Context: an optimization exercise on an open-source flow, tuned for small area and a short achievable clock period. The choices shown serve that exercise and are no tape-out recipe. Only simulation tests tie the RTL to the original design; equivalence was not proved. The series may have gaps, and a smaller design here may also do less where the tests do not look. Treat power and IR drop as tool artefacts here; the default activity estimate runs too high for this design.

### IR drop over the die, run 1

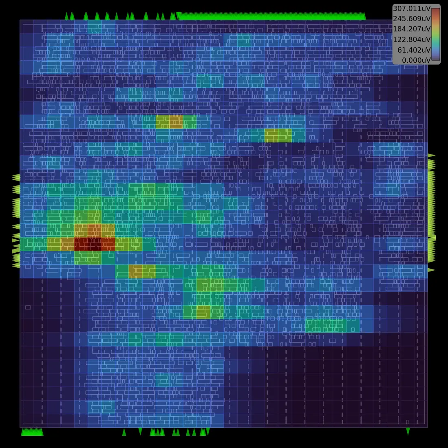
### Top view of the die, run 1

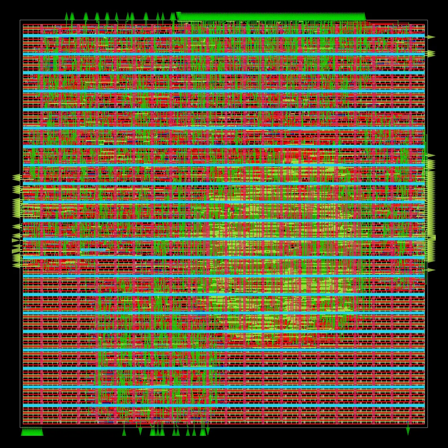
### Wiring heat map, run 1

The die is cut into 30 by 30 equal tiles; black is low, pale yellow is high, scaled to the fullest tile. Values are wire area over tile area, all layers added.
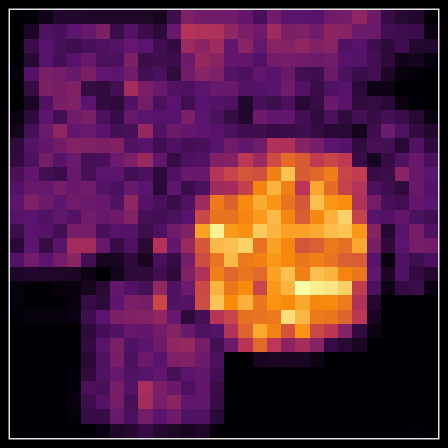
### Clock network drawn from the DEF, run 1

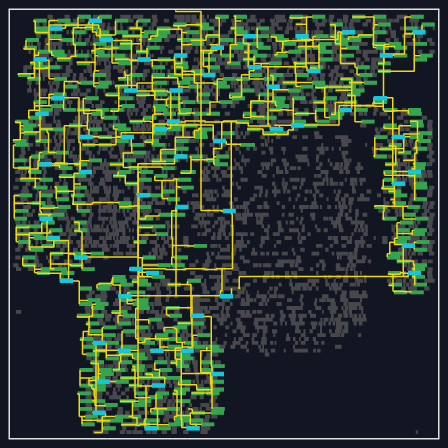
===== design/flow/meta.hex =====
1
0
0
0
1
1
0
0
0
0
0
0
0
0
1
0
1
0
1
0
0
0
1
1
0
0
0
0
0
1
1
0
1
1
0
0
0
1
0
1
1
1
0
1
1
0
0
0
1
0
1
1
0
1
0
1
1
1
1
0
0
1
0
1
1
1
0
0
1
1
0
0
0
0
0
1
0
0
1
0
1
1
1
1
0
0
1
0
1
0
1
1
0
0
0
0
0
0
1
0
1
0
0
0
1
0
0
0
1
1
1
1
1
0
1
1
1
1
0
0
1
0
1
0
0
0
0
0
1
1
0
0
0
1
0
1
1
0
0
0
0
1
0
0
0
0
1
1
0
0
1
1
1
0
1
1
1
0
1
0
1
1
1
1
0
0
0
1
0
1
1
0
0
1
1
1
0
1
0
0
1
0
1
0
0
1
0
0
0
0
1
0
1
1
1
1
1
1
1
1
0
1
1
1
1
1
0
0
0
0
1
0
0
0
1
0
0
0
0
1
1
0
0
0
1
0
0
0
1
1
1
0
1
1
0
1
0
0
0
1
0
0
1
0
1
1
1
1
1
0
0
1
1
1
1
1
0
0
0
1
0
0
0
0
0
1
1
1
0
0
0
0
0
0
1
0
1
0
1
1
0
1
0
0
1
0
1
0
0
1
0
0
1
0
1
1
1
0
0
1
0
1
1
1
1
1
1
0
0
0
0
1
1
1
1
1
1
1
1
0
0
0
0
0
0
0
1
0
0
1
0
1
0
1
0
0
0
0
0
1
0
0
1
0
1
1
1
0
0
1
0
0
1
0
1
0
0
0
0
0
0
0
1
1
0
1
0
0
1
1
0
0
0
0
1
0
0
0
1
0
1
0
1
1
1
0
0
1
1
0
1
0
1
0
1
0
1
1
0
0
0
0
1
0
1
0
1
0
0
0
0
1
1
1
1
1
0
1
0
1
0
0
1
0
0
1
0
1
0
0
0
1
0
1
0
1
1
1
0
1
1
0
1
0
0
0
1
1
0
1
0
1
0
1
0
1
1
0
0
1
1
0
1
0
1
1
0
1
0
0
1
1
1
1
1
0
0
1
0
0
0
0
0
0
0
1
1
1
0
0
1
0
1
1
0
1
0
1
0
1
1
1
1
0
1
1
1
1
1
0
1
0
0
1
1
1
1
1
0
1
1
0
0
0
0
1
1
1
1
0
0
0
0
0
1
1
0
1
0
0
1
1
1
0
1
0
1
1
0
1
1
1
1
1
0
0
0
0
1
1
1
0
0
1
1
1
1
0
0
1
1
0
0
0
1
1
0
1
1
1
0
0
0
0
1
0
1
0
0
1
0
1
0
0
1
0
0
0
1
0
0
1
0
1
0
0
1
1
0
1
1
1
1
1
1
0
1
0
1
1
1
0
1
0
1
1
0
1
1
1
0
0
0
1
0
1
1
0
1
1
0
1
1
0
1
1
0
1
1
0
0
0
0
1
0
0
1
0
0
1
1
0
0
1
1
0
1
0
0
1
0
0
0
0
1
1
1
0
0
0
1
1
0
0
0
1
0
0
0
0
1
1
0
1
1
0
0
0
1
1
1
0
1
0
0
1
0
0
1
1
1
0
1
1
1
0
1
0
0
1
0
1
0
0
0
1
1
1
0
0
1
0
0
1
1
0
1
0
0
0
1
1
0
1
1
1
1
1
0
1
1
0
1
0
0
0
1
1
1
1
1
1
1
1
0
1
1
1
1
0
0
0
1
1
0
1
0
0
0
0
0
1
0
0
0
0
0
0
0
0
0
0
0
1
1
0
1
1
0
1
0
1
0
0
0
0
0
1
1
1
0
1
1
1
1
1
0
1
1
0
0
1
1
0
1
1
1
0
1
0
0
0
0
1
0
0
1
1
1
1
1
0
1
1
0
0
1
0
0
0
1
1
1
1
0
0
0
1
0
0
1
0
0
0
1
1
0
0
0
0
1
1
0
1
1
1
1
1
1
0
1
0
1
0
1
1
1
1
0
0
0
1
0
1
1
1
1
0
1
1
0
0
0
1
0
0
1
1
1
0
0
1
0
1
0
0
0
1
0
1
0
1
0
1
1
1
0
1
1
1
1
1
1
0
1
1
1
0
0
0
0
0
1
0
0
0
0
1
1
1
1
1
0
0
0
0
0
1
0
0
1
1
1
0
1
0
1
1
1
1
1
1
1
0
0
0
0
1
1
0
1
1
1
1
0
1
1
0
0
0
1
0
1
1
1
1
0
1
0
0
1
0
1
0
1
0
1
1
1
0
0
1
1
1
0
0
1
1
1
0
0
0
1
0
0
0
1
0
1
0
0
0
1
0
0
1
0
0
1
1
1
0
0
1
0
0
1
0
0
1
1
0
0
1
0
1
0
0
1
1
0
0
0
1
1
1
1
1
1
0
1
0
0
0
1
0
1
1
1
1
1
1
0
0
1
0
0
1
1
1
1
0
0
1
1
1
1
0
0
0
0
1
0
0
0
1
1
1
1
0
0
0
1
0
0
1
1
0
0
1
0
1
0
0
0
1
0
1
1
0
0
1
1
1
1
0
0
1
0
0
1
0
0
1
1
0
0
1
1
0
0
1
1
1
1
1
1
0
1
0
1
1
1
1
0
1
0
0
1
1
0
1
1
0
0
1
0
1
1
0
0
1
0
0
0
1
0
0
0
1
0
0
1
0
0
1
1
0
0
0
1
1
0
0
1
1
1
0
0
0
0
1
1
0
0
0
1
0
1
0
1
1
0
0
0
0
0
1
0
0
1
0
0
1
0
0
1
0
0
0
0
0
0
0
0
0
1
0
1
0
1
0
1
1
0
0
0
1
1
1
1
0
1
0
1
0
0
1
1
0
0
0
0
1
1
1
1
1
1
1
1
1
1
0
0
0
0
1
1
0
0
0
0
1
1
1
1
1
1
0
1
1
1
0
1
1
0
0
1
1
1
0
0
1
0
0
0
0
0
1
1
0
1
1
0
1
1
0
1
1
0
1
0
0
0
1
1
1
0
0
0
0
1
0
1
1
0
0
1
0
1
0
1
0
0
1
1
1
1
1
1
0
1
1
0
0
1
0
1
1
1
1
0
1
0
0
1
1
0
0
0
1
1
1
1
1
0
0
1
1
0
1
1
1
1
1
1
1
1
0
1
0
0
1
0
1
1
0
0
0
0
1
1
1
1
0
0
0
1
0
1
0
1
1
0
0
0
1
1
1
0
1
0
0
0
0
0
0
0
1
1
1
0
1
1
0
0
1
1
0
0
0
0
0
1
0
1
1
1
0
0
0
1
1
0
0
1
0
0
1
1
0
0
0
1
0
0
1
0
1
1
0
1
1
1
1
0
0
0
0
0
1
1
0
1
0
0
0
1
1
1
0
1
1
1
0
1
1
0
0
1
0
0
1
0
0
0
1
1
0
1
0
1
1
1
0
1
1
1
1
1
1
0
0
0
1
1
1
1
1
1
1
1
0
0
1
0
0
1
1
0
1
1
0
0
1
0
1
0
0
1
0
1
1
1
0
0
1
0
0
1
1
1
1
0
0
1
1
1
1
1
1
0
1
0
1
0
0
0
0
1
0
0
1
1
0
0
1
1
0
0
0
1
1
1
0
0
0
1
1
0
0
1
1
1
1
1
1
0
0
1
0
1
0
1
0
1
0
0
0
0
1
1
0
1
1
0
0
1
1
1
0
0
1
1
1
0
1
1
1
1
1
1
1
0
0
1
0
1
1
0
0
1
1
1
0
0
1
1
1
1
0
0
0
0
1
0
1
1
0
0
1
1
1
1
0
1
0
0
0
1
1
0
0
1
0
1
0
0
1
1
1
0
0
1
0
1
0
0
1
1
1
0
0
0
0
1
0
1
1
1
1
0
0
0
1
1
1
1
1
1
0
1
1
1
1
1
1
0
1
1
1
0
0
0
1
1
0
0
1
1
1
1
0
0
1
1
1
1
1
1
1
0
0
1
0
1
1
0
1
0
0
1
1
1
0
1
0
0
1
1
1
1
1
1
0
1
1
0
1
1
1
0
0
0
1
1
0
1
1
0
1
1
0
1
1
0
1
0
0
1
0
0
1
0
0
0
1
0
1
0
1
1
0
0
0
0
0
0
0
0
0
0
1
0
1
1
0
0
0
0
0
0
1
1
1
1
1
0
1
0
1
1
0
1
0
0
0
0
0
0
0
0
0
0
0
1
0
1
1
1
1
0
1
1
0
1
1
0
1
1
0
1
1
1
0
1
0
0
0
0
1
0
1
1
0
1
1
0
1
0
1
0
0
0
1
0
1
1
1
1
1
0
1
0
0
0
1
1
1
1
0
0
0
1
1
1
1
1
0
0
0
1
0
0
1
0
0
1
1
1
0
0
0
1
0
1
0
1
1
0
1
0
0
1
1
1
0
0
0
0
1
1
1
1
0
1
1
1
1
1
0
0
1
0
0
1
0
0
1
1
1
0
0
0
1
1
1
0
1
1
0
0
0
1
0
0
0
1
1
1
1
1
0
1
0
0
0
0
0
0
0
1
1
0
1
1
1
0
1
1
0
1
1
0
0
1
1
0
1
1
1
1
1
1
0
1
1
0
1
1
0
0
1
1
1
1
1
0
1
0
1
0
0
0
1
1
0
0
1
0
0
1
1
1
1
1
0
1
1
1
0
0
1
1
0
1
1
1
0
1
0
0
0
0
1
1
1
1
1
0
1
1
1
0
1
0
1
0
0
0
0
0
1
0
0
0
0
0
1
1
0
1
1
0
0
1
0
0
1
1
0
1
1
0
1
0
0
0
1
0
1
0
0
0
1
0
0
0
0
1
0
0
1
1
1
0
1
0
0
1
0
1
1
1
0
0
1
0
0
1
1
1
0
0
1
1
1
0
0
0
1
0
1
1
1
0
1
0
1
1
0
1
0
1
0
0
1
1
0
1
0
1
1
1
0
1
1
1
1
1
0
0
1
0
0
1
0
0
0
0
0
0
1
0
1
1
0
0
1
1
1
1
0
1
1
1
0
1
0
1
0
0
1
0
0
1
1
1
0
0
0
0
1
0
1
0
1
1
1
1
1
1
1
1
1
1
1
1
1
0
0
1
1
1
0
1
1
1
0
1
0
1
1
0
1
0
1
1
0
0
0
0
1
0
0
1
0
0
0
0
1
1
1
0
1
0
1
0
1
1
1
1
0
1
1
0
0
0
1
1
1
1
0
1
0
0
0
1
1
1
1
0
0
1
1
0
1
0
1
1
0
0
1
0
1
1
1
1
1
0
1
0
0
1
0
0
1
0
0
1
1
0
1
0
0
1
1
1
1
1
0
0
1
1
1
1
0
1
1
0
1
0
0
0
0
1
1
0
1
0
0
0
0
1
0
0
0
1
1
0
1
1
1
0
1
0
1
1
1
0
1
1
1
0
0
1
1
0
0
1
1
0
1
0
1
0
0
0
0
0
1
0
0
1
0
0
1
1
0
1
1
1
0
1
0
0
1
0
1
0
0
0
0
1
0
0
0
0
1
0
1
1
1
1
0
0
1
1
1
0
1
1
0
0
0
0
0
1
1
0
0
0
0
0
1
0
1
1
1
0
1
1
0
1
0
0
1
0
0
0
0
0
0
0
1
1
1
0
1
1
1
1
1
0
0
1
1
1
1
1
1
0
1
0
0
0
1
0
1
0
1
1
0
1
1
1
1
1
1
1
1
1
1
0
0
0
0
0
0
1
1
0
0
1
1
0
1
0
1
0
0
1
1
1
0
0
1
1
1
0
1
0
0
1
0
0
1
1
0
1
0
1
1
0
1
0
0
1
1
0
1
1
1
1
0
0
1
1
1
1
1
1
0
0
1
1
1
0
1
0
0
1
1
1
1
0
1
0
1
1
0
0
1
0
0
0
0
1
1
0
1
0
0
0
0
1
1
0
0
1
0
0
1
0
1
1
0
0
1
0
0
1
0
1
1
1
1
0
0
0
0
0
1
0
0
0
0
1
0
0
1
0
1
1
1
0
0
0
1
1
1
0
1
1
1
1
1
0
0
1
0
0
0
0
0
0
0
1
1
0
0
1
1
1
1
0
1
1
0
0
0
0
1
0
0
0
1
0
1
1
1
0
1
1
0
0
1
0
0
0
1
0
1
0
1
0
1
0
1
1
0
1
1
1
0
1
1
1
1
1
1
1
1
1
1
1
1
1
1
1
0
0
1
0
1
0
1
1
1
1
0
1
0
1
0
1
0
0
1
1
0
1
1
1
0
0
0
1
0
1
1
0
1
1
1
1
0
1
0
1
1
1
0
1
1
1
1
1
1
1
0
1
0
0
0
1
1
0
1
0
1
0
0
1
1
1
0
1
1
0
0
1
0
0
1
1
0
0
1
0
1
0
1
1
1
1
0
1
1
1
1
0
1
0
1
1
1
1
0
1
0
1
1
1
0
1
1
1
0
0
0
1
0
0
0
1
0
0
1
1
1
1
1
0
1
0
0
1
1
1
1
0
0
1
1
1
1
1
1
1
1
1
0
1
0
0
1
0
1
1
1
1
1
0
0
1
1
1
0
1
1
0
0
1
1
0
1
0
1
0
0
0
1
0
1
1
1
1
0
0
1
0
0
1
0
1
1
0
0
0
1
0
0
0
0
0
0
0
1
0
0
1
1
1
0
1
0
1
1
1
1
0
1
1
1
1
1
1
1
0
1
0
0
0
0
0
0
0
0
1
0
0
1
0
1
1
1
0
0
0
1
1
1
0
1
1
0
1
0
0
0
0
0
0
0
0
0
1
1
0
0
1
0
1
1
0
0
0
1
1
1
1
0
0
1
1
1
0
1
0
0
1
0
0
1
1
0
1
1
0
0
1
1
1
0
1
0
0
1
0
0
1
0
1
1
0
1
0
0
1
1
0
0
1
1
0
0
1
0
1
1
0
0
1
1
1
1
1
0
1
1
0
1
1
1
0
1
1
1
1
1
1
0
1
0
1
1
0
1
0
0
0
0
0
0
0
1
0
1
0
0
1
0
0
0
0
0
1
1
0
1
1
1
0
0
0
0
1
1
1
1
0
0
1
1
0
0
0
1
1
1
1
1
1
0
1
0
0
0
0
1
1
0
1
1
0
0
1
0
1
0
0
0
0
1
0
0
1
0
1
0
0
0
0
1
0
1
1
0
1
1
1
0
0
1
1
1
1
0
0
0
1
0
0
0
0
0
0
0
1
1
0
1
0
1
1
1
1
0
0
0
0
0
1
0
1
0
1
0
1
0
1
1
0
1
0
1
0
0
1
1
1
1
1
1
0
0
1
0
1
0
0
1
1
1
1
1
0
1
1
0
1
1
1
0
1
0
0
1
1
1
1
0
0
0
1
0
1
0
0
1
1
1
1
1
1
1
1
1
0
0
1
0
1
0
1
0
1
0
0
0
0
0
0
0
1
0
1
0
1
1
1
0
1
1
1
0
1
0
0
0
1
0
1
0
0
1
0
1
0
1
0
0
1
0
1
0
0
1
1
0
1
0
1
0
1
0
1
0
1
0
1
0
0
1
1
1
1
0
0
1
0
1
1
0
1
1
0
1
0
1
0
1
1
0
0
1
0
0
1
1
0
1
1
1
0
0
0
1
0
1
0
1
1
0
1
0
1
1
0
0
1
1
0
0
0
0
0
1
0
1
0
1
1
0
1
1
0
1
0
1
1
0
0
1
0
1
1
1
1
0
0
1
1
0
1
1
1
0
1
1
1
0
1
0
0
1
0
1
1
0
1
1
1
0
0
1
0
0
0
1
0
0
0
0
0
0
1
0
0
0
0
0
1
1
0
1
0
1
1
1
0
0
0
1
1
1
1
1
1
1
0
0
1
0
1
0
0
1
1
1
0
1
0
1
0
0
1
1
1
1
1
0
1
1
1
1
1
1
0
0
0
0
1
0
1
1
0
1
0
1
1
0
1
0
1
0
0
0
1
0
0
0
0
0
1
1
1
0
0
0
0
0
0
0
1
1
1
1
0
0
1
1
0
0
1
1
1
0
0
0
1
0
1
0
1
0
0
0
0
0
0
0
0
0
1
0
1
1
0
0
0
0
0
0
0
0
0
1
1
1
1
1
0
1
0
0
1
0
0
0
1
1
0
0
1
0
1
0
0
0
0
1
0
1
0
1
1
0
1
1
0
0
1
1
0
0
1
1
1
1
0
1
0
0
0
0
0
1
1
0
0
1
0
1
1
1
1
0
1
0
1
0
0
0
1
1
0
1
0
0
1
0
0
0
0
1
0
0
1
1
0
0
0
1
1
0
1
1
0
0
1
1
0
1
1
1
1
0
1
0
0
1
0
1
0
1
1
0
0
0
0
1
1
0
0
0
1
0
0
0
0
1
0
1
0
1
1
1
0
1
0
1
1
0
1
0
1
0
0
1
1
1
0
1
0
1
0
0
1
0
0
1
0
0
0
1
0
0
1
0
1
1
1
0
1
1
1
0
1
1
1
0
0
0
0
1
1
1
0
1
0
1
1
1
0
1
0
1
1
1
1
1
0
0
1
0
1
1
0
0
0
0
0
0
0
1
1
0
0
1
0
0
1
1
1
1
1
1
1
0
0
0
0
1
0
1
1
0
0
1
0
1
0
1
1
0
0
0
0
1
0
0
0
0
1
1
0
0
1
1
0
1
0
0
0
0
0
0
1
1
0
1
0
1
1
1
1
0
1
0
1
0
1
1
0
1
1
0
0
0
1
1
1
1
0
0
0
1
0
1
0
1
0
0
1
0
1
0
0
0
1
0
1
0
1
0
1
1
0
1
0
0
1
0
1
0
1
0
0
1
1
0
0
1
0
1
0
1
1
1
1
0
1
1
0
0
0
0
0
0
0
0
0
1
1
1
1
1
0
1
0
1
1
1
0
1
0
0
0
1
1
0
0
1
0
1
1
1
1
1
0
1
0
1
0
1
1
0
1
0
1
0
1
1
1
1
1
1
0
1
1
1
0
0
1
1
1
1
0
0
1
1
0
1
1
1
1
1
1
0
0
1
1
1
0
1
1
0
0
1
1
0
1
0
1
1
0
1
1
1
1
0
1
1
0
0
1
0
1
1
1
1
0
0
1
1
0
0
1
1
0
1
1
1
0
1
1
1
1
1
1
1
0
1
0
0
0
1
0
1
1
1
1
1
0
0
0
1
1
1
1
1
0
0
1
1
1
0
1
1
1
1
1
1
0
0
0
1
1
0
1
0
1
0

===== design/flow/run.sh =====
#!/bin/bash
# synth_recipe.tcl (not shown) runs the flow's synth.tcl, then flattens the netlist and writes it again
# the make line also repeats each setting of config.mk as NAME=value (left out here)
make -C /OpenROAD-flow-scripts/flow DESIGN_CONFIG=/design/flow/config.mk WORK_HOME=/design/flow/orfs CLKGATE_MAP_FILE= SYNTH_SCRIPT=/design/flow/synth_recipe.tcl finish

===== design/flow/config.mk =====
export PLATFORM = sky130hd
export DESIGN_NAME = pim_system_top
export DESIGN_NICKNAME = pim_system_top
export VERILOG_FILES = /design/flow/design.v
export SDC_FILE = /design/flow/constraint.sdc
export NUM_CORES = 4
export LEC_CHECK = 0
export CAP_MARGIN = 20
export CORE_MARGIN = 2
export CORE_UTILIZATION = 35
export SLEW_MARGIN = 20
export SYNTH_MEMORY_MAX_BITS = 32768

===== design/flow/constraint.sdc =====
create_clock -name core_clock -period 8.0 [get_ports {clk}]
set_input_delay 1.6000 -clock core_clock [delete_from_list [all_inputs] [get_ports {clk}]]
set_output_delay 1.6000 -clock core_clock [all_outputs]
set_load 0.01 [all_outputs]

===== design/flow/design.v =====
`timescale 1ps/1ps
module pim_mac_engine #(parameter BLOCK_SIZE = 16)(
    input clk, input rst_n, input start, output reg busy, output reg done, output reg [63:0] result
);
    reg [4:0] idx; reg [63:0] acc; wire [31:0] x = idx + 1; wire [31:0] w = (idx + 1) << 1;
    always @(posedge clk or negedge rst_n) begin
        if (!rst_n) begin idx <= 0; acc <= 0; busy <= 0; done <= 0; result<= 0; end
        else begin
            done <= 0;
            if (start && !busy) begin busy <= 1; idx <= 0; acc <= 0; end
            else if (busy) begin
                acc <= acc + (x * w); idx <= idx + 1;
                if (idx == BLOCK_SIZE-1) begin busy <= 0; done <= 1; result <= acc + (x * w); end
            end
        end
    end
endmodule
`timescale 1ps/1ps
module dram_controller_ddr3 #(parameter META_DEPTH = 4096)(
    input clk, input rst_n, input req_valid, output reg req_ready, input [31:0] req_addr,
    output reg resp_valid, input resp_ready, output reg [511:0] resp_data,
    output reg cke, cs_n, ras_n, cas_n, we_n, output reg [2:0] ba, output reg [13:0] addr, output reg odt,
    output reg pim_start, input pim_done, input [63:0] pim_result,
    output reg [31:0] act_count, rd_count, pre_count, skip_count, pim_ops_count, pim_cycle_count
);
    wire [2:0] bank = req_addr[12:10]; wire [12:0] row = req_addr[25:13];
    reg [12:0] open_row [0:7]; reg row_open [0:7]; integer i;
    reg meta_mem [0:META_DEPTH-1]; reg [11:0] meta_index;
    initial begin $readmemh("meta.hex", meta_mem); end
    localparam ST_IDLE=3'd0, ST_PRE=3'd1, ST_ACT=3'd2, ST_RD=3'd3, ST_PIM=3'd4, ST_RESP=3'd5;
    reg [2:0] state, lat_bank; reg [12:0] lat_row;
    always @(posedge clk or negedge rst_n) begin
        if (!rst_n) begin
            state <= ST_IDLE; req_ready <= 1; resp_valid <= 0; resp_data <= 0; pim_start <= 0;
            act_count <= 0; rd_count <= 0; pre_count <= 0; skip_count<= 0; pim_ops_count <= 0; pim_cycle_count <= 0;
            meta_index <= 0; for(i=0; i<8; i=i+1) begin row_open[i] <= 0; open_row[i] <= 0; end
            cke <= 1; odt <= 0; cs_n <= 1; ras_n<= 1; cas_n<= 1; we_n <= 1; ba <= 0; addr <= 0;
        end else begin
            resp_valid <= 0; pim_start <= 0; cs_n <= 0; ras_n <= 1; cas_n <= 1; we_n <= 1;
            case (state)
                ST_IDLE: begin
                    req_ready <= 1;
                    if (req_valid && req_ready) begin
                        req_ready <= 0; lat_bank <= bank; lat_row <= row;
                        if (meta_mem[meta_index] == 1) begin
                            skip_count <= skip_count + 1; meta_index <= meta_index + 1;
                            resp_data <= 0; resp_valid <= 1; state <= ST_RESP;
                        end else begin
                            if (row_open[bank] && open_row[bank] == row) state <= ST_RD;
                            else if (row_open[bank]) state <= ST_PRE; else state <= ST_ACT;
                        end
                    end
                end
                ST_PRE: begin
                    pre_count <= pre_count + 1; ba <= lat_bank; addr <= 0;
                    cs_n <= 0; ras_n <= 0; cas_n <= 1; we_n <= 0;
                    row_open[lat_bank] <= 0; state <= ST_ACT;
                end
                ST_ACT: begin
                    act_count <= act_count + 1; ba <= lat_bank; addr <= {1'b0, lat_row};
                    cs_n <= 0; ras_n <= 0; cas_n <= 1; we_n <= 1;
                    open_row[lat_bank] <= lat_row; row_open[lat_bank] <= 1; state <= ST_RD;
                end
                ST_RD: begin
                    rd_count <= rd_count + 1; ba <= lat_bank; addr <= 0;
                    cs_n <= 0; ras_n <= 1; cas_n <= 0; we_n <= 1; state <= ST_PIM;
                end
                ST_PIM: begin
                    pim_start <= 1;
                    if (pim_done) begin
                        resp_data <= {448'd0, pim_result}; resp_valid <= 1;
                        meta_index <= meta_index + 1; state <= ST_RESP;
                    end
                end
                ST_RESP: begin if (resp_ready) state <= ST_IDLE; else resp_valid <= 1; end
            endcase
            if (state == ST_RD) begin pim_ops_count <= pim_ops_count + 1; pim_cycle_count <= pim_cycle_count + 16; end
        end
    end
endmodule
`timescale 1ps/1ps
module pim_system_top (
    input clk, input rst_n, input req_valid, output req_ready, input [31:0] req_addr,
    output resp_valid, input resp_ready, output [63:0] resp_data,
    output [31:0] act_count, rd_count, pre_count, skip_count, pim_ops_count, pim_cycle_count
);
    wire cke, cs_n, ras_n, cas_n, we_n, odt; wire [2:0] ba; wire [13:0] addr;
    wire pim_start, pim_done; wire [63:0] pim_result;
    wire [511:0] resp_data_full;    
    assign resp_data = resp_data_full[63:0];
    dram_controller_ddr3 u_ctrl (
        .clk(clk), .rst_n(rst_n), .req_valid(req_valid), .req_ready(req_ready), .req_addr(req_addr),
        .resp_valid(resp_valid), .resp_ready(resp_ready), .resp_data(resp_data_full),
        .cke(cke), .cs_n(cs_n), .ras_n(ras_n), .cas_n(cas_n), .we_n(we_n), .ba(ba), .addr(addr), .odt(odt),
        .pim_start(pim_start), .pim_done(pim_done), .pim_result(pim_result),
        .act_count(act_count), .rd_count(rd_count), .pre_count(pre_count),
        .skip_count(skip_count), .pim_ops_count(pim_ops_count), .pim_cycle_count(pim_cycle_count)
    );
    pim_mac_engine u_pim (.clk(clk), .rst_n(rst_n), .start(pim_start), .busy(), .done(pim_done), .result(pim_result));
endmodule

==> flow_summary.yaml, run 1 <==
outcome:
  outcome: "complete, no violations"
route:
  dr_wl_met3_mm: 8.90
  top_layer_used: "met5"
  drc: 0
  wl_met2_mm: 49.7
  vias: 26600
final_layout:
  seq_area_mm2: 0.0134
  dominant_cells: "multi-input gates"
  synthToLayoutAreaGrowth_pct: 19.7
  clock_area_share_pct: 5.96
  finish.net_count: 3538
  fill_cells: 8569
  inverters: 101
  layout-drive-gt1-share_pct: 11.3
  regMostFlops: "u_ctrl.open_row"
  layout_common_cells: "507 x dfrtp_1, 417 x nand2_1, 271 x clkdlybuf4s50_1"
  n_sequential_cell: 530
  fin_area_mm2: 0.0367
  bufAreaShareNonClock_pct: 9.09
  multi_input_area_share_pct: 43.6
  clock_buffers: 76
  seq_share_pct: 36.4
  utilization_pct: 42.3
  multi_input_area_mm2: 0.0160
  buffers: 348
floorplanning:
  ioPinCount: 294
  rows: 108
  coreArea_mm2: 0.0868
  die-area_mm2: 0.0899
  tapCellCount: 1155
clock_network:
  clk_pin_slew_ps: 70
  post_cts_buffers: 0
  cts_buffers: 59
  postCtsHoldBufs: 0
  tritoncts: "yes"
  cts-htree-levels: 2
  cts_root_buf: "clkbuf_16"
  cts_sinks: 530
worst_setup_path:
  path_buf_inv: 2
  startpoint: "u_pim.idx[0]"
  crit_top_cell: "ha_1"
  cp-end-kind: "flop"
  worstSetupPathType: "reg2reg"
  cp-start-kind: "flop"
  crit_end: "u_pim.result[61]"
  r2r_cells: 26
  r2r-end: "u_pim.result[61]"
  worstPathArrival_ps: 7520
  cp_max_fo: 19
  required_ps: 8510
  cp_num_cells: 26
  r2r_start: "u_pim.idx[0]"
global_route:
  grt_pass1_vias: 25800
  busiest_layer: "met2"
  overflow: 0
  grt_max_degree: 141
  track_usage_pct: 24.3
  grt_first_pass_wirelength_mm: 169
  antenna_found_initial: 1
  grtUsageMet2_pct: 37.3
  met1_usage_pct: 32.7
synth:
  synth_area_leaders: "dfrtp_1 42%, xnor2_1 6.0%, nand2_1 5.1%"
  synthXorXnorAreaFrac_pct: 7.81
  synthSimpleGateAreaFrac_pct: 17.1
  ys_seq_elements: 530
  yosysTopAreaCell: "dfrtp_1"
  synth_edf_count: 16
  synthAdderAreaFrac_pct: 3.37
  avgSynthCellArea_um2: 9.47
  synthTopCellsByCount: "513 x dfrtp_1, 419 x nand2_1, 222 x o21ai_0"
  synthArstFlopShare_pct: 97.0
  synth_cell_types: 94
  ys.flop_type: "dfrtp_1"
  synth-seq-area-share_pct: 43.6
  synth_top_family_by_area: "simple AND/OR/NAND/NOR gates"
  synthMuxAreaShare_pct: 7.58
sta:
  maxSlewHeadroom_pct: 31.2
  fmax_mhz: 143
  rsz0062_at_grt: "false"
  min_period_ps: 7010
  hold_viol_final: 0
job:
  drv_cap: 0
place:
  dp_hpwl_mm: 77.2
  gp_congestion: 1.06
  portBuffers: 272
  pre_cts_slack_ps: 927
min_path:
  hp-start: "u_ctrl.pim_cycle_count[31]"
  holdCritPathClass: "reg2reg"
  min_to: "u_ctrl.pim_cycle_count[31]"
## Picture notes: 'IR drop over the die'

## Picture notes: 'Top view of the die'
DRT Wirelength: 112 mm
post-route insts no fill: 4632
die span in x: 300 um

## Picture notes: 'Wiring heat map'
mean over tiles	0.21
fullest tile	0.80
nearly empty tiles	19%
tiles over half the peak	15%

## Picture notes: 'Clock network drawn from the DEF'
[clock wires] yellow | length: 7540 um
[flip-flops] green | count: 530
[cells driving clock nets] cyan | count: 59
flops lie	widely spread
routed clock nets	60
Worst Skew: 44.5 ps
clock latency (worst-skew pair): 660 ps

### Gate families picked out, run 1

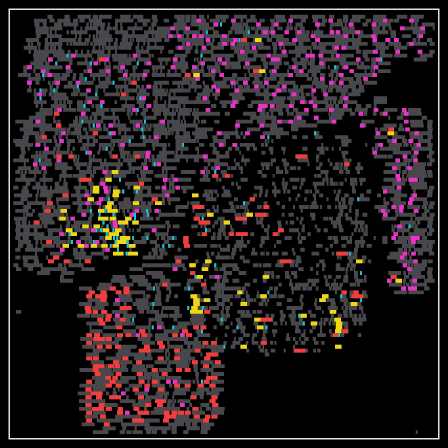

==> run 1 -> run 2 <==
==> design/flow/design.v (replaced) <==
`timescale 1ps/1ps
module pim_system_top (
    input clk, input rst_n, input req_valid, output req_ready, input [31:0] req_addr,
    output resp_valid, input resp_ready, output [63:0] resp_data,
    output [31:0] act_count, rd_count, pre_count, skip_count, pim_ops_count, pim_cycle_count
);
    localparam [63:0] MAC_RESULT = 64'd2992;
    reg s_idle, s_d1, s_act, s_rd, s_pim, s_resp, rdy;
    reg pim_start, resp_nz, bump, flag_v, flag_r;
    reg [11:0] meta_index;
    reg [31:0] act_c, rd_c, pre_c, skip_c;
    reg busy, done; reg [3:0] idx;
    reg [2:0] lat_bank; reg [12:0] lat_row;
    reg [12:0] open_row [0:7]; reg [7:0] row_open;
    reg meta_mem [0:4095];
    initial begin $readmemh("meta.hex", meta_mem); end
    wire flag   = flag_v ? flag_r : meta_mem[0];
    wire accept = req_valid & rdy;
    wire is_open = row_open[lat_bank];
    wire is_eq   = (open_row[lat_bank] == lat_row);
    wire hit     = is_open & is_eq;
    wire pim_fin = s_pim & done;
    always @(posedge clk or negedge rst_n) begin
        if (!rst_n) begin
            s_idle <= 1; s_d1 <= 0; s_act <= 0; s_rd <= 0; s_pim <= 0; s_resp <= 0; rdy <= 1;
            pim_start <= 0; resp_nz <= 0; bump <= 0; flag_v <= 0; meta_index <= 0;
            act_c <= 0; rd_c <= 0; pre_c <= 0; skip_c <= 0;
            busy <= 0; done <= 0; idx <= 0; row_open <= 0;
        end else begin
            rdy    <= s_idle & ~accept;
            s_idle <= (s_idle & ~accept) | (s_resp & resp_ready);
            s_resp <= (accept & flag) | pim_fin | (s_resp & ~resp_ready);
            s_d1   <= accept & ~flag;
            s_act  <= s_d1 & is_open & ~is_eq;
            s_rd   <= s_act | (s_d1 & ~is_open);
            s_pim  <= s_rd | (s_d1 & hit) | (s_pim & ~done);
            pim_start <= s_pim;
            if (accept & flag) resp_nz <= 0; else if (pim_fin) resp_nz <= 1;
            bump <= (accept & flag) | pim_fin;
            meta_index <= meta_index + bump;
            flag_v <= 1;
            if (accept & flag) skip_c <= skip_c + 1;
            if (s_d1 & is_open & ~is_eq) pre_c <= pre_c + 1;
            if (s_act | (s_d1 & ~is_open)) act_c <= act_c + 1;
            if (s_rd | (s_d1 & hit)) rd_c <= rd_c + 1;
            if (s_d1) row_open[lat_bank] <= 1'b1;
            done <= busy & (idx == 4'd15);
            idx  <= idx + busy;
            busy <= busy ? (idx != 4'd15) : pim_start;
        end
    end
    always @(posedge clk) begin
        flag_r <= meta_mem[meta_index];
        lat_bank <= req_addr[12:10];
        lat_row  <= req_addr[25:13];
        if (s_d1) open_row[lat_bank] <= lat_row;
    end
    assign req_ready = rdy;
    assign resp_valid = s_resp;
    assign resp_data = resp_nz ? MAC_RESULT : 64'd0;
    assign act_count = act_c;
    assign pre_count = pre_c;
    assign skip_count = skip_c;
    assign rd_count = rd_c;
    assign pim_ops_count = rd_c;
    assign pim_cycle_count = {rd_c[27:0], 4'd0};
endmodule
### Gate families picked out, run 2

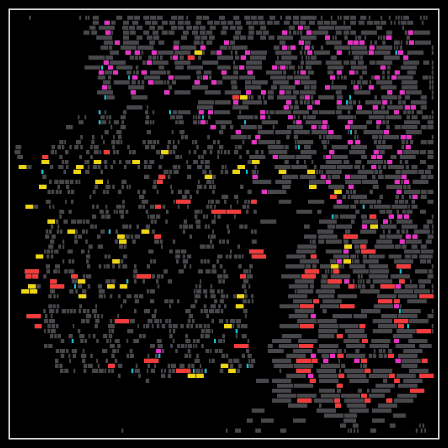
family	color	cells	most used
XOR/XNOR gates	magenta	150	xnor2_1
multiplexers	red	78	mux2i_1
inverters	cyan	31	inv_1
adder and majority cells	yellow	45	ha_1
fraction of area in multi-input gates: 43.8%
post-route insts no fill: 2671

### Wiring heat map, run 2

The die is cut into 23 by 23 equal tiles; black is low, pale yellow is high, scaled to the fullest tile. Values are wire area over tile area, all layers added.
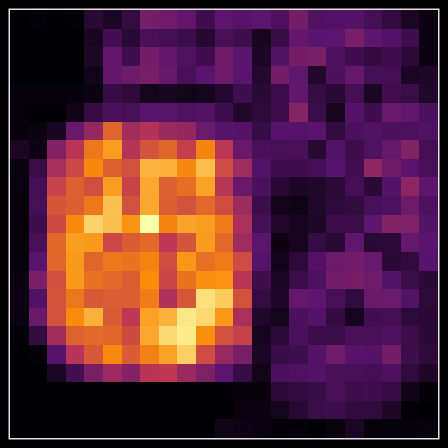
mean over tiles	0.23
nearly empty tiles	15%
fullest tile	0.85

==> flow_summary.yaml, run 2 <==
outcome:
  outcome: "complete, no violations"
final_layout:
  synthToLayoutAreaGrowth_pct: 16.6
  inverters: 31
  utilization_pct: 41.2
  finish.net_count: 2039
  clock_area_share_pct: 5.01
  bufAreaShareNonClock_pct: 11.5
  seq_share_pct: 35.2
  dominant_cells: "multi-input gates"
  regMostFlops: "open_row"
  fin_area_mm2: 0.0216
  seq_area_mm2: 0.00761
  layout-drive-gt1-share_pct: 9.79
  buffers: 256
  multi_input_area_mm2: 0.00946
  layout_common_cells: "214 x clkdlybuf4s50_1, 159 x dfrtp_1, 111 x nor2_1"
  fill_cells: 5177
  clock_buffers: 40
  n_sequential_cell: 286
clock_network:
  insertion_delay_ps: 570
  cts_sinks: 286
  cts_buffers: 31
  clockBufferDepth: 3
  postCtsHoldBufs: 0
  cts-htree-levels: 1
  tritoncts: "yes"
  post_cts_buffers: 0
  cts_root_buf: "clkbuf_16"
  post_cts_resized: 0
  clk_pin_slew_ps: 60
floorplanning:
  rows: 84
  tapCellCount: 688
  die_w_um: 234
  die-area_mm2: 0.0548
  ioPinCount: 294
  coreArea_mm2: 0.0524
synth:
  synth_most_common_cell: "dfrtp_1"
  synthTopCellsByCount: "163 x dfrtp_1, 130 x buf_4, 113 x nor2_1"
  synthSimpleGateAreaFrac_pct: 17.1
  synthXorXnorAreaFrac_pct: 7.09
  synth_cell_types: 82
  ys.flop_type: "dfrtp_1"
  synthArstFlopShare_pct: 57.7
  yosysTopAreaCell: "dfrtp_1"
  ys_seq_elements: 286
  synthAdderAreaFrac_pct: 3.04
  synthMuxAreaShare_pct: 6.51
  avgSynthCellArea_um2: 9.81
  synth-seq-area-share_pct: 41.0
  synth_area_leaders: "dfrtp_1 22%, edfxtp_1 17%, buf_4 5.3%"
  yosysTopAreaCellShare_pct: 22.0
  synth_top_family_by_area: "simple AND/OR/NAND/NOR gates"
global_route:
  track_usage_pct: 26.4
  busiest_layer: "met2"
  grt_max_degree: 109
  grtUsageMet2_pct: 39.8
  antenna_found_initial: 0
  grt_first_pass_wirelength_mm: 107
  grt_pass1_vias: 15400
  overflow: 0
  met1_usage_pct: 34.7
route:
  postRouteAntennaNets: 0
  drt_wl_total_mm: 74.5
  drc: 0
  vias: 16200
  dr_wl_met3_mm: 7.13
  top_layer_used: "met4"
  wl_met2_mm: 32.6
sta:
  min_period_ps: 4680
  skew_ps: 22.4
  rsz0062_at_grt: "false"
  hold_ws_ps: 432
  maxSlewHeadroom_pct: 21.5
  fmax_mhz: 214
place:
  portBuffers: 215
  gp_congestion: 1.04
  dp_hpwl_mm: 50.8
  pre_cts_slack_ps: 3520
min_path:
  holdCritPathClass: "reg2reg"
  min_to: "pim_start"
  hp-start: "s_pim"
worst_setup_path:
  r2r_start: "meta_index[0]"
  crit_end: "flag_r"
  r2r_cells: 12
  path_buf_inv: 3
  r2r-end: "flag_r"
  cp_num_cells: 12
  required_ps: 8450
  cp-start-kind: "flop"
  worstSetupPathType: "reg2reg"
  startpoint: "meta_index[0]"
  worstPathArrival_ps: 5130
  cp_max_fo: 28
  cp-end-kind: "flop"
job:
  drv_cap: 0
### Local utilization, run 2

The die is cut into 23 by 23 equal tiles; black is low, pale yellow is high, 0 to 100% covered.
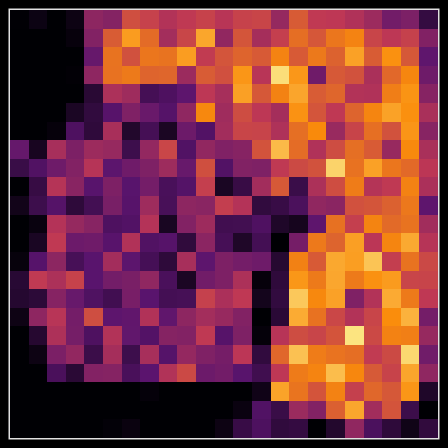
emptiest ninth of the die	south-west
mean over tiles	38%
tiles over 75% full	7.8%
nearly empty tiles	14%
fullest tile	94%

### IR drop over the die, run 2

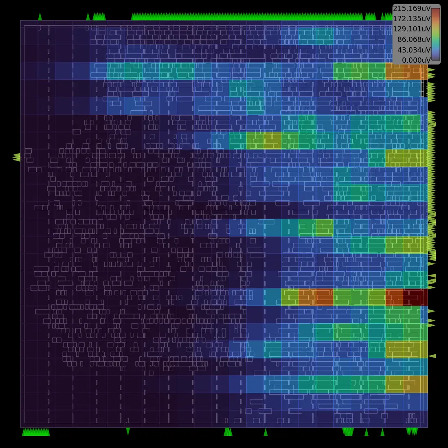

==> run 2 -> run 3 <==
--- a/design/flow/design.v
+++ b/design/flow/design.v
@@ -7,5 +7,7 @@
     localparam [63:0] MAC_RESULT = 64'd2992;
     reg s_idle, s_d1, s_act, s_rd, s_pim, s_resp, rdy;
-    reg pim_start, resp_nz, bump, flag_v, flag_r;
+    reg pim_start, resp_nz, bump, flag_v;
+    localparam LO = 8;
+    reg [(1<<(12-LO))-1:0] rom_s;
     reg [11:0] meta_index;
     reg [31:0] act_c, rd_c, pre_c, skip_c;
@@ -14,6 +16,7 @@
     reg [12:0] open_row [0:7]; reg [7:0] row_open;
     reg meta_mem [0:4095];
+    integer k;
     initial begin $readmemh("meta.hex", meta_mem); end
-    wire flag   = flag_v ? flag_r : meta_mem[0];
+    wire flag   = flag_v ? rom_s[meta_index[11:LO]] : meta_mem[0];
     wire accept = req_valid & rdy;
     wire is_open = row_open[lat_bank];
@@ -51,5 +54,6 @@
     end
     always @(posedge clk) begin
-        flag_r <= meta_mem[meta_index];
+        for (k = 0; k < (1<<(12-LO)); k = k + 1)
+            rom_s[k] <= meta_mem[{k[11-LO:0], meta_index[LO-1:0]}];
         lat_bank <= req_addr[12:10];
         lat_row  <= req_addr[25:13];
--- a/design/flow/config.mk
+++ b/design/flow/config.mk
@@ -9,4 +9,5 @@
 export CORE_MARGIN = 2
 export CORE_UTILIZATION = 35
+export SETUP_SLACK_MARGIN = 5
 export SLEW_MARGIN = 20
 export SYNTH_MEMORY_MAX_BITS = 32768
### IR drop over the die, run 3

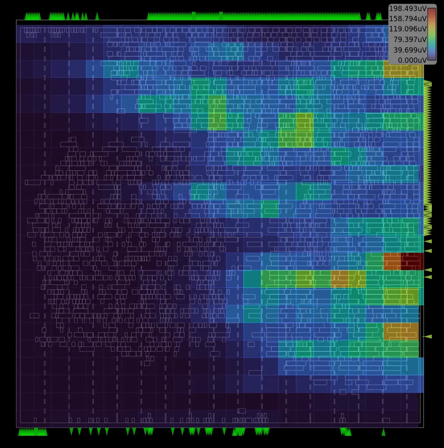

### Top view of the die, run 3

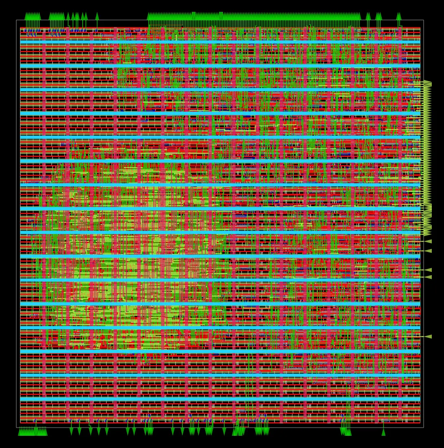
IO Count: 294
DRT Wirelength: 65.5 mm

==> flow_summary.yaml, run 3 <==
final_layout:
  multi_input_area_mm2: 0.00964
  fill_cells: 4975
  multi_input_area_share_pct: 42.2
  layout-drive-gt1-share_pct: 18.2
  layout_common_cells: "188 x dlygate4sd2_1, 140 x nor2_1, 135 x nand2_1"
  utilization_pct: 44.3
  inverters: 32
  buffers: 341
  clock_buffers: 50
  synthToLayoutAreaGrowth_pct: 24.5
  seq_area_mm2: 0.00796
  clock_area_share_pct: 4.73
  seq_share_pct: 34.8
  dominant_cells: "multi-input gates"
  finish.net_count: 2157
  regMostFlops: "open_row"
  n_sequential_cell: 301
  fin_area_mm2: 0.0228
synth:
  synthArstFlopShare_pct: 54.8
  synth_cell_types: 70
  synth_top_family_by_area: "simple AND/OR/NAND/NOR gates"
  synthXorXnorAreaFrac_pct: 7.12
  ys_seq_elements: 301
  ys.flop_type: "dfrtp_1"
  synthAdderAreaFrac_pct: 2.87
  synthTopCellsByCount: "163 x dfrtp_1, 153 x nor2_1, 142 x nand2_1"
  synth_most_common_cell: "dfrtp_1"
  yosysTopAreaCell: "dfrtp_1"
  avgSynthCellArea_um2: 9.59
  synthMuxAreaShare_pct: 6.56
  yosysTopAreaCellShare_pct: 22.2
  synthSimpleGateAreaFrac_pct: 15.9
sta:
  hold_ws_ps: 455
  tightest_slew_ps: 1130
  min_period_ps: 3160
  drv_slew: 0
  fmax_mhz: 316
  rsz0062_at_grt: "true"
floorplanning:
  initial_utilization_pct: 35.5
  die-area_mm2: 0.0543
  coreArea_mm2: 0.0516
  die_h_um: 233
  rows: 83
  die_w_um: 233
global_route:
  grt_max_degree: 92
  grtUsageMet2_pct: 35.2
  overflow: 0
  grt_first_pass_wirelength_mm: 95.0
  antenna_found_initial: 1
  busiest_layer: "met2"
  met1_usage_pct: 30.0
clock_network:
  cts-htree-levels: 2
  clk_pin_slew_ps: 50
  tritoncts: "yes"
  clockBufferDepth: 3
  post_cts_resized: 337
  insertion_delay_ps: 510
  post_cts_buffers: 51
  cts_buffers: 34
place:
  pre_cts_slack_ps: 3530
  gp_congestion: 1.07
  placed_cell_area_mm2: 0.0203
  dp_hpwl_mm: 43.2
  portBuffers: 215
min_path:
  holdCritPathClass: "reg2reg"
  hp-start: "row_open[3]"
worst_setup_path:
  path_buf_inv: 2
  crit_end: "rom_s[5]"
  cp_max_fo: 12
  startpoint: "meta_index[1]"
  r2r_cells: 7
  cp_num_cells: 7
  r2r_start: "meta_index[1]"
  r2r-end: "rom_s[5]"
  worstSetupPathType: "reg2reg"
route:
  drc: 0
  dr_wl_met3_mm: 6.47
  vias: 16100
  wl_met2_mm: 29.4
  top_layer_used: "met4"
outcome:
  outcome: "complete, no violations"
job:
  drv_cap: 0
### Clock network drawn from the DEF, run 3

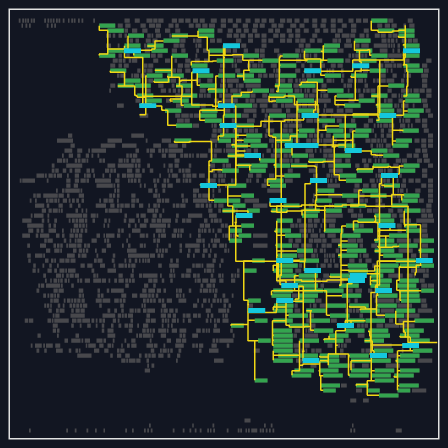
Worst Skew: 12.3 ps

### Wiring heat map, run 3

The die is cut into 23 by 23 equal tiles; black is low, pale yellow is high, scaled to the fullest tile. Values are wire area over tile area, all layers added.
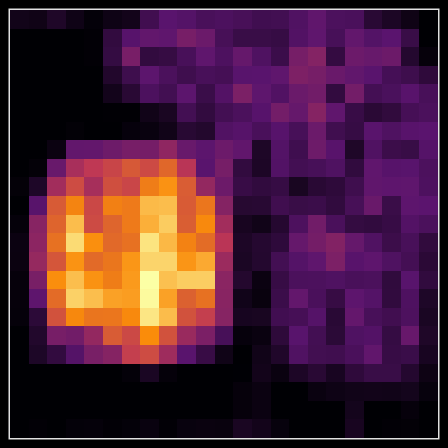

==> run 3 -> run 4 <==
--- a/design/flow/design.v
+++ b/design/flow/design.v
@@ -8,19 +8,19 @@
     reg s_idle, s_d1, s_act, s_rd, s_pim, s_resp, rdy;
     reg pim_start, resp_nz, bump, flag_v;
-    localparam LO = 8;
-    reg [(1<<(12-LO))-1:0] rom_s;
     reg [11:0] meta_index;
     reg [31:0] act_c, rd_c, pre_c, skip_c;
     reg busy, done; reg [3:0] idx;
-    reg [2:0] lat_bank; reg [12:0] lat_row;
     reg [12:0] open_row [0:7]; reg [7:0] row_open;
+    reg hit_open, hit_eq;
+    localparam LO = 7;
+    reg [(1<<(12-LO))-1:0] rom_s;
     reg meta_mem [0:4095];
     integer k;
     initial begin $readmemh("meta.hex", meta_mem); end
+    wire [2:0] bank = req_addr[12:10];
+    wire [12:0] row = req_addr[25:13];
     wire flag   = flag_v ? rom_s[meta_index[11:LO]] : meta_mem[0];
     wire accept = req_valid & rdy;
-    wire is_open = row_open[lat_bank];
-    wire is_eq   = (open_row[lat_bank] == lat_row);
-    wire hit     = is_open & is_eq;
+    wire take_dense = accept & ~flag;
     wire pim_fin = s_pim & done;
     always @(posedge clk or negedge rst_n) begin
@@ -34,8 +34,8 @@
             s_idle <= (s_idle & ~accept) | (s_resp & resp_ready);
             s_resp <= (accept & flag) | pim_fin | (s_resp & ~resp_ready);
-            s_d1   <= accept & ~flag;
-            s_act  <= s_d1 & is_open & ~is_eq;
-            s_rd   <= s_act | (s_d1 & ~is_open);
-            s_pim  <= s_rd | (s_d1 & hit) | (s_pim & ~done);
+            s_d1   <= take_dense;
+            s_act  <= s_d1 & hit_open & ~hit_eq;
+            s_rd   <= s_act | (s_d1 & ~hit_open);
+            s_pim  <= s_rd | (s_d1 & hit_open & hit_eq) | (s_pim & ~done);
             pim_start <= s_pim;
             if (accept & flag) resp_nz <= 0; else if (pim_fin) resp_nz <= 1;
@@ -44,8 +44,8 @@
             flag_v <= 1;
             if (accept & flag) skip_c <= skip_c + 1;
-            if (s_d1 & is_open & ~is_eq) pre_c <= pre_c + 1;
-            if (s_act | (s_d1 & ~is_open)) act_c <= act_c + 1;
-            if (s_rd | (s_d1 & hit)) rd_c <= rd_c + 1;
-            if (s_d1) row_open[lat_bank] <= 1'b1;
+            if (s_d1 & hit_open & ~hit_eq) pre_c <= pre_c + 1;
+            if (s_act | (s_d1 & ~hit_open)) act_c <= act_c + 1;
+            if (s_rd | (s_d1 & hit_open & hit_eq)) rd_c <= rd_c + 1;
+            if (take_dense) row_open[bank] <= 1'b1;
             done <= busy & (idx == 4'd15);
             idx  <= idx + busy;
@@ -56,7 +56,7 @@
         for (k = 0; k < (1<<(12-LO)); k = k + 1)
             rom_s[k] <= meta_mem[{k[11-LO:0], meta_index[LO-1:0]}];
-        lat_bank <= req_addr[12:10];
-        lat_row  <= req_addr[25:13];
-        if (s_d1) open_row[lat_bank] <= lat_row;
+        hit_open <= row_open[bank];
+        hit_eq   <= (open_row[bank] == row);
+        if (take_dense) open_row[bank] <= row;
     end
     assign req_ready = rdy;
==> design/flow/flow/run.sh (new file) <==
#!/bin/bash
# Own layout flow: the standard ORFS flow, with two changes:
#  * synthesis maps logic with an area-oriented ABC script (flow/abc.script),
#    the rest of the synthesis script (registers, flattening, names) unchanged;
#  * ports are buffered with buf_2 instead of ORFS's default choice.
# Each step's full output goes to its own log in this folder.
set -euo pipefail
W=$(pwd)
SD="$W/scripts_abc"
rm -rf "$SD"
cp -r "$FLOW_HOME/scripts" "$SD"
cp "$W/flow/abc.script" "$SD/abc_area.script"
export BUFFER_PORTS_ARGS="-buffer_cell sky130_fd_sc_hd__buf_2"
SCRIPTS_DIR="$SD" ABC_AREA=1 bash standard.sh synth > "$W/log_synth.txt" 2>&1
bash standard.sh finish > "$W/log_layout.txt" 2>&1
==> design/flow/flow/abc.script (new file) <==
strash
dch
map -a
topo
stime -c
buffer -c
upsize -c
dnsize -c
==> design/flow/standard.sh (new file) <==
#!/bin/bash
# synth_recipe.tcl (not shown) runs the flow's synth.tcl, then flattens the netlist and writes it again
# the make line also repeats each setting of config.mk as NAME=value (left out here)
make -C /OpenROAD-flow-scripts/flow DESIGN_CONFIG=/design/flow/config.mk WORK_HOME=/design/flow/orfs CLKGATE_MAP_FILE= SYNTH_SCRIPT=/design/flow/synth_recipe.tcl "${@:-finish}"
removed: design/flow/run.sh
### Wiring heat map, run 4

The die is cut into 23 by 23 equal tiles; black is low, pale yellow is high, scaled to the fullest tile. Values are wire area over tile area, all layers added.
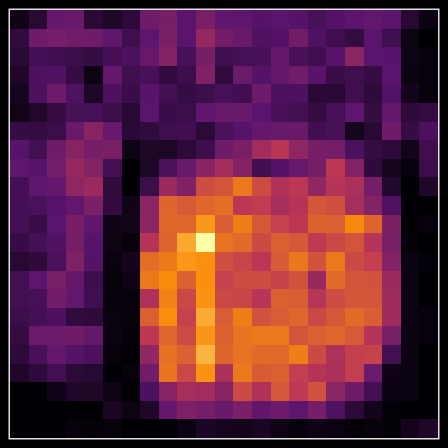
all-layer global routing usage: 28.8%
DRT Wirelength: 77.4 mm

### Clock network drawn from the DEF, run 4

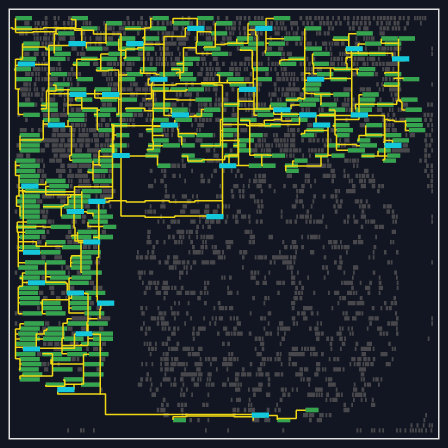
[flip-flops] green | count: 303
[clock wires] yellow | length: 4050 um
[cells driving clock nets] cyan | count: 35
flops lie	widely spread
routed clock nets	36

### IR drop over the die, run 4

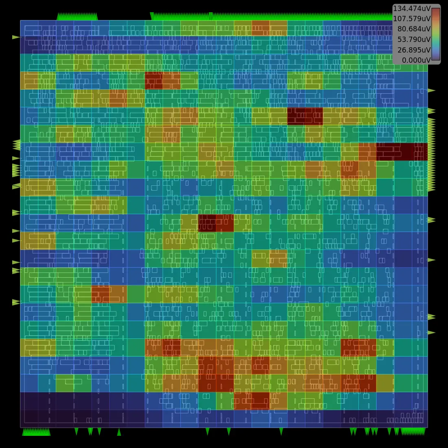

==> flow_summary.yaml, run 4 <==
synth:
  synthArstFlopShare_pct: 54.5
  synth_cell_types: 66
  synthAdderAreaFrac_pct: 2.97
  synth_top_family_by_area: "simple AND/OR/NAND/NOR gates"
  synth_edf_count: 104
  synthMuxAreaShare_pct: 0.0637
  synth_area_leaders: "dfrtp_1 23%, edfxtp_1 18%, nor2_1 5.5%"
  ys_seq_elements: 303
  synthXorXnorAreaFrac_pct: 7.18
  yosysTopAreaCellShare_pct: 23.1
  ys.flop_type: "dfrtp_1"
  synthCells: 2021
  synthTopCellsByCount: "257 x nor2_1, 208 x inv_1, 187 x nand2_1"
  yosysTopAreaCell: "dfrtp_1"
  synthSimpleGateAreaFrac_pct: 17.1
min_path:
  holdCritPathClass: "reg2reg"
  hp-start: "s_pim"
worst_setup_path:
  r2r-end: "rom_s[7]"
  r2r_cells: 7
  r2r_start: "meta_index[1]"
  crit_end: "rom_s[7]"
  cp_max_fo: 12
  startpoint: "meta_index[1]"
  path_buf_inv: 4
  worstSetupPathType: "reg2reg"
  worstPathArrival_ps: 3460
  cp_num_cells: 7
final_layout:
  inverters: 222
  layout-drive-gt1-share_pct: 22.5
  n_sequential_cell: 303
  synthToLayoutAreaGrowth_pct: 19.1
  bufAreaShareNonClock_pct: 8.95
  finish.net_count: 2293
  layout_common_cells: "226 x nor2_1, 211 x buf_2, 187 x inv_1"
  multi_input_area_share_pct: 39.5
  seq_area_mm2: 0.00794
  fill_cells: 4957
  fin_area_mm2: 0.0211
  regMostFlops: "open_row"
  multi_input_area_mm2: 0.00831
  seq_share_pct: 37.7
  buffers: 302
  dominant_cells: "multi-input gates"
clock_network:
  insertion_delay_ps: 560
  cts_buffers: 35
  tritoncts: "yes"
  cts-htree-levels: 2
  clockBufferDepth: 3
  post_cts_buffers: 32
route:
  dr_wl_met3_mm: 6.57
  wl_met2_mm: 33.5
  vias: 16100
  drc: 0
global_route:
  overflow: 0
  antenna_found_initial: 1
  busiest_layer: "met2"
  grt_pass1_vias: 15500
  grt_max_degree: 103
  grt_first_pass_wirelength_mm: 110
  grtUsageMet2_pct: 42.7
floorplanning:
  initial_utilization_pct: 35.4
  rows: 82
  die_w_um: 229
  die_h_um: 229
  ioPinCount: 294
  die-area_mm2: 0.0523
place:
  placed_cell_area_mm2: 0.0191
  dp_hpwl_mm: 56.5
  portBuffers: 215
outcome:
  outcome: "complete, no violations"
sta:
  skew_ps: 19.1
  drv_slew: 0
  fmax_mhz: 325
  rsz0062_at_grt: "false"
job:
  drv_cap: 0
### Local utilization, run 4

The die is cut into 23 by 23 equal tiles; black is low, pale yellow is high, 0 to 100% covered.
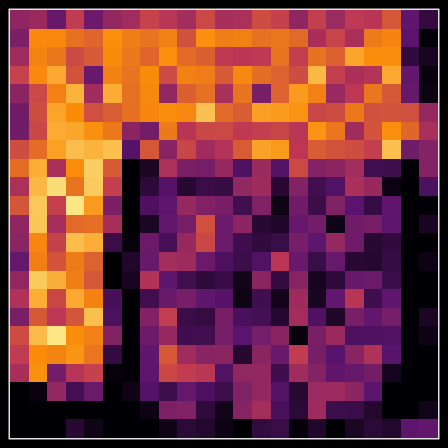

==> run 4 -> run 5 <==
--- a/design/flow/design.v
+++ b/design/flow/design.v
@@ -7,12 +7,13 @@
     localparam [63:0] MAC_RESULT = 64'd2992;
     reg s_idle, s_d1, s_act, s_rd, s_pim, s_resp, rdy;
-    reg pim_start, resp_nz, bump, flag_v;
+    reg pim_start, resp_nz;
     reg [11:0] meta_index;
     reg [31:0] act_c, rd_c, pre_c, skip_c;
     reg busy, done; reg [3:0] idx;
     reg [12:0] open_row [0:7]; reg [7:0] row_open;
-    reg hit_open, hit_eq;
+    reg hit_open; reg [12:0] row_diff;
     localparam LO = 7;
     reg [(1<<(12-LO))-1:0] rom_s;
+    reg flag_r; reg [1:0] flag_v;
     reg meta_mem [0:4095];
     integer k;
@@ -20,12 +21,14 @@
     wire [2:0] bank = req_addr[12:10];
     wire [12:0] row = req_addr[25:13];
-    wire flag   = flag_v ? rom_s[meta_index[11:LO]] : meta_mem[0];
+    wire flag   = flag_v[1] ? flag_r : meta_mem[0];
     wire accept = req_valid & rdy;
+    wire take_skip  = accept & flag;
     wire take_dense = accept & ~flag;
     wire pim_fin = s_pim & done;
+    wire hit_eq  = ~|row_diff;
     always @(posedge clk or negedge rst_n) begin
         if (!rst_n) begin
             s_idle <= 1; s_d1 <= 0; s_act <= 0; s_rd <= 0; s_pim <= 0; s_resp <= 0; rdy <= 1;
-            pim_start <= 0; resp_nz <= 0; bump <= 0; flag_v <= 0; meta_index <= 0;
+            pim_start <= 0; resp_nz <= 0; flag_v <= 0; meta_index <= 0;
             act_c <= 0; rd_c <= 0; pre_c <= 0; skip_c <= 0;
             busy <= 0; done <= 0; idx <= 0; row_open <= 0;
@@ -33,5 +36,5 @@
             rdy    <= s_idle & ~accept;
             s_idle <= (s_idle & ~accept) | (s_resp & resp_ready);
-            s_resp <= (accept & flag) | pim_fin | (s_resp & ~resp_ready);
+            s_resp <= take_skip | pim_fin | (s_resp & ~resp_ready);
             s_d1   <= take_dense;
             s_act  <= s_d1 & hit_open & ~hit_eq;
@@ -39,9 +42,8 @@
             s_pim  <= s_rd | (s_d1 & hit_open & hit_eq) | (s_pim & ~done);
             pim_start <= s_pim;
-            if (accept & flag) resp_nz <= 0; else if (pim_fin) resp_nz <= 1;
-            bump <= (accept & flag) | pim_fin;
-            meta_index <= meta_index + bump;
-            flag_v <= 1;
-            if (accept & flag) skip_c <= skip_c + 1;
+            if (take_skip) resp_nz <= 0; else if (pim_fin) resp_nz <= 1;
+            if (take_skip | pim_fin) meta_index <= meta_index + 1;
+            flag_v <= {flag_v[0], 1'b1};
+            if (take_skip) skip_c <= skip_c + 1;
             if (s_d1 & hit_open & ~hit_eq) pre_c <= pre_c + 1;
             if (s_act | (s_d1 & ~hit_open)) act_c <= act_c + 1;
@@ -56,6 +58,7 @@
         for (k = 0; k < (1<<(12-LO)); k = k + 1)
             rom_s[k] <= meta_mem[{k[11-LO:0], meta_index[LO-1:0]}];
+        flag_r   <= rom_s[meta_index[11:LO]];
         hit_open <= row_open[bank];
-        hit_eq   <= (open_row[bank] == row);
+        row_diff <= open_row[bank] ^ row;
         if (take_dense) open_row[bank] <= row;
     end
==> design/flow/flow/run.sh (replaced) <==
#!/bin/bash
# Own layout flow: the standard ORFS flow with these changes:
#  * synthesis maps logic with an area-oriented ABC script (flow/abc.script)
#    and without ORFS's half/full-adder extraction (ADDER_MAP_FILE empty), so
#    ABC sees the whole logic; registers, flattening and names are unchanged;
#  * ports are buffered with buf_2 instead of ORFS's default choice;
#  * constant outputs share tie cells (SKIP_REPAIR_TIE_FANOUT).
# Each step's full output goes to its own log in this folder.
set -euo pipefail
W=$(pwd)
SD="$W/scripts_abc"
rm -rf "$SD"
cp -r "$FLOW_HOME/scripts" "$SD"
cp "$W/flow/abc.script" "$SD/abc_area.script"
export ADDER_MAP_FILE=
export BUFFER_PORTS_ARGS="-buffer_cell sky130_fd_sc_hd__buf_2"
export SKIP_REPAIR_TIE_FANOUT=1
SCRIPTS_DIR="$SD" ABC_AREA=1 bash standard.sh synth > "$W/log_synth.txt" 2>&1
bash standard.sh finish > "$W/log_layout.txt" 2>&1
==> design/flow/flow/abc.script (replaced) <==
&get -n
&st
&dch
&nf -a -R 1000
&put
--- a/design/flow/config.mk
+++ b/design/flow/config.mk
@@ -8,5 +8,5 @@
 export CAP_MARGIN = 20
 export CORE_MARGIN = 2
-export CORE_UTILIZATION = 35
+export CORE_UTILIZATION = 45
 export SETUP_SLACK_MARGIN = 5
 export SLEW_MARGIN = 20
### Local utilization, run 5

The die is cut into 20 by 20 equal tiles; black is low, pale yellow is high, 0 to 100% covered.
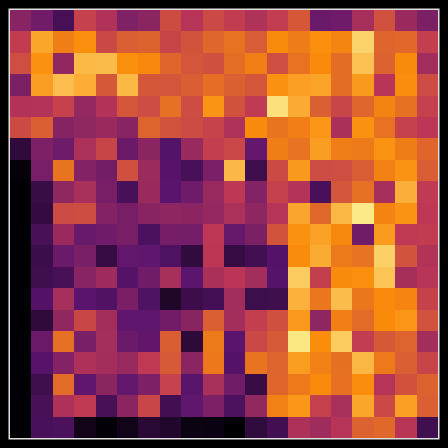
tiles over 75% full	14%
nearly empty tiles	3.7%
mean over tiles	49%

### Top view of the die, run 5

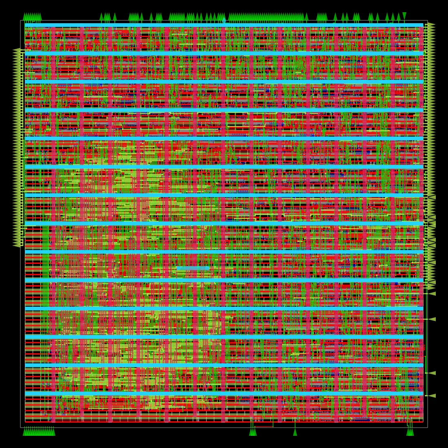
Final Cell Area: 0.0192 mm^2
DRT Wirelength: 61.7 mm

### Wiring heat map, run 5

The die is cut into 39 by 39 equal tiles; black is low, pale yellow is high, scaled to the fullest tile. Values are wire area over tile area, all layers added.
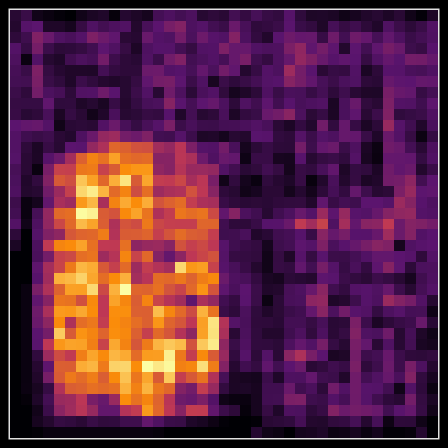
routed via count: 15100
DR WL/cell: 26.0 um
all-layer global routing usage: 31.9%

==> flow_summary.yaml, run 5 <==
route:
  dr_wl_met3_mm: 5.95
global_route:
  grt_max_degree: 114
  grt_pass1_vias: 14300
  busiest_layer: "met2"
final_layout:
  layout_common_cells: "213 x buf_2, 195 x nand2_1, 160 x dfrtp_1"
  bufAreaShareNonClock_pct: 7.96
  inverters: 15
  finish.net_count: 1917
  regMostFlops: "open_row"
  multi_input_area_mm2: 0.00759
  multi_input_area_share_pct: 39.6
clock_network:
  cts_buffers: 34
  post_cts_buffers: 3
  insertion_delay_ps: 530
worst_setup_path:
  crit_end: "rom_s[4]"
  path_buf_inv: 2
  cp_num_cells: 11
  cp_max_fo: 34
  r2r_cells: 11
synth:
  yosysTopAreaCell: "dfrtp_1"
  synth_top_family_by_area: "compound AO/OA/AOI/OAI gates"
  synthSimpleGateAreaFrac_pct: 17.4
  synthTopCellsByCount: "202 x nand2_1, 163 x dfrtp_1, 156 x nor2_1"
  synth_area_leaders: "dfrtp_1 25%, edfxtp_1 19%, buf_4 5.8%"
  ys_seq_elements: 316
  synthCells: 1700
  ys.flop_type: "dfrtp_1"
floorplanning:
  ioPinCount: 294
  rows: 70
  die-area_mm2: 0.0382
place:
  dp_hpwl_mm: 41.6
sta:
  drv_slew: 0
  rsz0062_at_grt: "true"
outcome:
  outcome: "complete, no violations"
### IR drop over the die, run 5

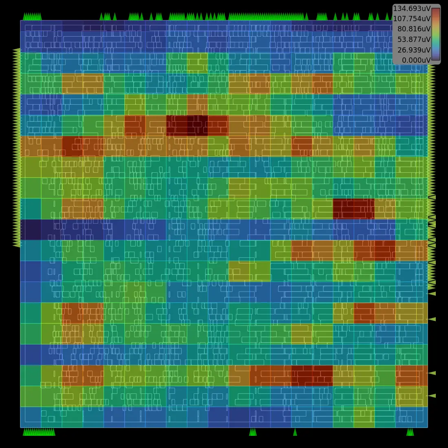

==> run 5 -> run 6 <==
--- a/design/flow/config.mk
+++ b/design/flow/config.mk
@@ -9,4 +9,7 @@
 export CORE_MARGIN = 2
 export CORE_UTILIZATION = 45
+export CTS_BUF_LIST = sky130_fd_sc_hd__clkbuf_8
+export CTS_CLUSTER_DIAMETER = 60
+export CTS_CLUSTER_SIZE = 16
 export SETUP_SLACK_MARGIN = 5
 export SLEW_MARGIN = 20
### IR drop over the die, run 6

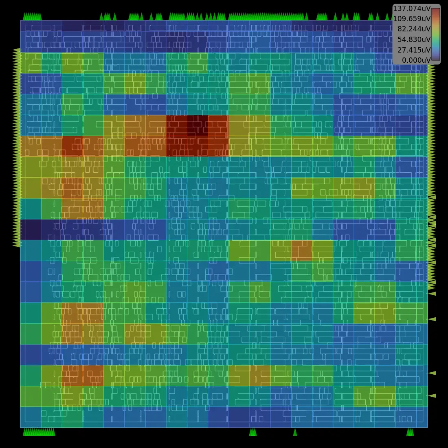

### Clock network drawn from the DEF, run 6

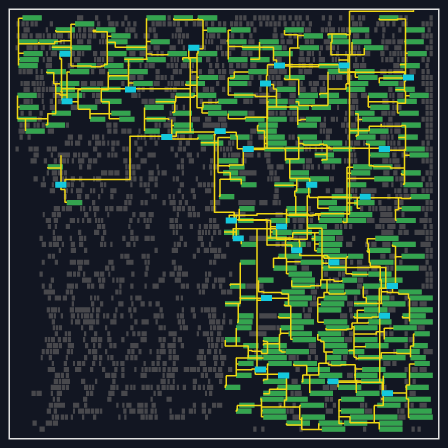
[clock wires] yellow | length: 3610 um
[flip-flops] green | count: 316
[cells driving clock nets] cyan | count: 27
routed clock nets	28

### Wiring heat map, run 6

The die is cut into 39 by 39 equal tiles; black is low, pale yellow is high, scaled to the fullest tile. Values are wire area over tile area, all layers added.
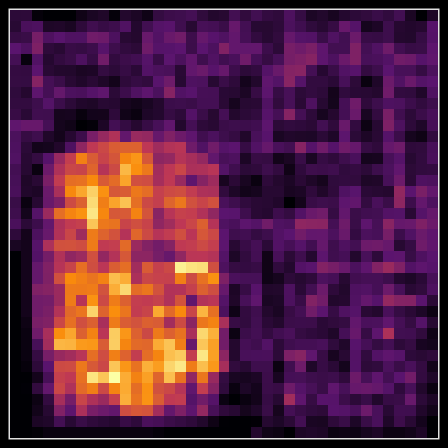
fullest tile	1.0
tiles over half the peak	17%
nearly empty tiles	3.4%
mean over tiles	0.28
densest ninth of the die	west
DRT Wirelength: 61.3 mm
DR WL/cell: 25.9 um

==> flow_summary.yaml, run 6 <==
final_layout:
  bufAreaShareNonClock_pct: 8.23
  layout_common_cells: "214 x buf_2, 193 x nand2_1, 158 x dfrtp_1"
  multi_input_area_mm2: 0.00760
  regMostFlops: "open_row"
  fin_area_mm2: 0.0185
  seq_area_mm2: 0.00821
  n_sequential_cell: 316
  dominant_cells: "flip-flops and latches"
  utilization_pct: 50.9
  largest_reg_flops: 104
  finish.net_count: 1908
  multi_input_area_share_pct: 41.1
  inverters: 15
job:
  drv_cap: 0
place:
  dp_cells: 2301
  gp_congestion: 1.04
  pre_cts_slack_ps: 4180
  dp_hpwl_mm: 41.6
worst_setup_path:
  path_buf_inv: 2
  cpPeakStageDelay_ps: 570
  cp_max_fo: 27
  crit_end: "rom_s[8]"
  cp-start-kind: "flop"
  r2r-end: "rom_s[8]"
  cp_num_cells: 7
  r2r_cells: 7
global_route:
  track_usage_pct: 31.3
  grt_max_degree: 114
  busiest_layer: "met2"
  grtUsageMet2_pct: 49.6
  overflow: 0
  grt_pass1_vias: 14100
synth:
  synthTopCellsByCount: "202 x nand2_1, 163 x dfrtp_1, 156 x nor2_1"
  synth_top_family_by_area: "compound AO/OA/AOI/OAI gates"
  synthMuxAreaShare_pct: 1.41
  synthSimpleGateAreaFrac_pct: 17.4
  yosysTopAreaCell: "dfrtp_1"
  synth_edf_count: 104
  synth_area_leaders: "dfrtp_1 25%, edfxtp_1 19%, buf_4 5.8%"
  ys.flop_type: "dfrtp_1"
  ys_seq_elements: 316
  yosys_warnings: 1
  synth_cell_types: 56
  synth_most_common_cell: "nand2_1"
  synthCells: 1700
sta:
  skew_ps: 52.2
  rsz0062_at_grt: "true"
  drv_slew: 0
  fmax_mhz: 325
  tightest_slew_ps: 1010
route:
  vias: 15100
  dr_wl_met3_mm: 6.20
  drc: 0
  wl_met1_mm: 24.0
floorplanning:
  coreArea_mm2: 0.0363
  ioPinCount: 294
  initial_utilization_pct: 45.3
  die-area_mm2: 0.0382
  rows: 70
min_path:
  hp-start: "flag_v[0]"
clock_network:
  cts_buffers: 27
  post_cts_buffers: 2
  cts-htree-levels: 1
  insertion_delay_ps: 600
  clockBufferDepth: 3
outcome:
  outcome: "complete, no violations"
### Local utilization, run 6

The die is cut into 20 by 20 equal tiles; black is low, pale yellow is high, 0 to 100% covered.
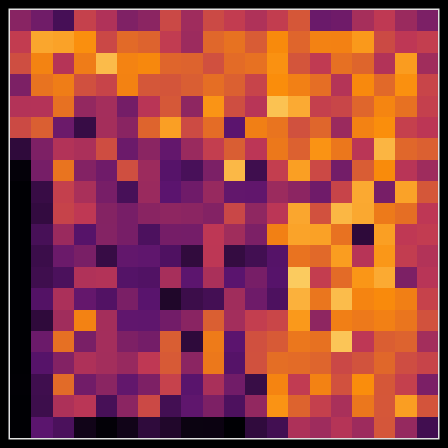

==> run 6 -> run 7 <==
--- a/design/flow/design.v
+++ b/design/flow/design.v
@@ -13,13 +13,33 @@
     reg [12:0] open_row [0:7]; reg [7:0] row_open;
     reg hit_open; reg [12:0] row_diff;
-    localparam LO = 7;
-    reg [(1<<(12-LO))-1:0] rom_s;
-    reg flag_r; reg [1:0] flag_v;
+    reg [31:0] rom_s;
+    reg [3:0] pd54, pd32;
+    reg [1:0] flag_v;
     reg meta_mem [0:4095];
-    integer k;
     initial begin $readmemh("meta.hex", meta_mem); end
+    wire [4095:0] mbits;
+    genvar gi, gk, gh, ga;
+    generate
+        for (gi = 0; gi < 4096; gi = gi + 1) begin : g_bits
+            assign mbits[gi] = meta_mem[gi];
+        end
+        for (gk = 0; gk < 32; gk = gk + 1) begin : g_k
+            wire [1:0] t;
+            for (gh = 0; gh < 2; gh = gh + 1) begin : g_h
+                wire [3:0] s;
+                for (ga = 0; ga < 4; ga = ga + 1) begin : g_a
+                    wire [15:0] q = mbits[gk*128 + gh*64 + ga*16 +: 16];
+                    wire [3:0] leaf = {q[12 + meta_index[1:0]], q[8 + meta_index[1:0]],
+                                       q[4 + meta_index[1:0]], q[meta_index[1:0]]};
+                    assign s[ga] = |(pd32 & leaf);
+                end
+                assign t[gh] = |(pd54 & s);
+            end
+            always @(posedge clk) rom_s[gk] <= meta_index[6] ? t[1] : t[0];
+        end
+    endgenerate
     wire [2:0] bank = req_addr[12:10];
     wire [12:0] row = req_addr[25:13];
-    wire flag   = flag_v[1] ? flag_r : meta_mem[0];
+    wire flag   = flag_v[1] ? rom_s[meta_index[11:7]] : meta_mem[0];
     wire accept = req_valid & rdy;
     wire take_skip  = accept & flag;
@@ -56,7 +76,6 @@
     end
     always @(posedge clk) begin
-        for (k = 0; k < (1<<(12-LO)); k = k + 1)
-            rom_s[k] <= meta_mem[{k[11-LO:0], meta_index[LO-1:0]}];
-        flag_r   <= rom_s[meta_index[11:LO]];
+        pd54 <= 4'b0001 << meta_index[5:4];
+        pd32 <= 4'b0001 << meta_index[3:2];
         hit_open <= row_open[bank];
         row_diff <= open_row[bank] ^ row;
### Local utilization, run 7

The die is cut into 20 by 20 equal tiles; black is low, pale yellow is high, 0 to 100% covered.
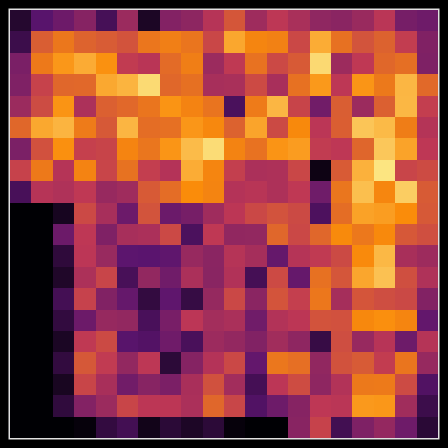
emptiest ninth of the die	south-west
tiles over 75% full	11%
nearly empty tiles	6.8%
fullest tile	94%
mean over tiles	48%

### IR drop over the die, run 7

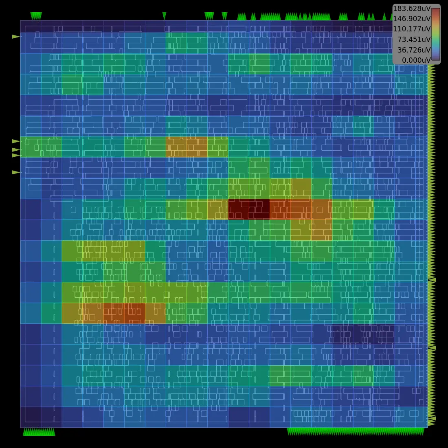

==> flow_summary.yaml, run 7 <==
outcome:
  outcome: "complete, no violations"
final_layout:
  n_sequential_cell: 323
  regMostFlops: "open_row"
  multi_input_area_mm2: 0.00757
  dominant_cells: "flip-flops and latches"
  layout_common_cells: "212 x buf_2, 161 x nand2_1, 158 x dfrtp_1"
  multi_input_area_share_pct: 40.3
worst_setup_path:
  cp-start-kind: "flop"
  crit_end: "rd_c[28]"
  cp_max_fo: 3
  cpPeakStageDelay_ps: 540
  r2r-end: "rd_c[28]"
synth:
  synth_top_family_by_area: "compound AO/OA/AOI/OAI gates"
  synth_area_leaders: "dfrtp_1 25%, edfxtp_1 19%, dfxtp_1 6.5%"
  synthTopCellsByCount: "167 x nand2_1, 163 x dfrtp_1, 128 x buf_4"
  synth_cell_types: 40
  synth_most_common_cell: "nand2_1"
  yosys_warnings: 1
  synthMuxAreaShare_pct: 2.28
  ys_seq_elements: 323
  yosysTopAreaCell: "dfrtp_1"
route:
  drt_wl_total_mm: 57.2
  dr_wl_met3_mm: 6.66
  wl_met1_mm: 22.0
  wl_per_cell_um: 25.5
  vias: 14600
  drc: 0
floorplanning:
  coreArea_mm2: 0.0364
  ioPinCount: 294
  initial_utilization_pct: 45.5
  rows: 70
sta:
  skew_ps: 32.0
  fmax_mhz: 321
  rsz0062_at_grt: "true"
  drv_slew: 0
clock_network:
  insertion_delay_ps: 590
  post_cts_buffers: 33
  cts-htree-levels: 1
place:
  dp_cells: 2154
  pre_cts_slack_ps: 3550
min_path:
  hp-start: "flag_v[0]"
job:
  drv_cap: 0
global_route:
  busiest_layer: "met2"
### Clock network drawn from the DEF, run 7

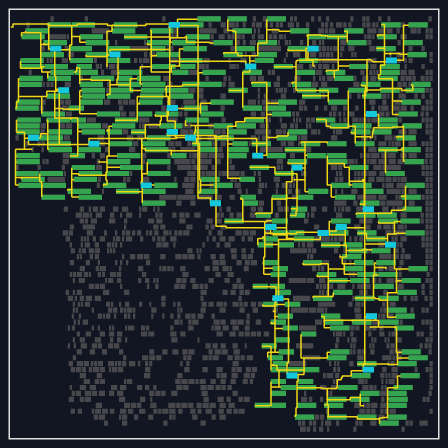
[clock wires] yellow | length: 3590 um
[cells driving clock nets] cyan | count: 26
[flip-flops] green | count: 323
flops lie	widely spread
routed clock nets	27

### Gate families picked out, run 7

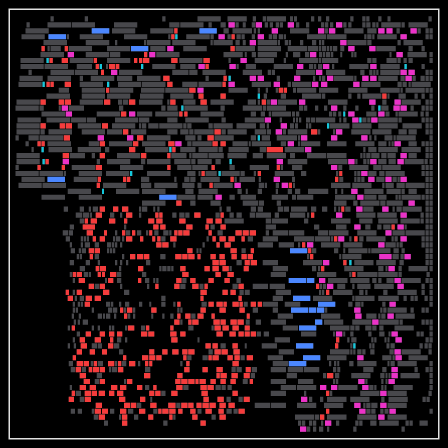

==> run 7 -> run 8 <==
--- a/design/flow/flow/run.sh
+++ b/design/flow/flow/run.sh
@@ -5,5 +5,6 @@
 #    ABC sees the whole logic; registers, flattening and names are unchanged;
 #  * ports are buffered with buf_2 instead of ORFS's default choice;
-#  * constant outputs share tie cells (SKIP_REPAIR_TIE_FANOUT).
+#  * constant outputs share tie cells (SKIP_REPAIR_TIE_FANOUT);
+#  * timing repair aims for 5.05 ns of setup slack (SETUP_SLACK_MARGIN).
 # Each step's full output goes to its own log in this folder.
 set -euo pipefail
@@ -16,4 +17,5 @@
 export BUFFER_PORTS_ARGS="-buffer_cell sky130_fd_sc_hd__buf_2"
 export SKIP_REPAIR_TIE_FANOUT=1
+export SETUP_SLACK_MARGIN=5.05
 SCRIPTS_DIR="$SD" ABC_AREA=1 bash standard.sh synth > "$W/log_synth.txt" 2>&1
 bash standard.sh finish > "$W/log_layout.txt" 2>&1
--- a/design/flow/config.mk
+++ b/design/flow/config.mk
@@ -12,5 +12,4 @@
 export CTS_CLUSTER_DIAMETER = 60
 export CTS_CLUSTER_SIZE = 16
-export SETUP_SLACK_MARGIN = 5
 export SLEW_MARGIN = 20
 export SYNTH_MEMORY_MAX_BITS = 32768
### Gate families picked out, run 8

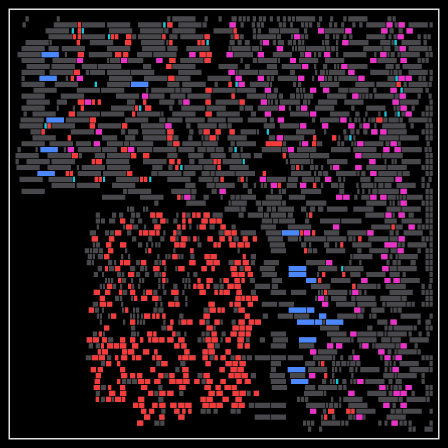
family	color	cells	most used
multiplexers	blue	19	mux4_2
XOR/XNOR gates	magenta	136	xor2_1
inverters	cyan	24	clkinv_1
inverting AOI/OAI gates	red	398	o31ai_1
post-route insts no fill: 2240
fraction of area in multi-input gates: 40.0%
commonest non-fill, non-tap cell in the layout: buf_2

### IR drop over the die, run 8

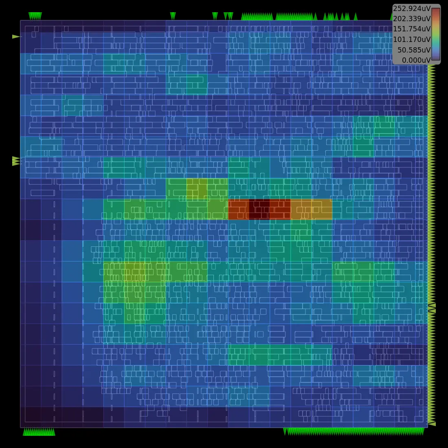

### Clock network drawn from the DEF, run 8

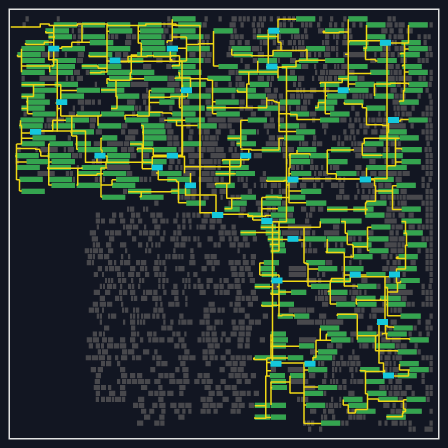
[clock wires] yellow | length: 3540 um
[flip-flops] green | count: 323
[cells driving clock nets] cyan | count: 28
routed clock nets	29
clock latency (worst-skew pair): 610 ps
Worst Skew: 58.5 ps

==> flow_summary.yaml, run 8 <==
place:
  dp_cells: 2152
  portBuffers: 215
  gp_congestion: 1.06
  pre_cts_slack_ps: 3610
  dp_hpwl_mm: 34.4
route:
  postRouteAntennaNets: 0
  drt-initial-drc-count: 2243
  drc: 0
  wl_per_cell_um: 24.3
  vias: 14600
  drt_wl_total_mm: 54.4
  dr_wl_met3_mm: 6.25
  wl_met1_mm: 21.7
global_route:
  grt_first_pass_wirelength_mm: 82.3
  met1_usage_pct: 36.0
  grt_pass1_vias: 13800
  busiest_layer: "met2"
  grtUsageMet2_pct: 42.1
  use_met3_pct: 8.37
floorplanning:
  initial_utilization_pct: 45.5
  die_h_um: 196
  coreArea_mm2: 0.0364
  rows: 70
  tapCellCount: 468
  ioPinCount: 294
final_layout:
  dominant_cells: "flip-flops and latches"
  fin_area_mm2: 0.0190
  nMultiInputCombCells: 1099
  fill_cells: 3231
  layout_common_cells: "212 x buf_2, 162 x nand2_1, 140 x dfrtp_1"
  regMostFlops: "open_row"
  inverters: 24
  n_sequential_cell: 323
  num_antenna_cells: 1
  multi_input_area_mm2: 0.00760
  layout-drive-gt1-share_pct: 23.7
synth:
  yosys_warnings: 1
  synth_edf_count: 104
  synthTopCellsByCount: "167 x nand2_1, 163 x dfrtp_1, 128 x buf_4"
  yosysTopAreaCell: "dfrtp_1"
  synth_top_family_by_area: "compound AO/OA/AOI/OAI gates"
  synth_area_mm2: 0.0166
  synth-seq-area-share_pct: 50.3
  synth_area_leaders: "dfrtp_1 25%, edfxtp_1 19%, dfxtp_1 6.5%"
  synthXorXnorAreaFrac_pct: 7.19
  avgSynthCellArea_um2: 10.5
  synthAdderAreaFrac_pct: 0
  synth_compound_area_share_pct: 18.7
  ys_seq_elements: 323
  synthMuxAreaShare_pct: 2.28
  synth_cell_types: 40
  synthCells: 1573
  synth_most_common_cell: "nand2_1"
clock_network:
  clockBufferDepth: 3
  tritoncts: "yes"
  post_cts_resized: 47
  post_cts_buffers: 21
  cts-htree-levels: 1
  cts_root_buf: "clkbuf_8"
worst_setup_path:
  cp_slowest_cell: "a21oi_2"
  cp-end-kind: "flop"
  r2r_cells: 6
  crit_end: "rom_s[29]"
  cp_max_fo: 39
  crit_family: "compound AO/OA/AOI/OAI gates"
  cpPeakStageDelay_ps: 1000
  cp-start-kind: "flop"
  path_buf_inv: 1
  r2r_start: "meta_index[0]"
  r2r-end: "rom_s[29]"
  required_ps: 8520
sta:
  finalWorstSetupSlack_ps: 5110
  hold_viol_final: 0
  rsz0062_at_grt: "true"
  fin_setup_tns_ps: 0
  hold_ws_ps: 364
  drv_slew: 0
  fmax_mhz: 346
min_path:
  hp-start: "flag_v[0]"
job:
  drv_cap: 0
outcome:
  outcome: "complete, no violations"
### Wiring heat map, run 8

The die is cut into 39 by 39 equal tiles; black is low, pale yellow is high, scaled to the fullest tile. Values are wire area over tile area, all layers added.
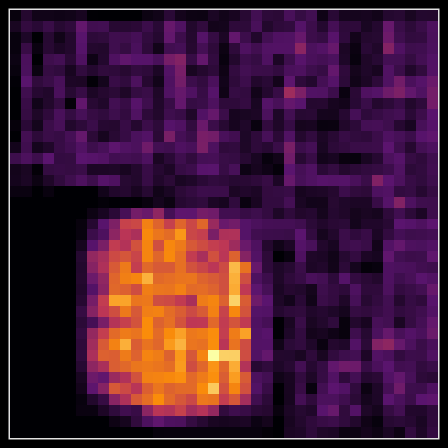

==> run 8 -> run 9 <==
--- a/design/flow/design.v
+++ b/design/flow/design.v
@@ -13,5 +13,5 @@
     reg [12:0] open_row [0:7]; reg [7:0] row_open;
     reg hit_open; reg [12:0] row_diff;
-    reg [31:0] rom_s;
+    reg [15:0] rom_s;
     reg [3:0] pd54, pd32;
     reg [1:0] flag_v;
@@ -24,10 +24,10 @@
             assign mbits[gi] = meta_mem[gi];
         end
-        for (gk = 0; gk < 32; gk = gk + 1) begin : g_k
-            wire [1:0] t;
-            for (gh = 0; gh < 2; gh = gh + 1) begin : g_h
+        for (gk = 0; gk < 16; gk = gk + 1) begin : g_k
+            wire [3:0] t;
+            for (gh = 0; gh < 4; gh = gh + 1) begin : g_h
                 wire [3:0] s;
                 for (ga = 0; ga < 4; ga = ga + 1) begin : g_a
-                    wire [15:0] q = mbits[gk*128 + gh*64 + ga*16 +: 16];
+                    wire [15:0] q = mbits[gk*256 + gh*64 + ga*16 +: 16];
                     wire [3:0] leaf = {q[12 + meta_index[1:0]], q[8 + meta_index[1:0]],
                                        q[4 + meta_index[1:0]], q[meta_index[1:0]]};
@@ -36,10 +36,10 @@
                 assign t[gh] = |(pd54 & s);
             end
-            always @(posedge clk) rom_s[gk] <= meta_index[6] ? t[1] : t[0];
+            always @(posedge clk) rom_s[gk] <= t[meta_index[7:6]];
         end
     endgenerate
     wire [2:0] bank = req_addr[12:10];
     wire [12:0] row = req_addr[25:13];
-    wire flag   = flag_v[1] ? rom_s[meta_index[11:7]] : meta_mem[0];
+    wire flag   = flag_v[1] ? rom_s[meta_index[11:8]] : meta_mem[0];
     wire accept = req_valid & rdy;
     wire take_skip  = accept & flag;
### Wiring heat map, run 9

The die is cut into 39 by 39 equal tiles; black is low, pale yellow is high, scaled to the fullest tile. Values are wire area over tile area, all layers added.
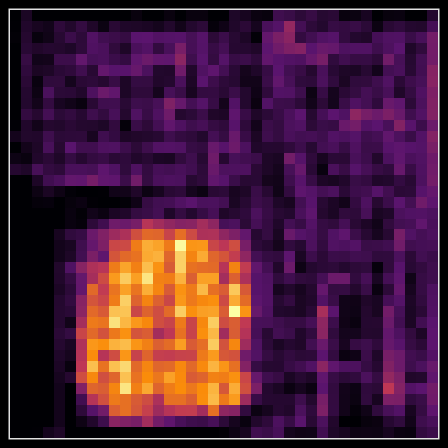
mean over tiles	0.26
nearly empty tiles	11%
fullest tile	1.1
tiles over half the peak	14%
emptiest ninth of the die	north-west

### Top view of the die, run 9

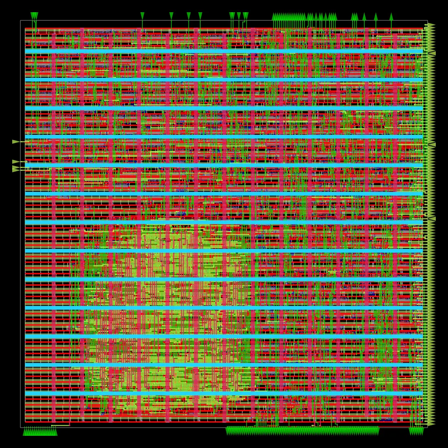
post-route insts no fill: 2223
Final Util: 50.9%
die area: 0.0377 mm^2
DRT Wirelength: 55.0 mm
Final Cell Area: 0.0181 mm^2

### Local utilization, run 9

The die is cut into 19 by 19 equal tiles; black is low, pale yellow is high, 0 to 100% covered.
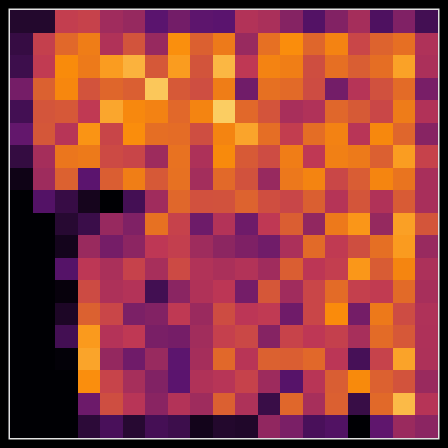
emptiest ninth of the die	south-west
fullest tile	89%
tiles over 75% full	6.4%
nearly empty tiles	7.8%

==> flow_summary.yaml, run 9 <==
outcome:
  outcome: "complete, no violations"
floorplanning:
  initial_utilization_pct: 45.8
  tapCellCount: 461
  coreArea_mm2: 0.0356
  die_h_um: 194
worst_setup_path:
  required_ps: 8400
  cp-start-kind: "flop"
  r2r-end: "rom_s[10]"
  cp_max_fo: 28
  cp-end-kind: "flop"
final_layout:
  multi_input_area_share_pct: 41.2
  multi_input_area_mm2: 0.00746
  layout-drive-gt1-share_pct: 20.7
  final_common_cell: "buf_2"
  regMostFlops: "open_row"
  nMultiInputCombCells: 1122
  dominant_cells: "flip-flops and latches"
  inverters: 26
place:
  dp_hpwl_mm: 34.6
  dp_cells: 2167
  portBuffers: 215
clock_network:
  post_cts_buffers: 5
  insertion_delay_ps: 600
  cts-htree-levels: 1
  tritoncts: "yes"
route:
  vias: 14600
  dr_wl_met3_mm: 6.75
  wl_per_cell_um: 24.8
  drt-initial-drc-count: 2526
  drc: 0
global_route:
  grt_first_pass_wirelength_mm: 83.5
  met1_usage_pct: 37.2
  use_met3_pct: 9.34
  grt_pass1_vias: 13800
synth:
  synth-seq-area-share_pct: 49.2
  synthAdderAreaFrac_pct: 0
  synthTopCellsByCount: "189 x nand2_1, 163 x dfrtp_1, 128 x buf_4"
  synth_most_common_cell: "nand2_1"
### IR drop over the die, run 9

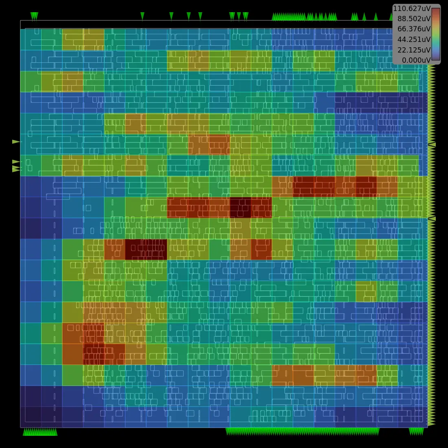

==> run 9 -> run 10 <==
--- a/design/flow/flow/run.sh
+++ b/design/flow/flow/run.sh
@@ -5,6 +5,5 @@
 #    ABC sees the whole logic; registers, flattening and names are unchanged;
 #  * ports are buffered with buf_2 instead of ORFS's default choice;
-#  * constant outputs share tie cells (SKIP_REPAIR_TIE_FANOUT);
-#  * timing repair aims for 5.05 ns of setup slack (SETUP_SLACK_MARGIN).
+#  * constant outputs share tie cells (SKIP_REPAIR_TIE_FANOUT).
 # Each step's full output goes to its own log in this folder.
 set -euo pipefail
@@ -17,5 +16,4 @@
 export BUFFER_PORTS_ARGS="-buffer_cell sky130_fd_sc_hd__buf_2"
 export SKIP_REPAIR_TIE_FANOUT=1
-export SETUP_SLACK_MARGIN=5.05
 SCRIPTS_DIR="$SD" ABC_AREA=1 bash standard.sh synth > "$W/log_synth.txt" 2>&1
 bash standard.sh finish > "$W/log_layout.txt" 2>&1
--- a/design/flow/config.mk
+++ b/design/flow/config.mk
@@ -12,4 +12,5 @@
 export CTS_CLUSTER_DIAMETER = 60
 export CTS_CLUSTER_SIZE = 16
+export SETUP_SLACK_MARGIN = 5
 export SLEW_MARGIN = 20
 export SYNTH_MEMORY_MAX_BITS = 32768
### IR drop over the die, run 10

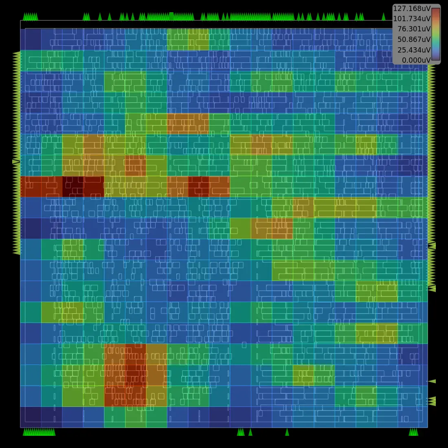

### Gate families picked out, run 10

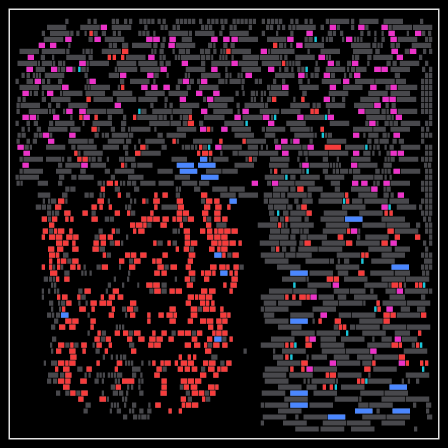
family	color	cells	most used
multiplexers	blue	20	mux4_2
inverters	cyan	26	clkinv_1
XOR/XNOR gates	magenta	133	xor2_1
inverting AOI/OAI gates	red	423	o41ai_1

### Wiring heat map, run 10

The die is cut into 39 by 39 equal tiles; black is low, pale yellow is high, scaled to the fullest tile. Values are wire area over tile area, all layers added.
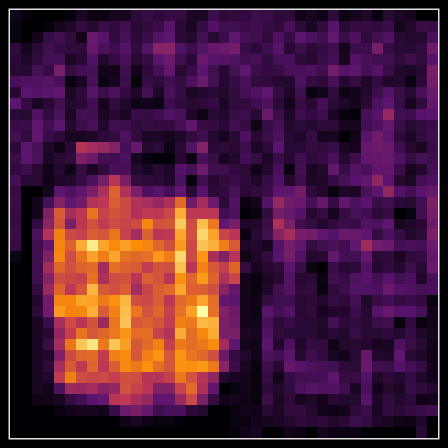
fullest tile	1.1
nearly empty tiles	6.8%
tiles over half the peak	15%

==> flow_summary.yaml, run 10 <==
place:
  placed_cell_area_mm2: 0.0173
  dp_hpwl_mm: 35.9
  dp_cells: 2166
  portBuffers: 215
worst_setup_path:
  cp_max_fo: 7
  cp-end-kind: "flop"
  worstSetupPathType: "reg2reg"
  cp-start-kind: "flop"
  required_ps: 8510
  r2r-end: "rd_c[29]"
global_route:
  grt_pass1_vias: 14000
  use_met3_pct: 6.64
  met1_usage_pct: 37.7
  grt_first_pass_wirelength_mm: 85.8
route:
  vias: 14600
  drt_wl_total_mm: 56.2
  drc: 0
  dr_wl_met3_mm: 5.95
  wl_per_cell_um: 25.2
floorplanning:
  die_h_um: 194
  die-area_mm2: 0.0377
  tapCellCount: 461
  coreArea_mm2: 0.0356
final_layout:
  fin_area_mm2: 0.0182
  nMultiInputCombCells: 1122
  multi_input_area_share_pct: 40.9
  layout-drive-gt1-share_pct: 20.8
  final_common_cell: "buf_2"
  final_cells: 2231
  inverters: 26
  dominant_cells: "flip-flops and latches"
clock_network:
  cts-htree-levels: 1
  post_cts_buffers: 12
  tritoncts: "yes"
synth:
  synthAdderAreaFrac_pct: 0
  synthTopCellsByCount: "189 x nand2_1, 163 x dfrtp_1, 128 x buf_4"
outcome:
  outcome: "complete, no violations"

port drivers added, routing unchanged:
No port has a modelled driver above. Below, the same layouts with a new extraction and two added sets of constraints. Step 1, drivers: a clkbuf_16 drives clk and a buf_2 each remaining input, both assumed. Step 2, shift: input delay + t, output delay - t, t = (earliest + latest rising clock arrival at the registers) / 2. This alone moves slack from input paths to output paths. a / b / c = ideal ports / drivers / drivers and shift; a / b = the first two.
run | shift t [ns] | setup slack, ns | latest minus earliest clock arrival (ns) | pins driven straight from the clock port
run 1 | 0.692 | 0.991 / 0.991 / 0.991 | 0.051 / 0.051 | 1
run 2 | 0.605 | 3.320 / 3.320 / 3.320 | 0.023 / 0.022 | 1
run 3 | 0.555 | 4.839 / 4.839 / 4.543 | 0.012 / 0.012 | 1
run 4 | 0.605 | 4.924 / 4.924 / 4.542 | 0.020 / 0.021 | 1
run 5 | 0.577 | 4.853 / 4.853 / 4.504 | 0.022 / 0.023 | 1
run 6 | 0.627 | 4.919 / 4.919 / 4.466 | 0.057 / 0.057 | 1
run 7 | 0.621 | 4.882 / 4.882 / 4.534 | 0.035 / 0.035 | 1
run 8 | 0.631 | 5.106 / 5.062 / 4.644 | 0.059 / 0.059 | 1
run 9 | 0.625 | 5.102 / 5.074 / 4.562 | 0.053 / 0.052 | 1
run 10 | 0.628 | 4.963 / 4.963 / 4.579 | 0.044 / 0.044 | 1
After both steps setup and hold are still met in every run listed. The setup slack of run 9, which loses most, moves by -0.028 ns with the drivers and by -0.540 ns with both steps.
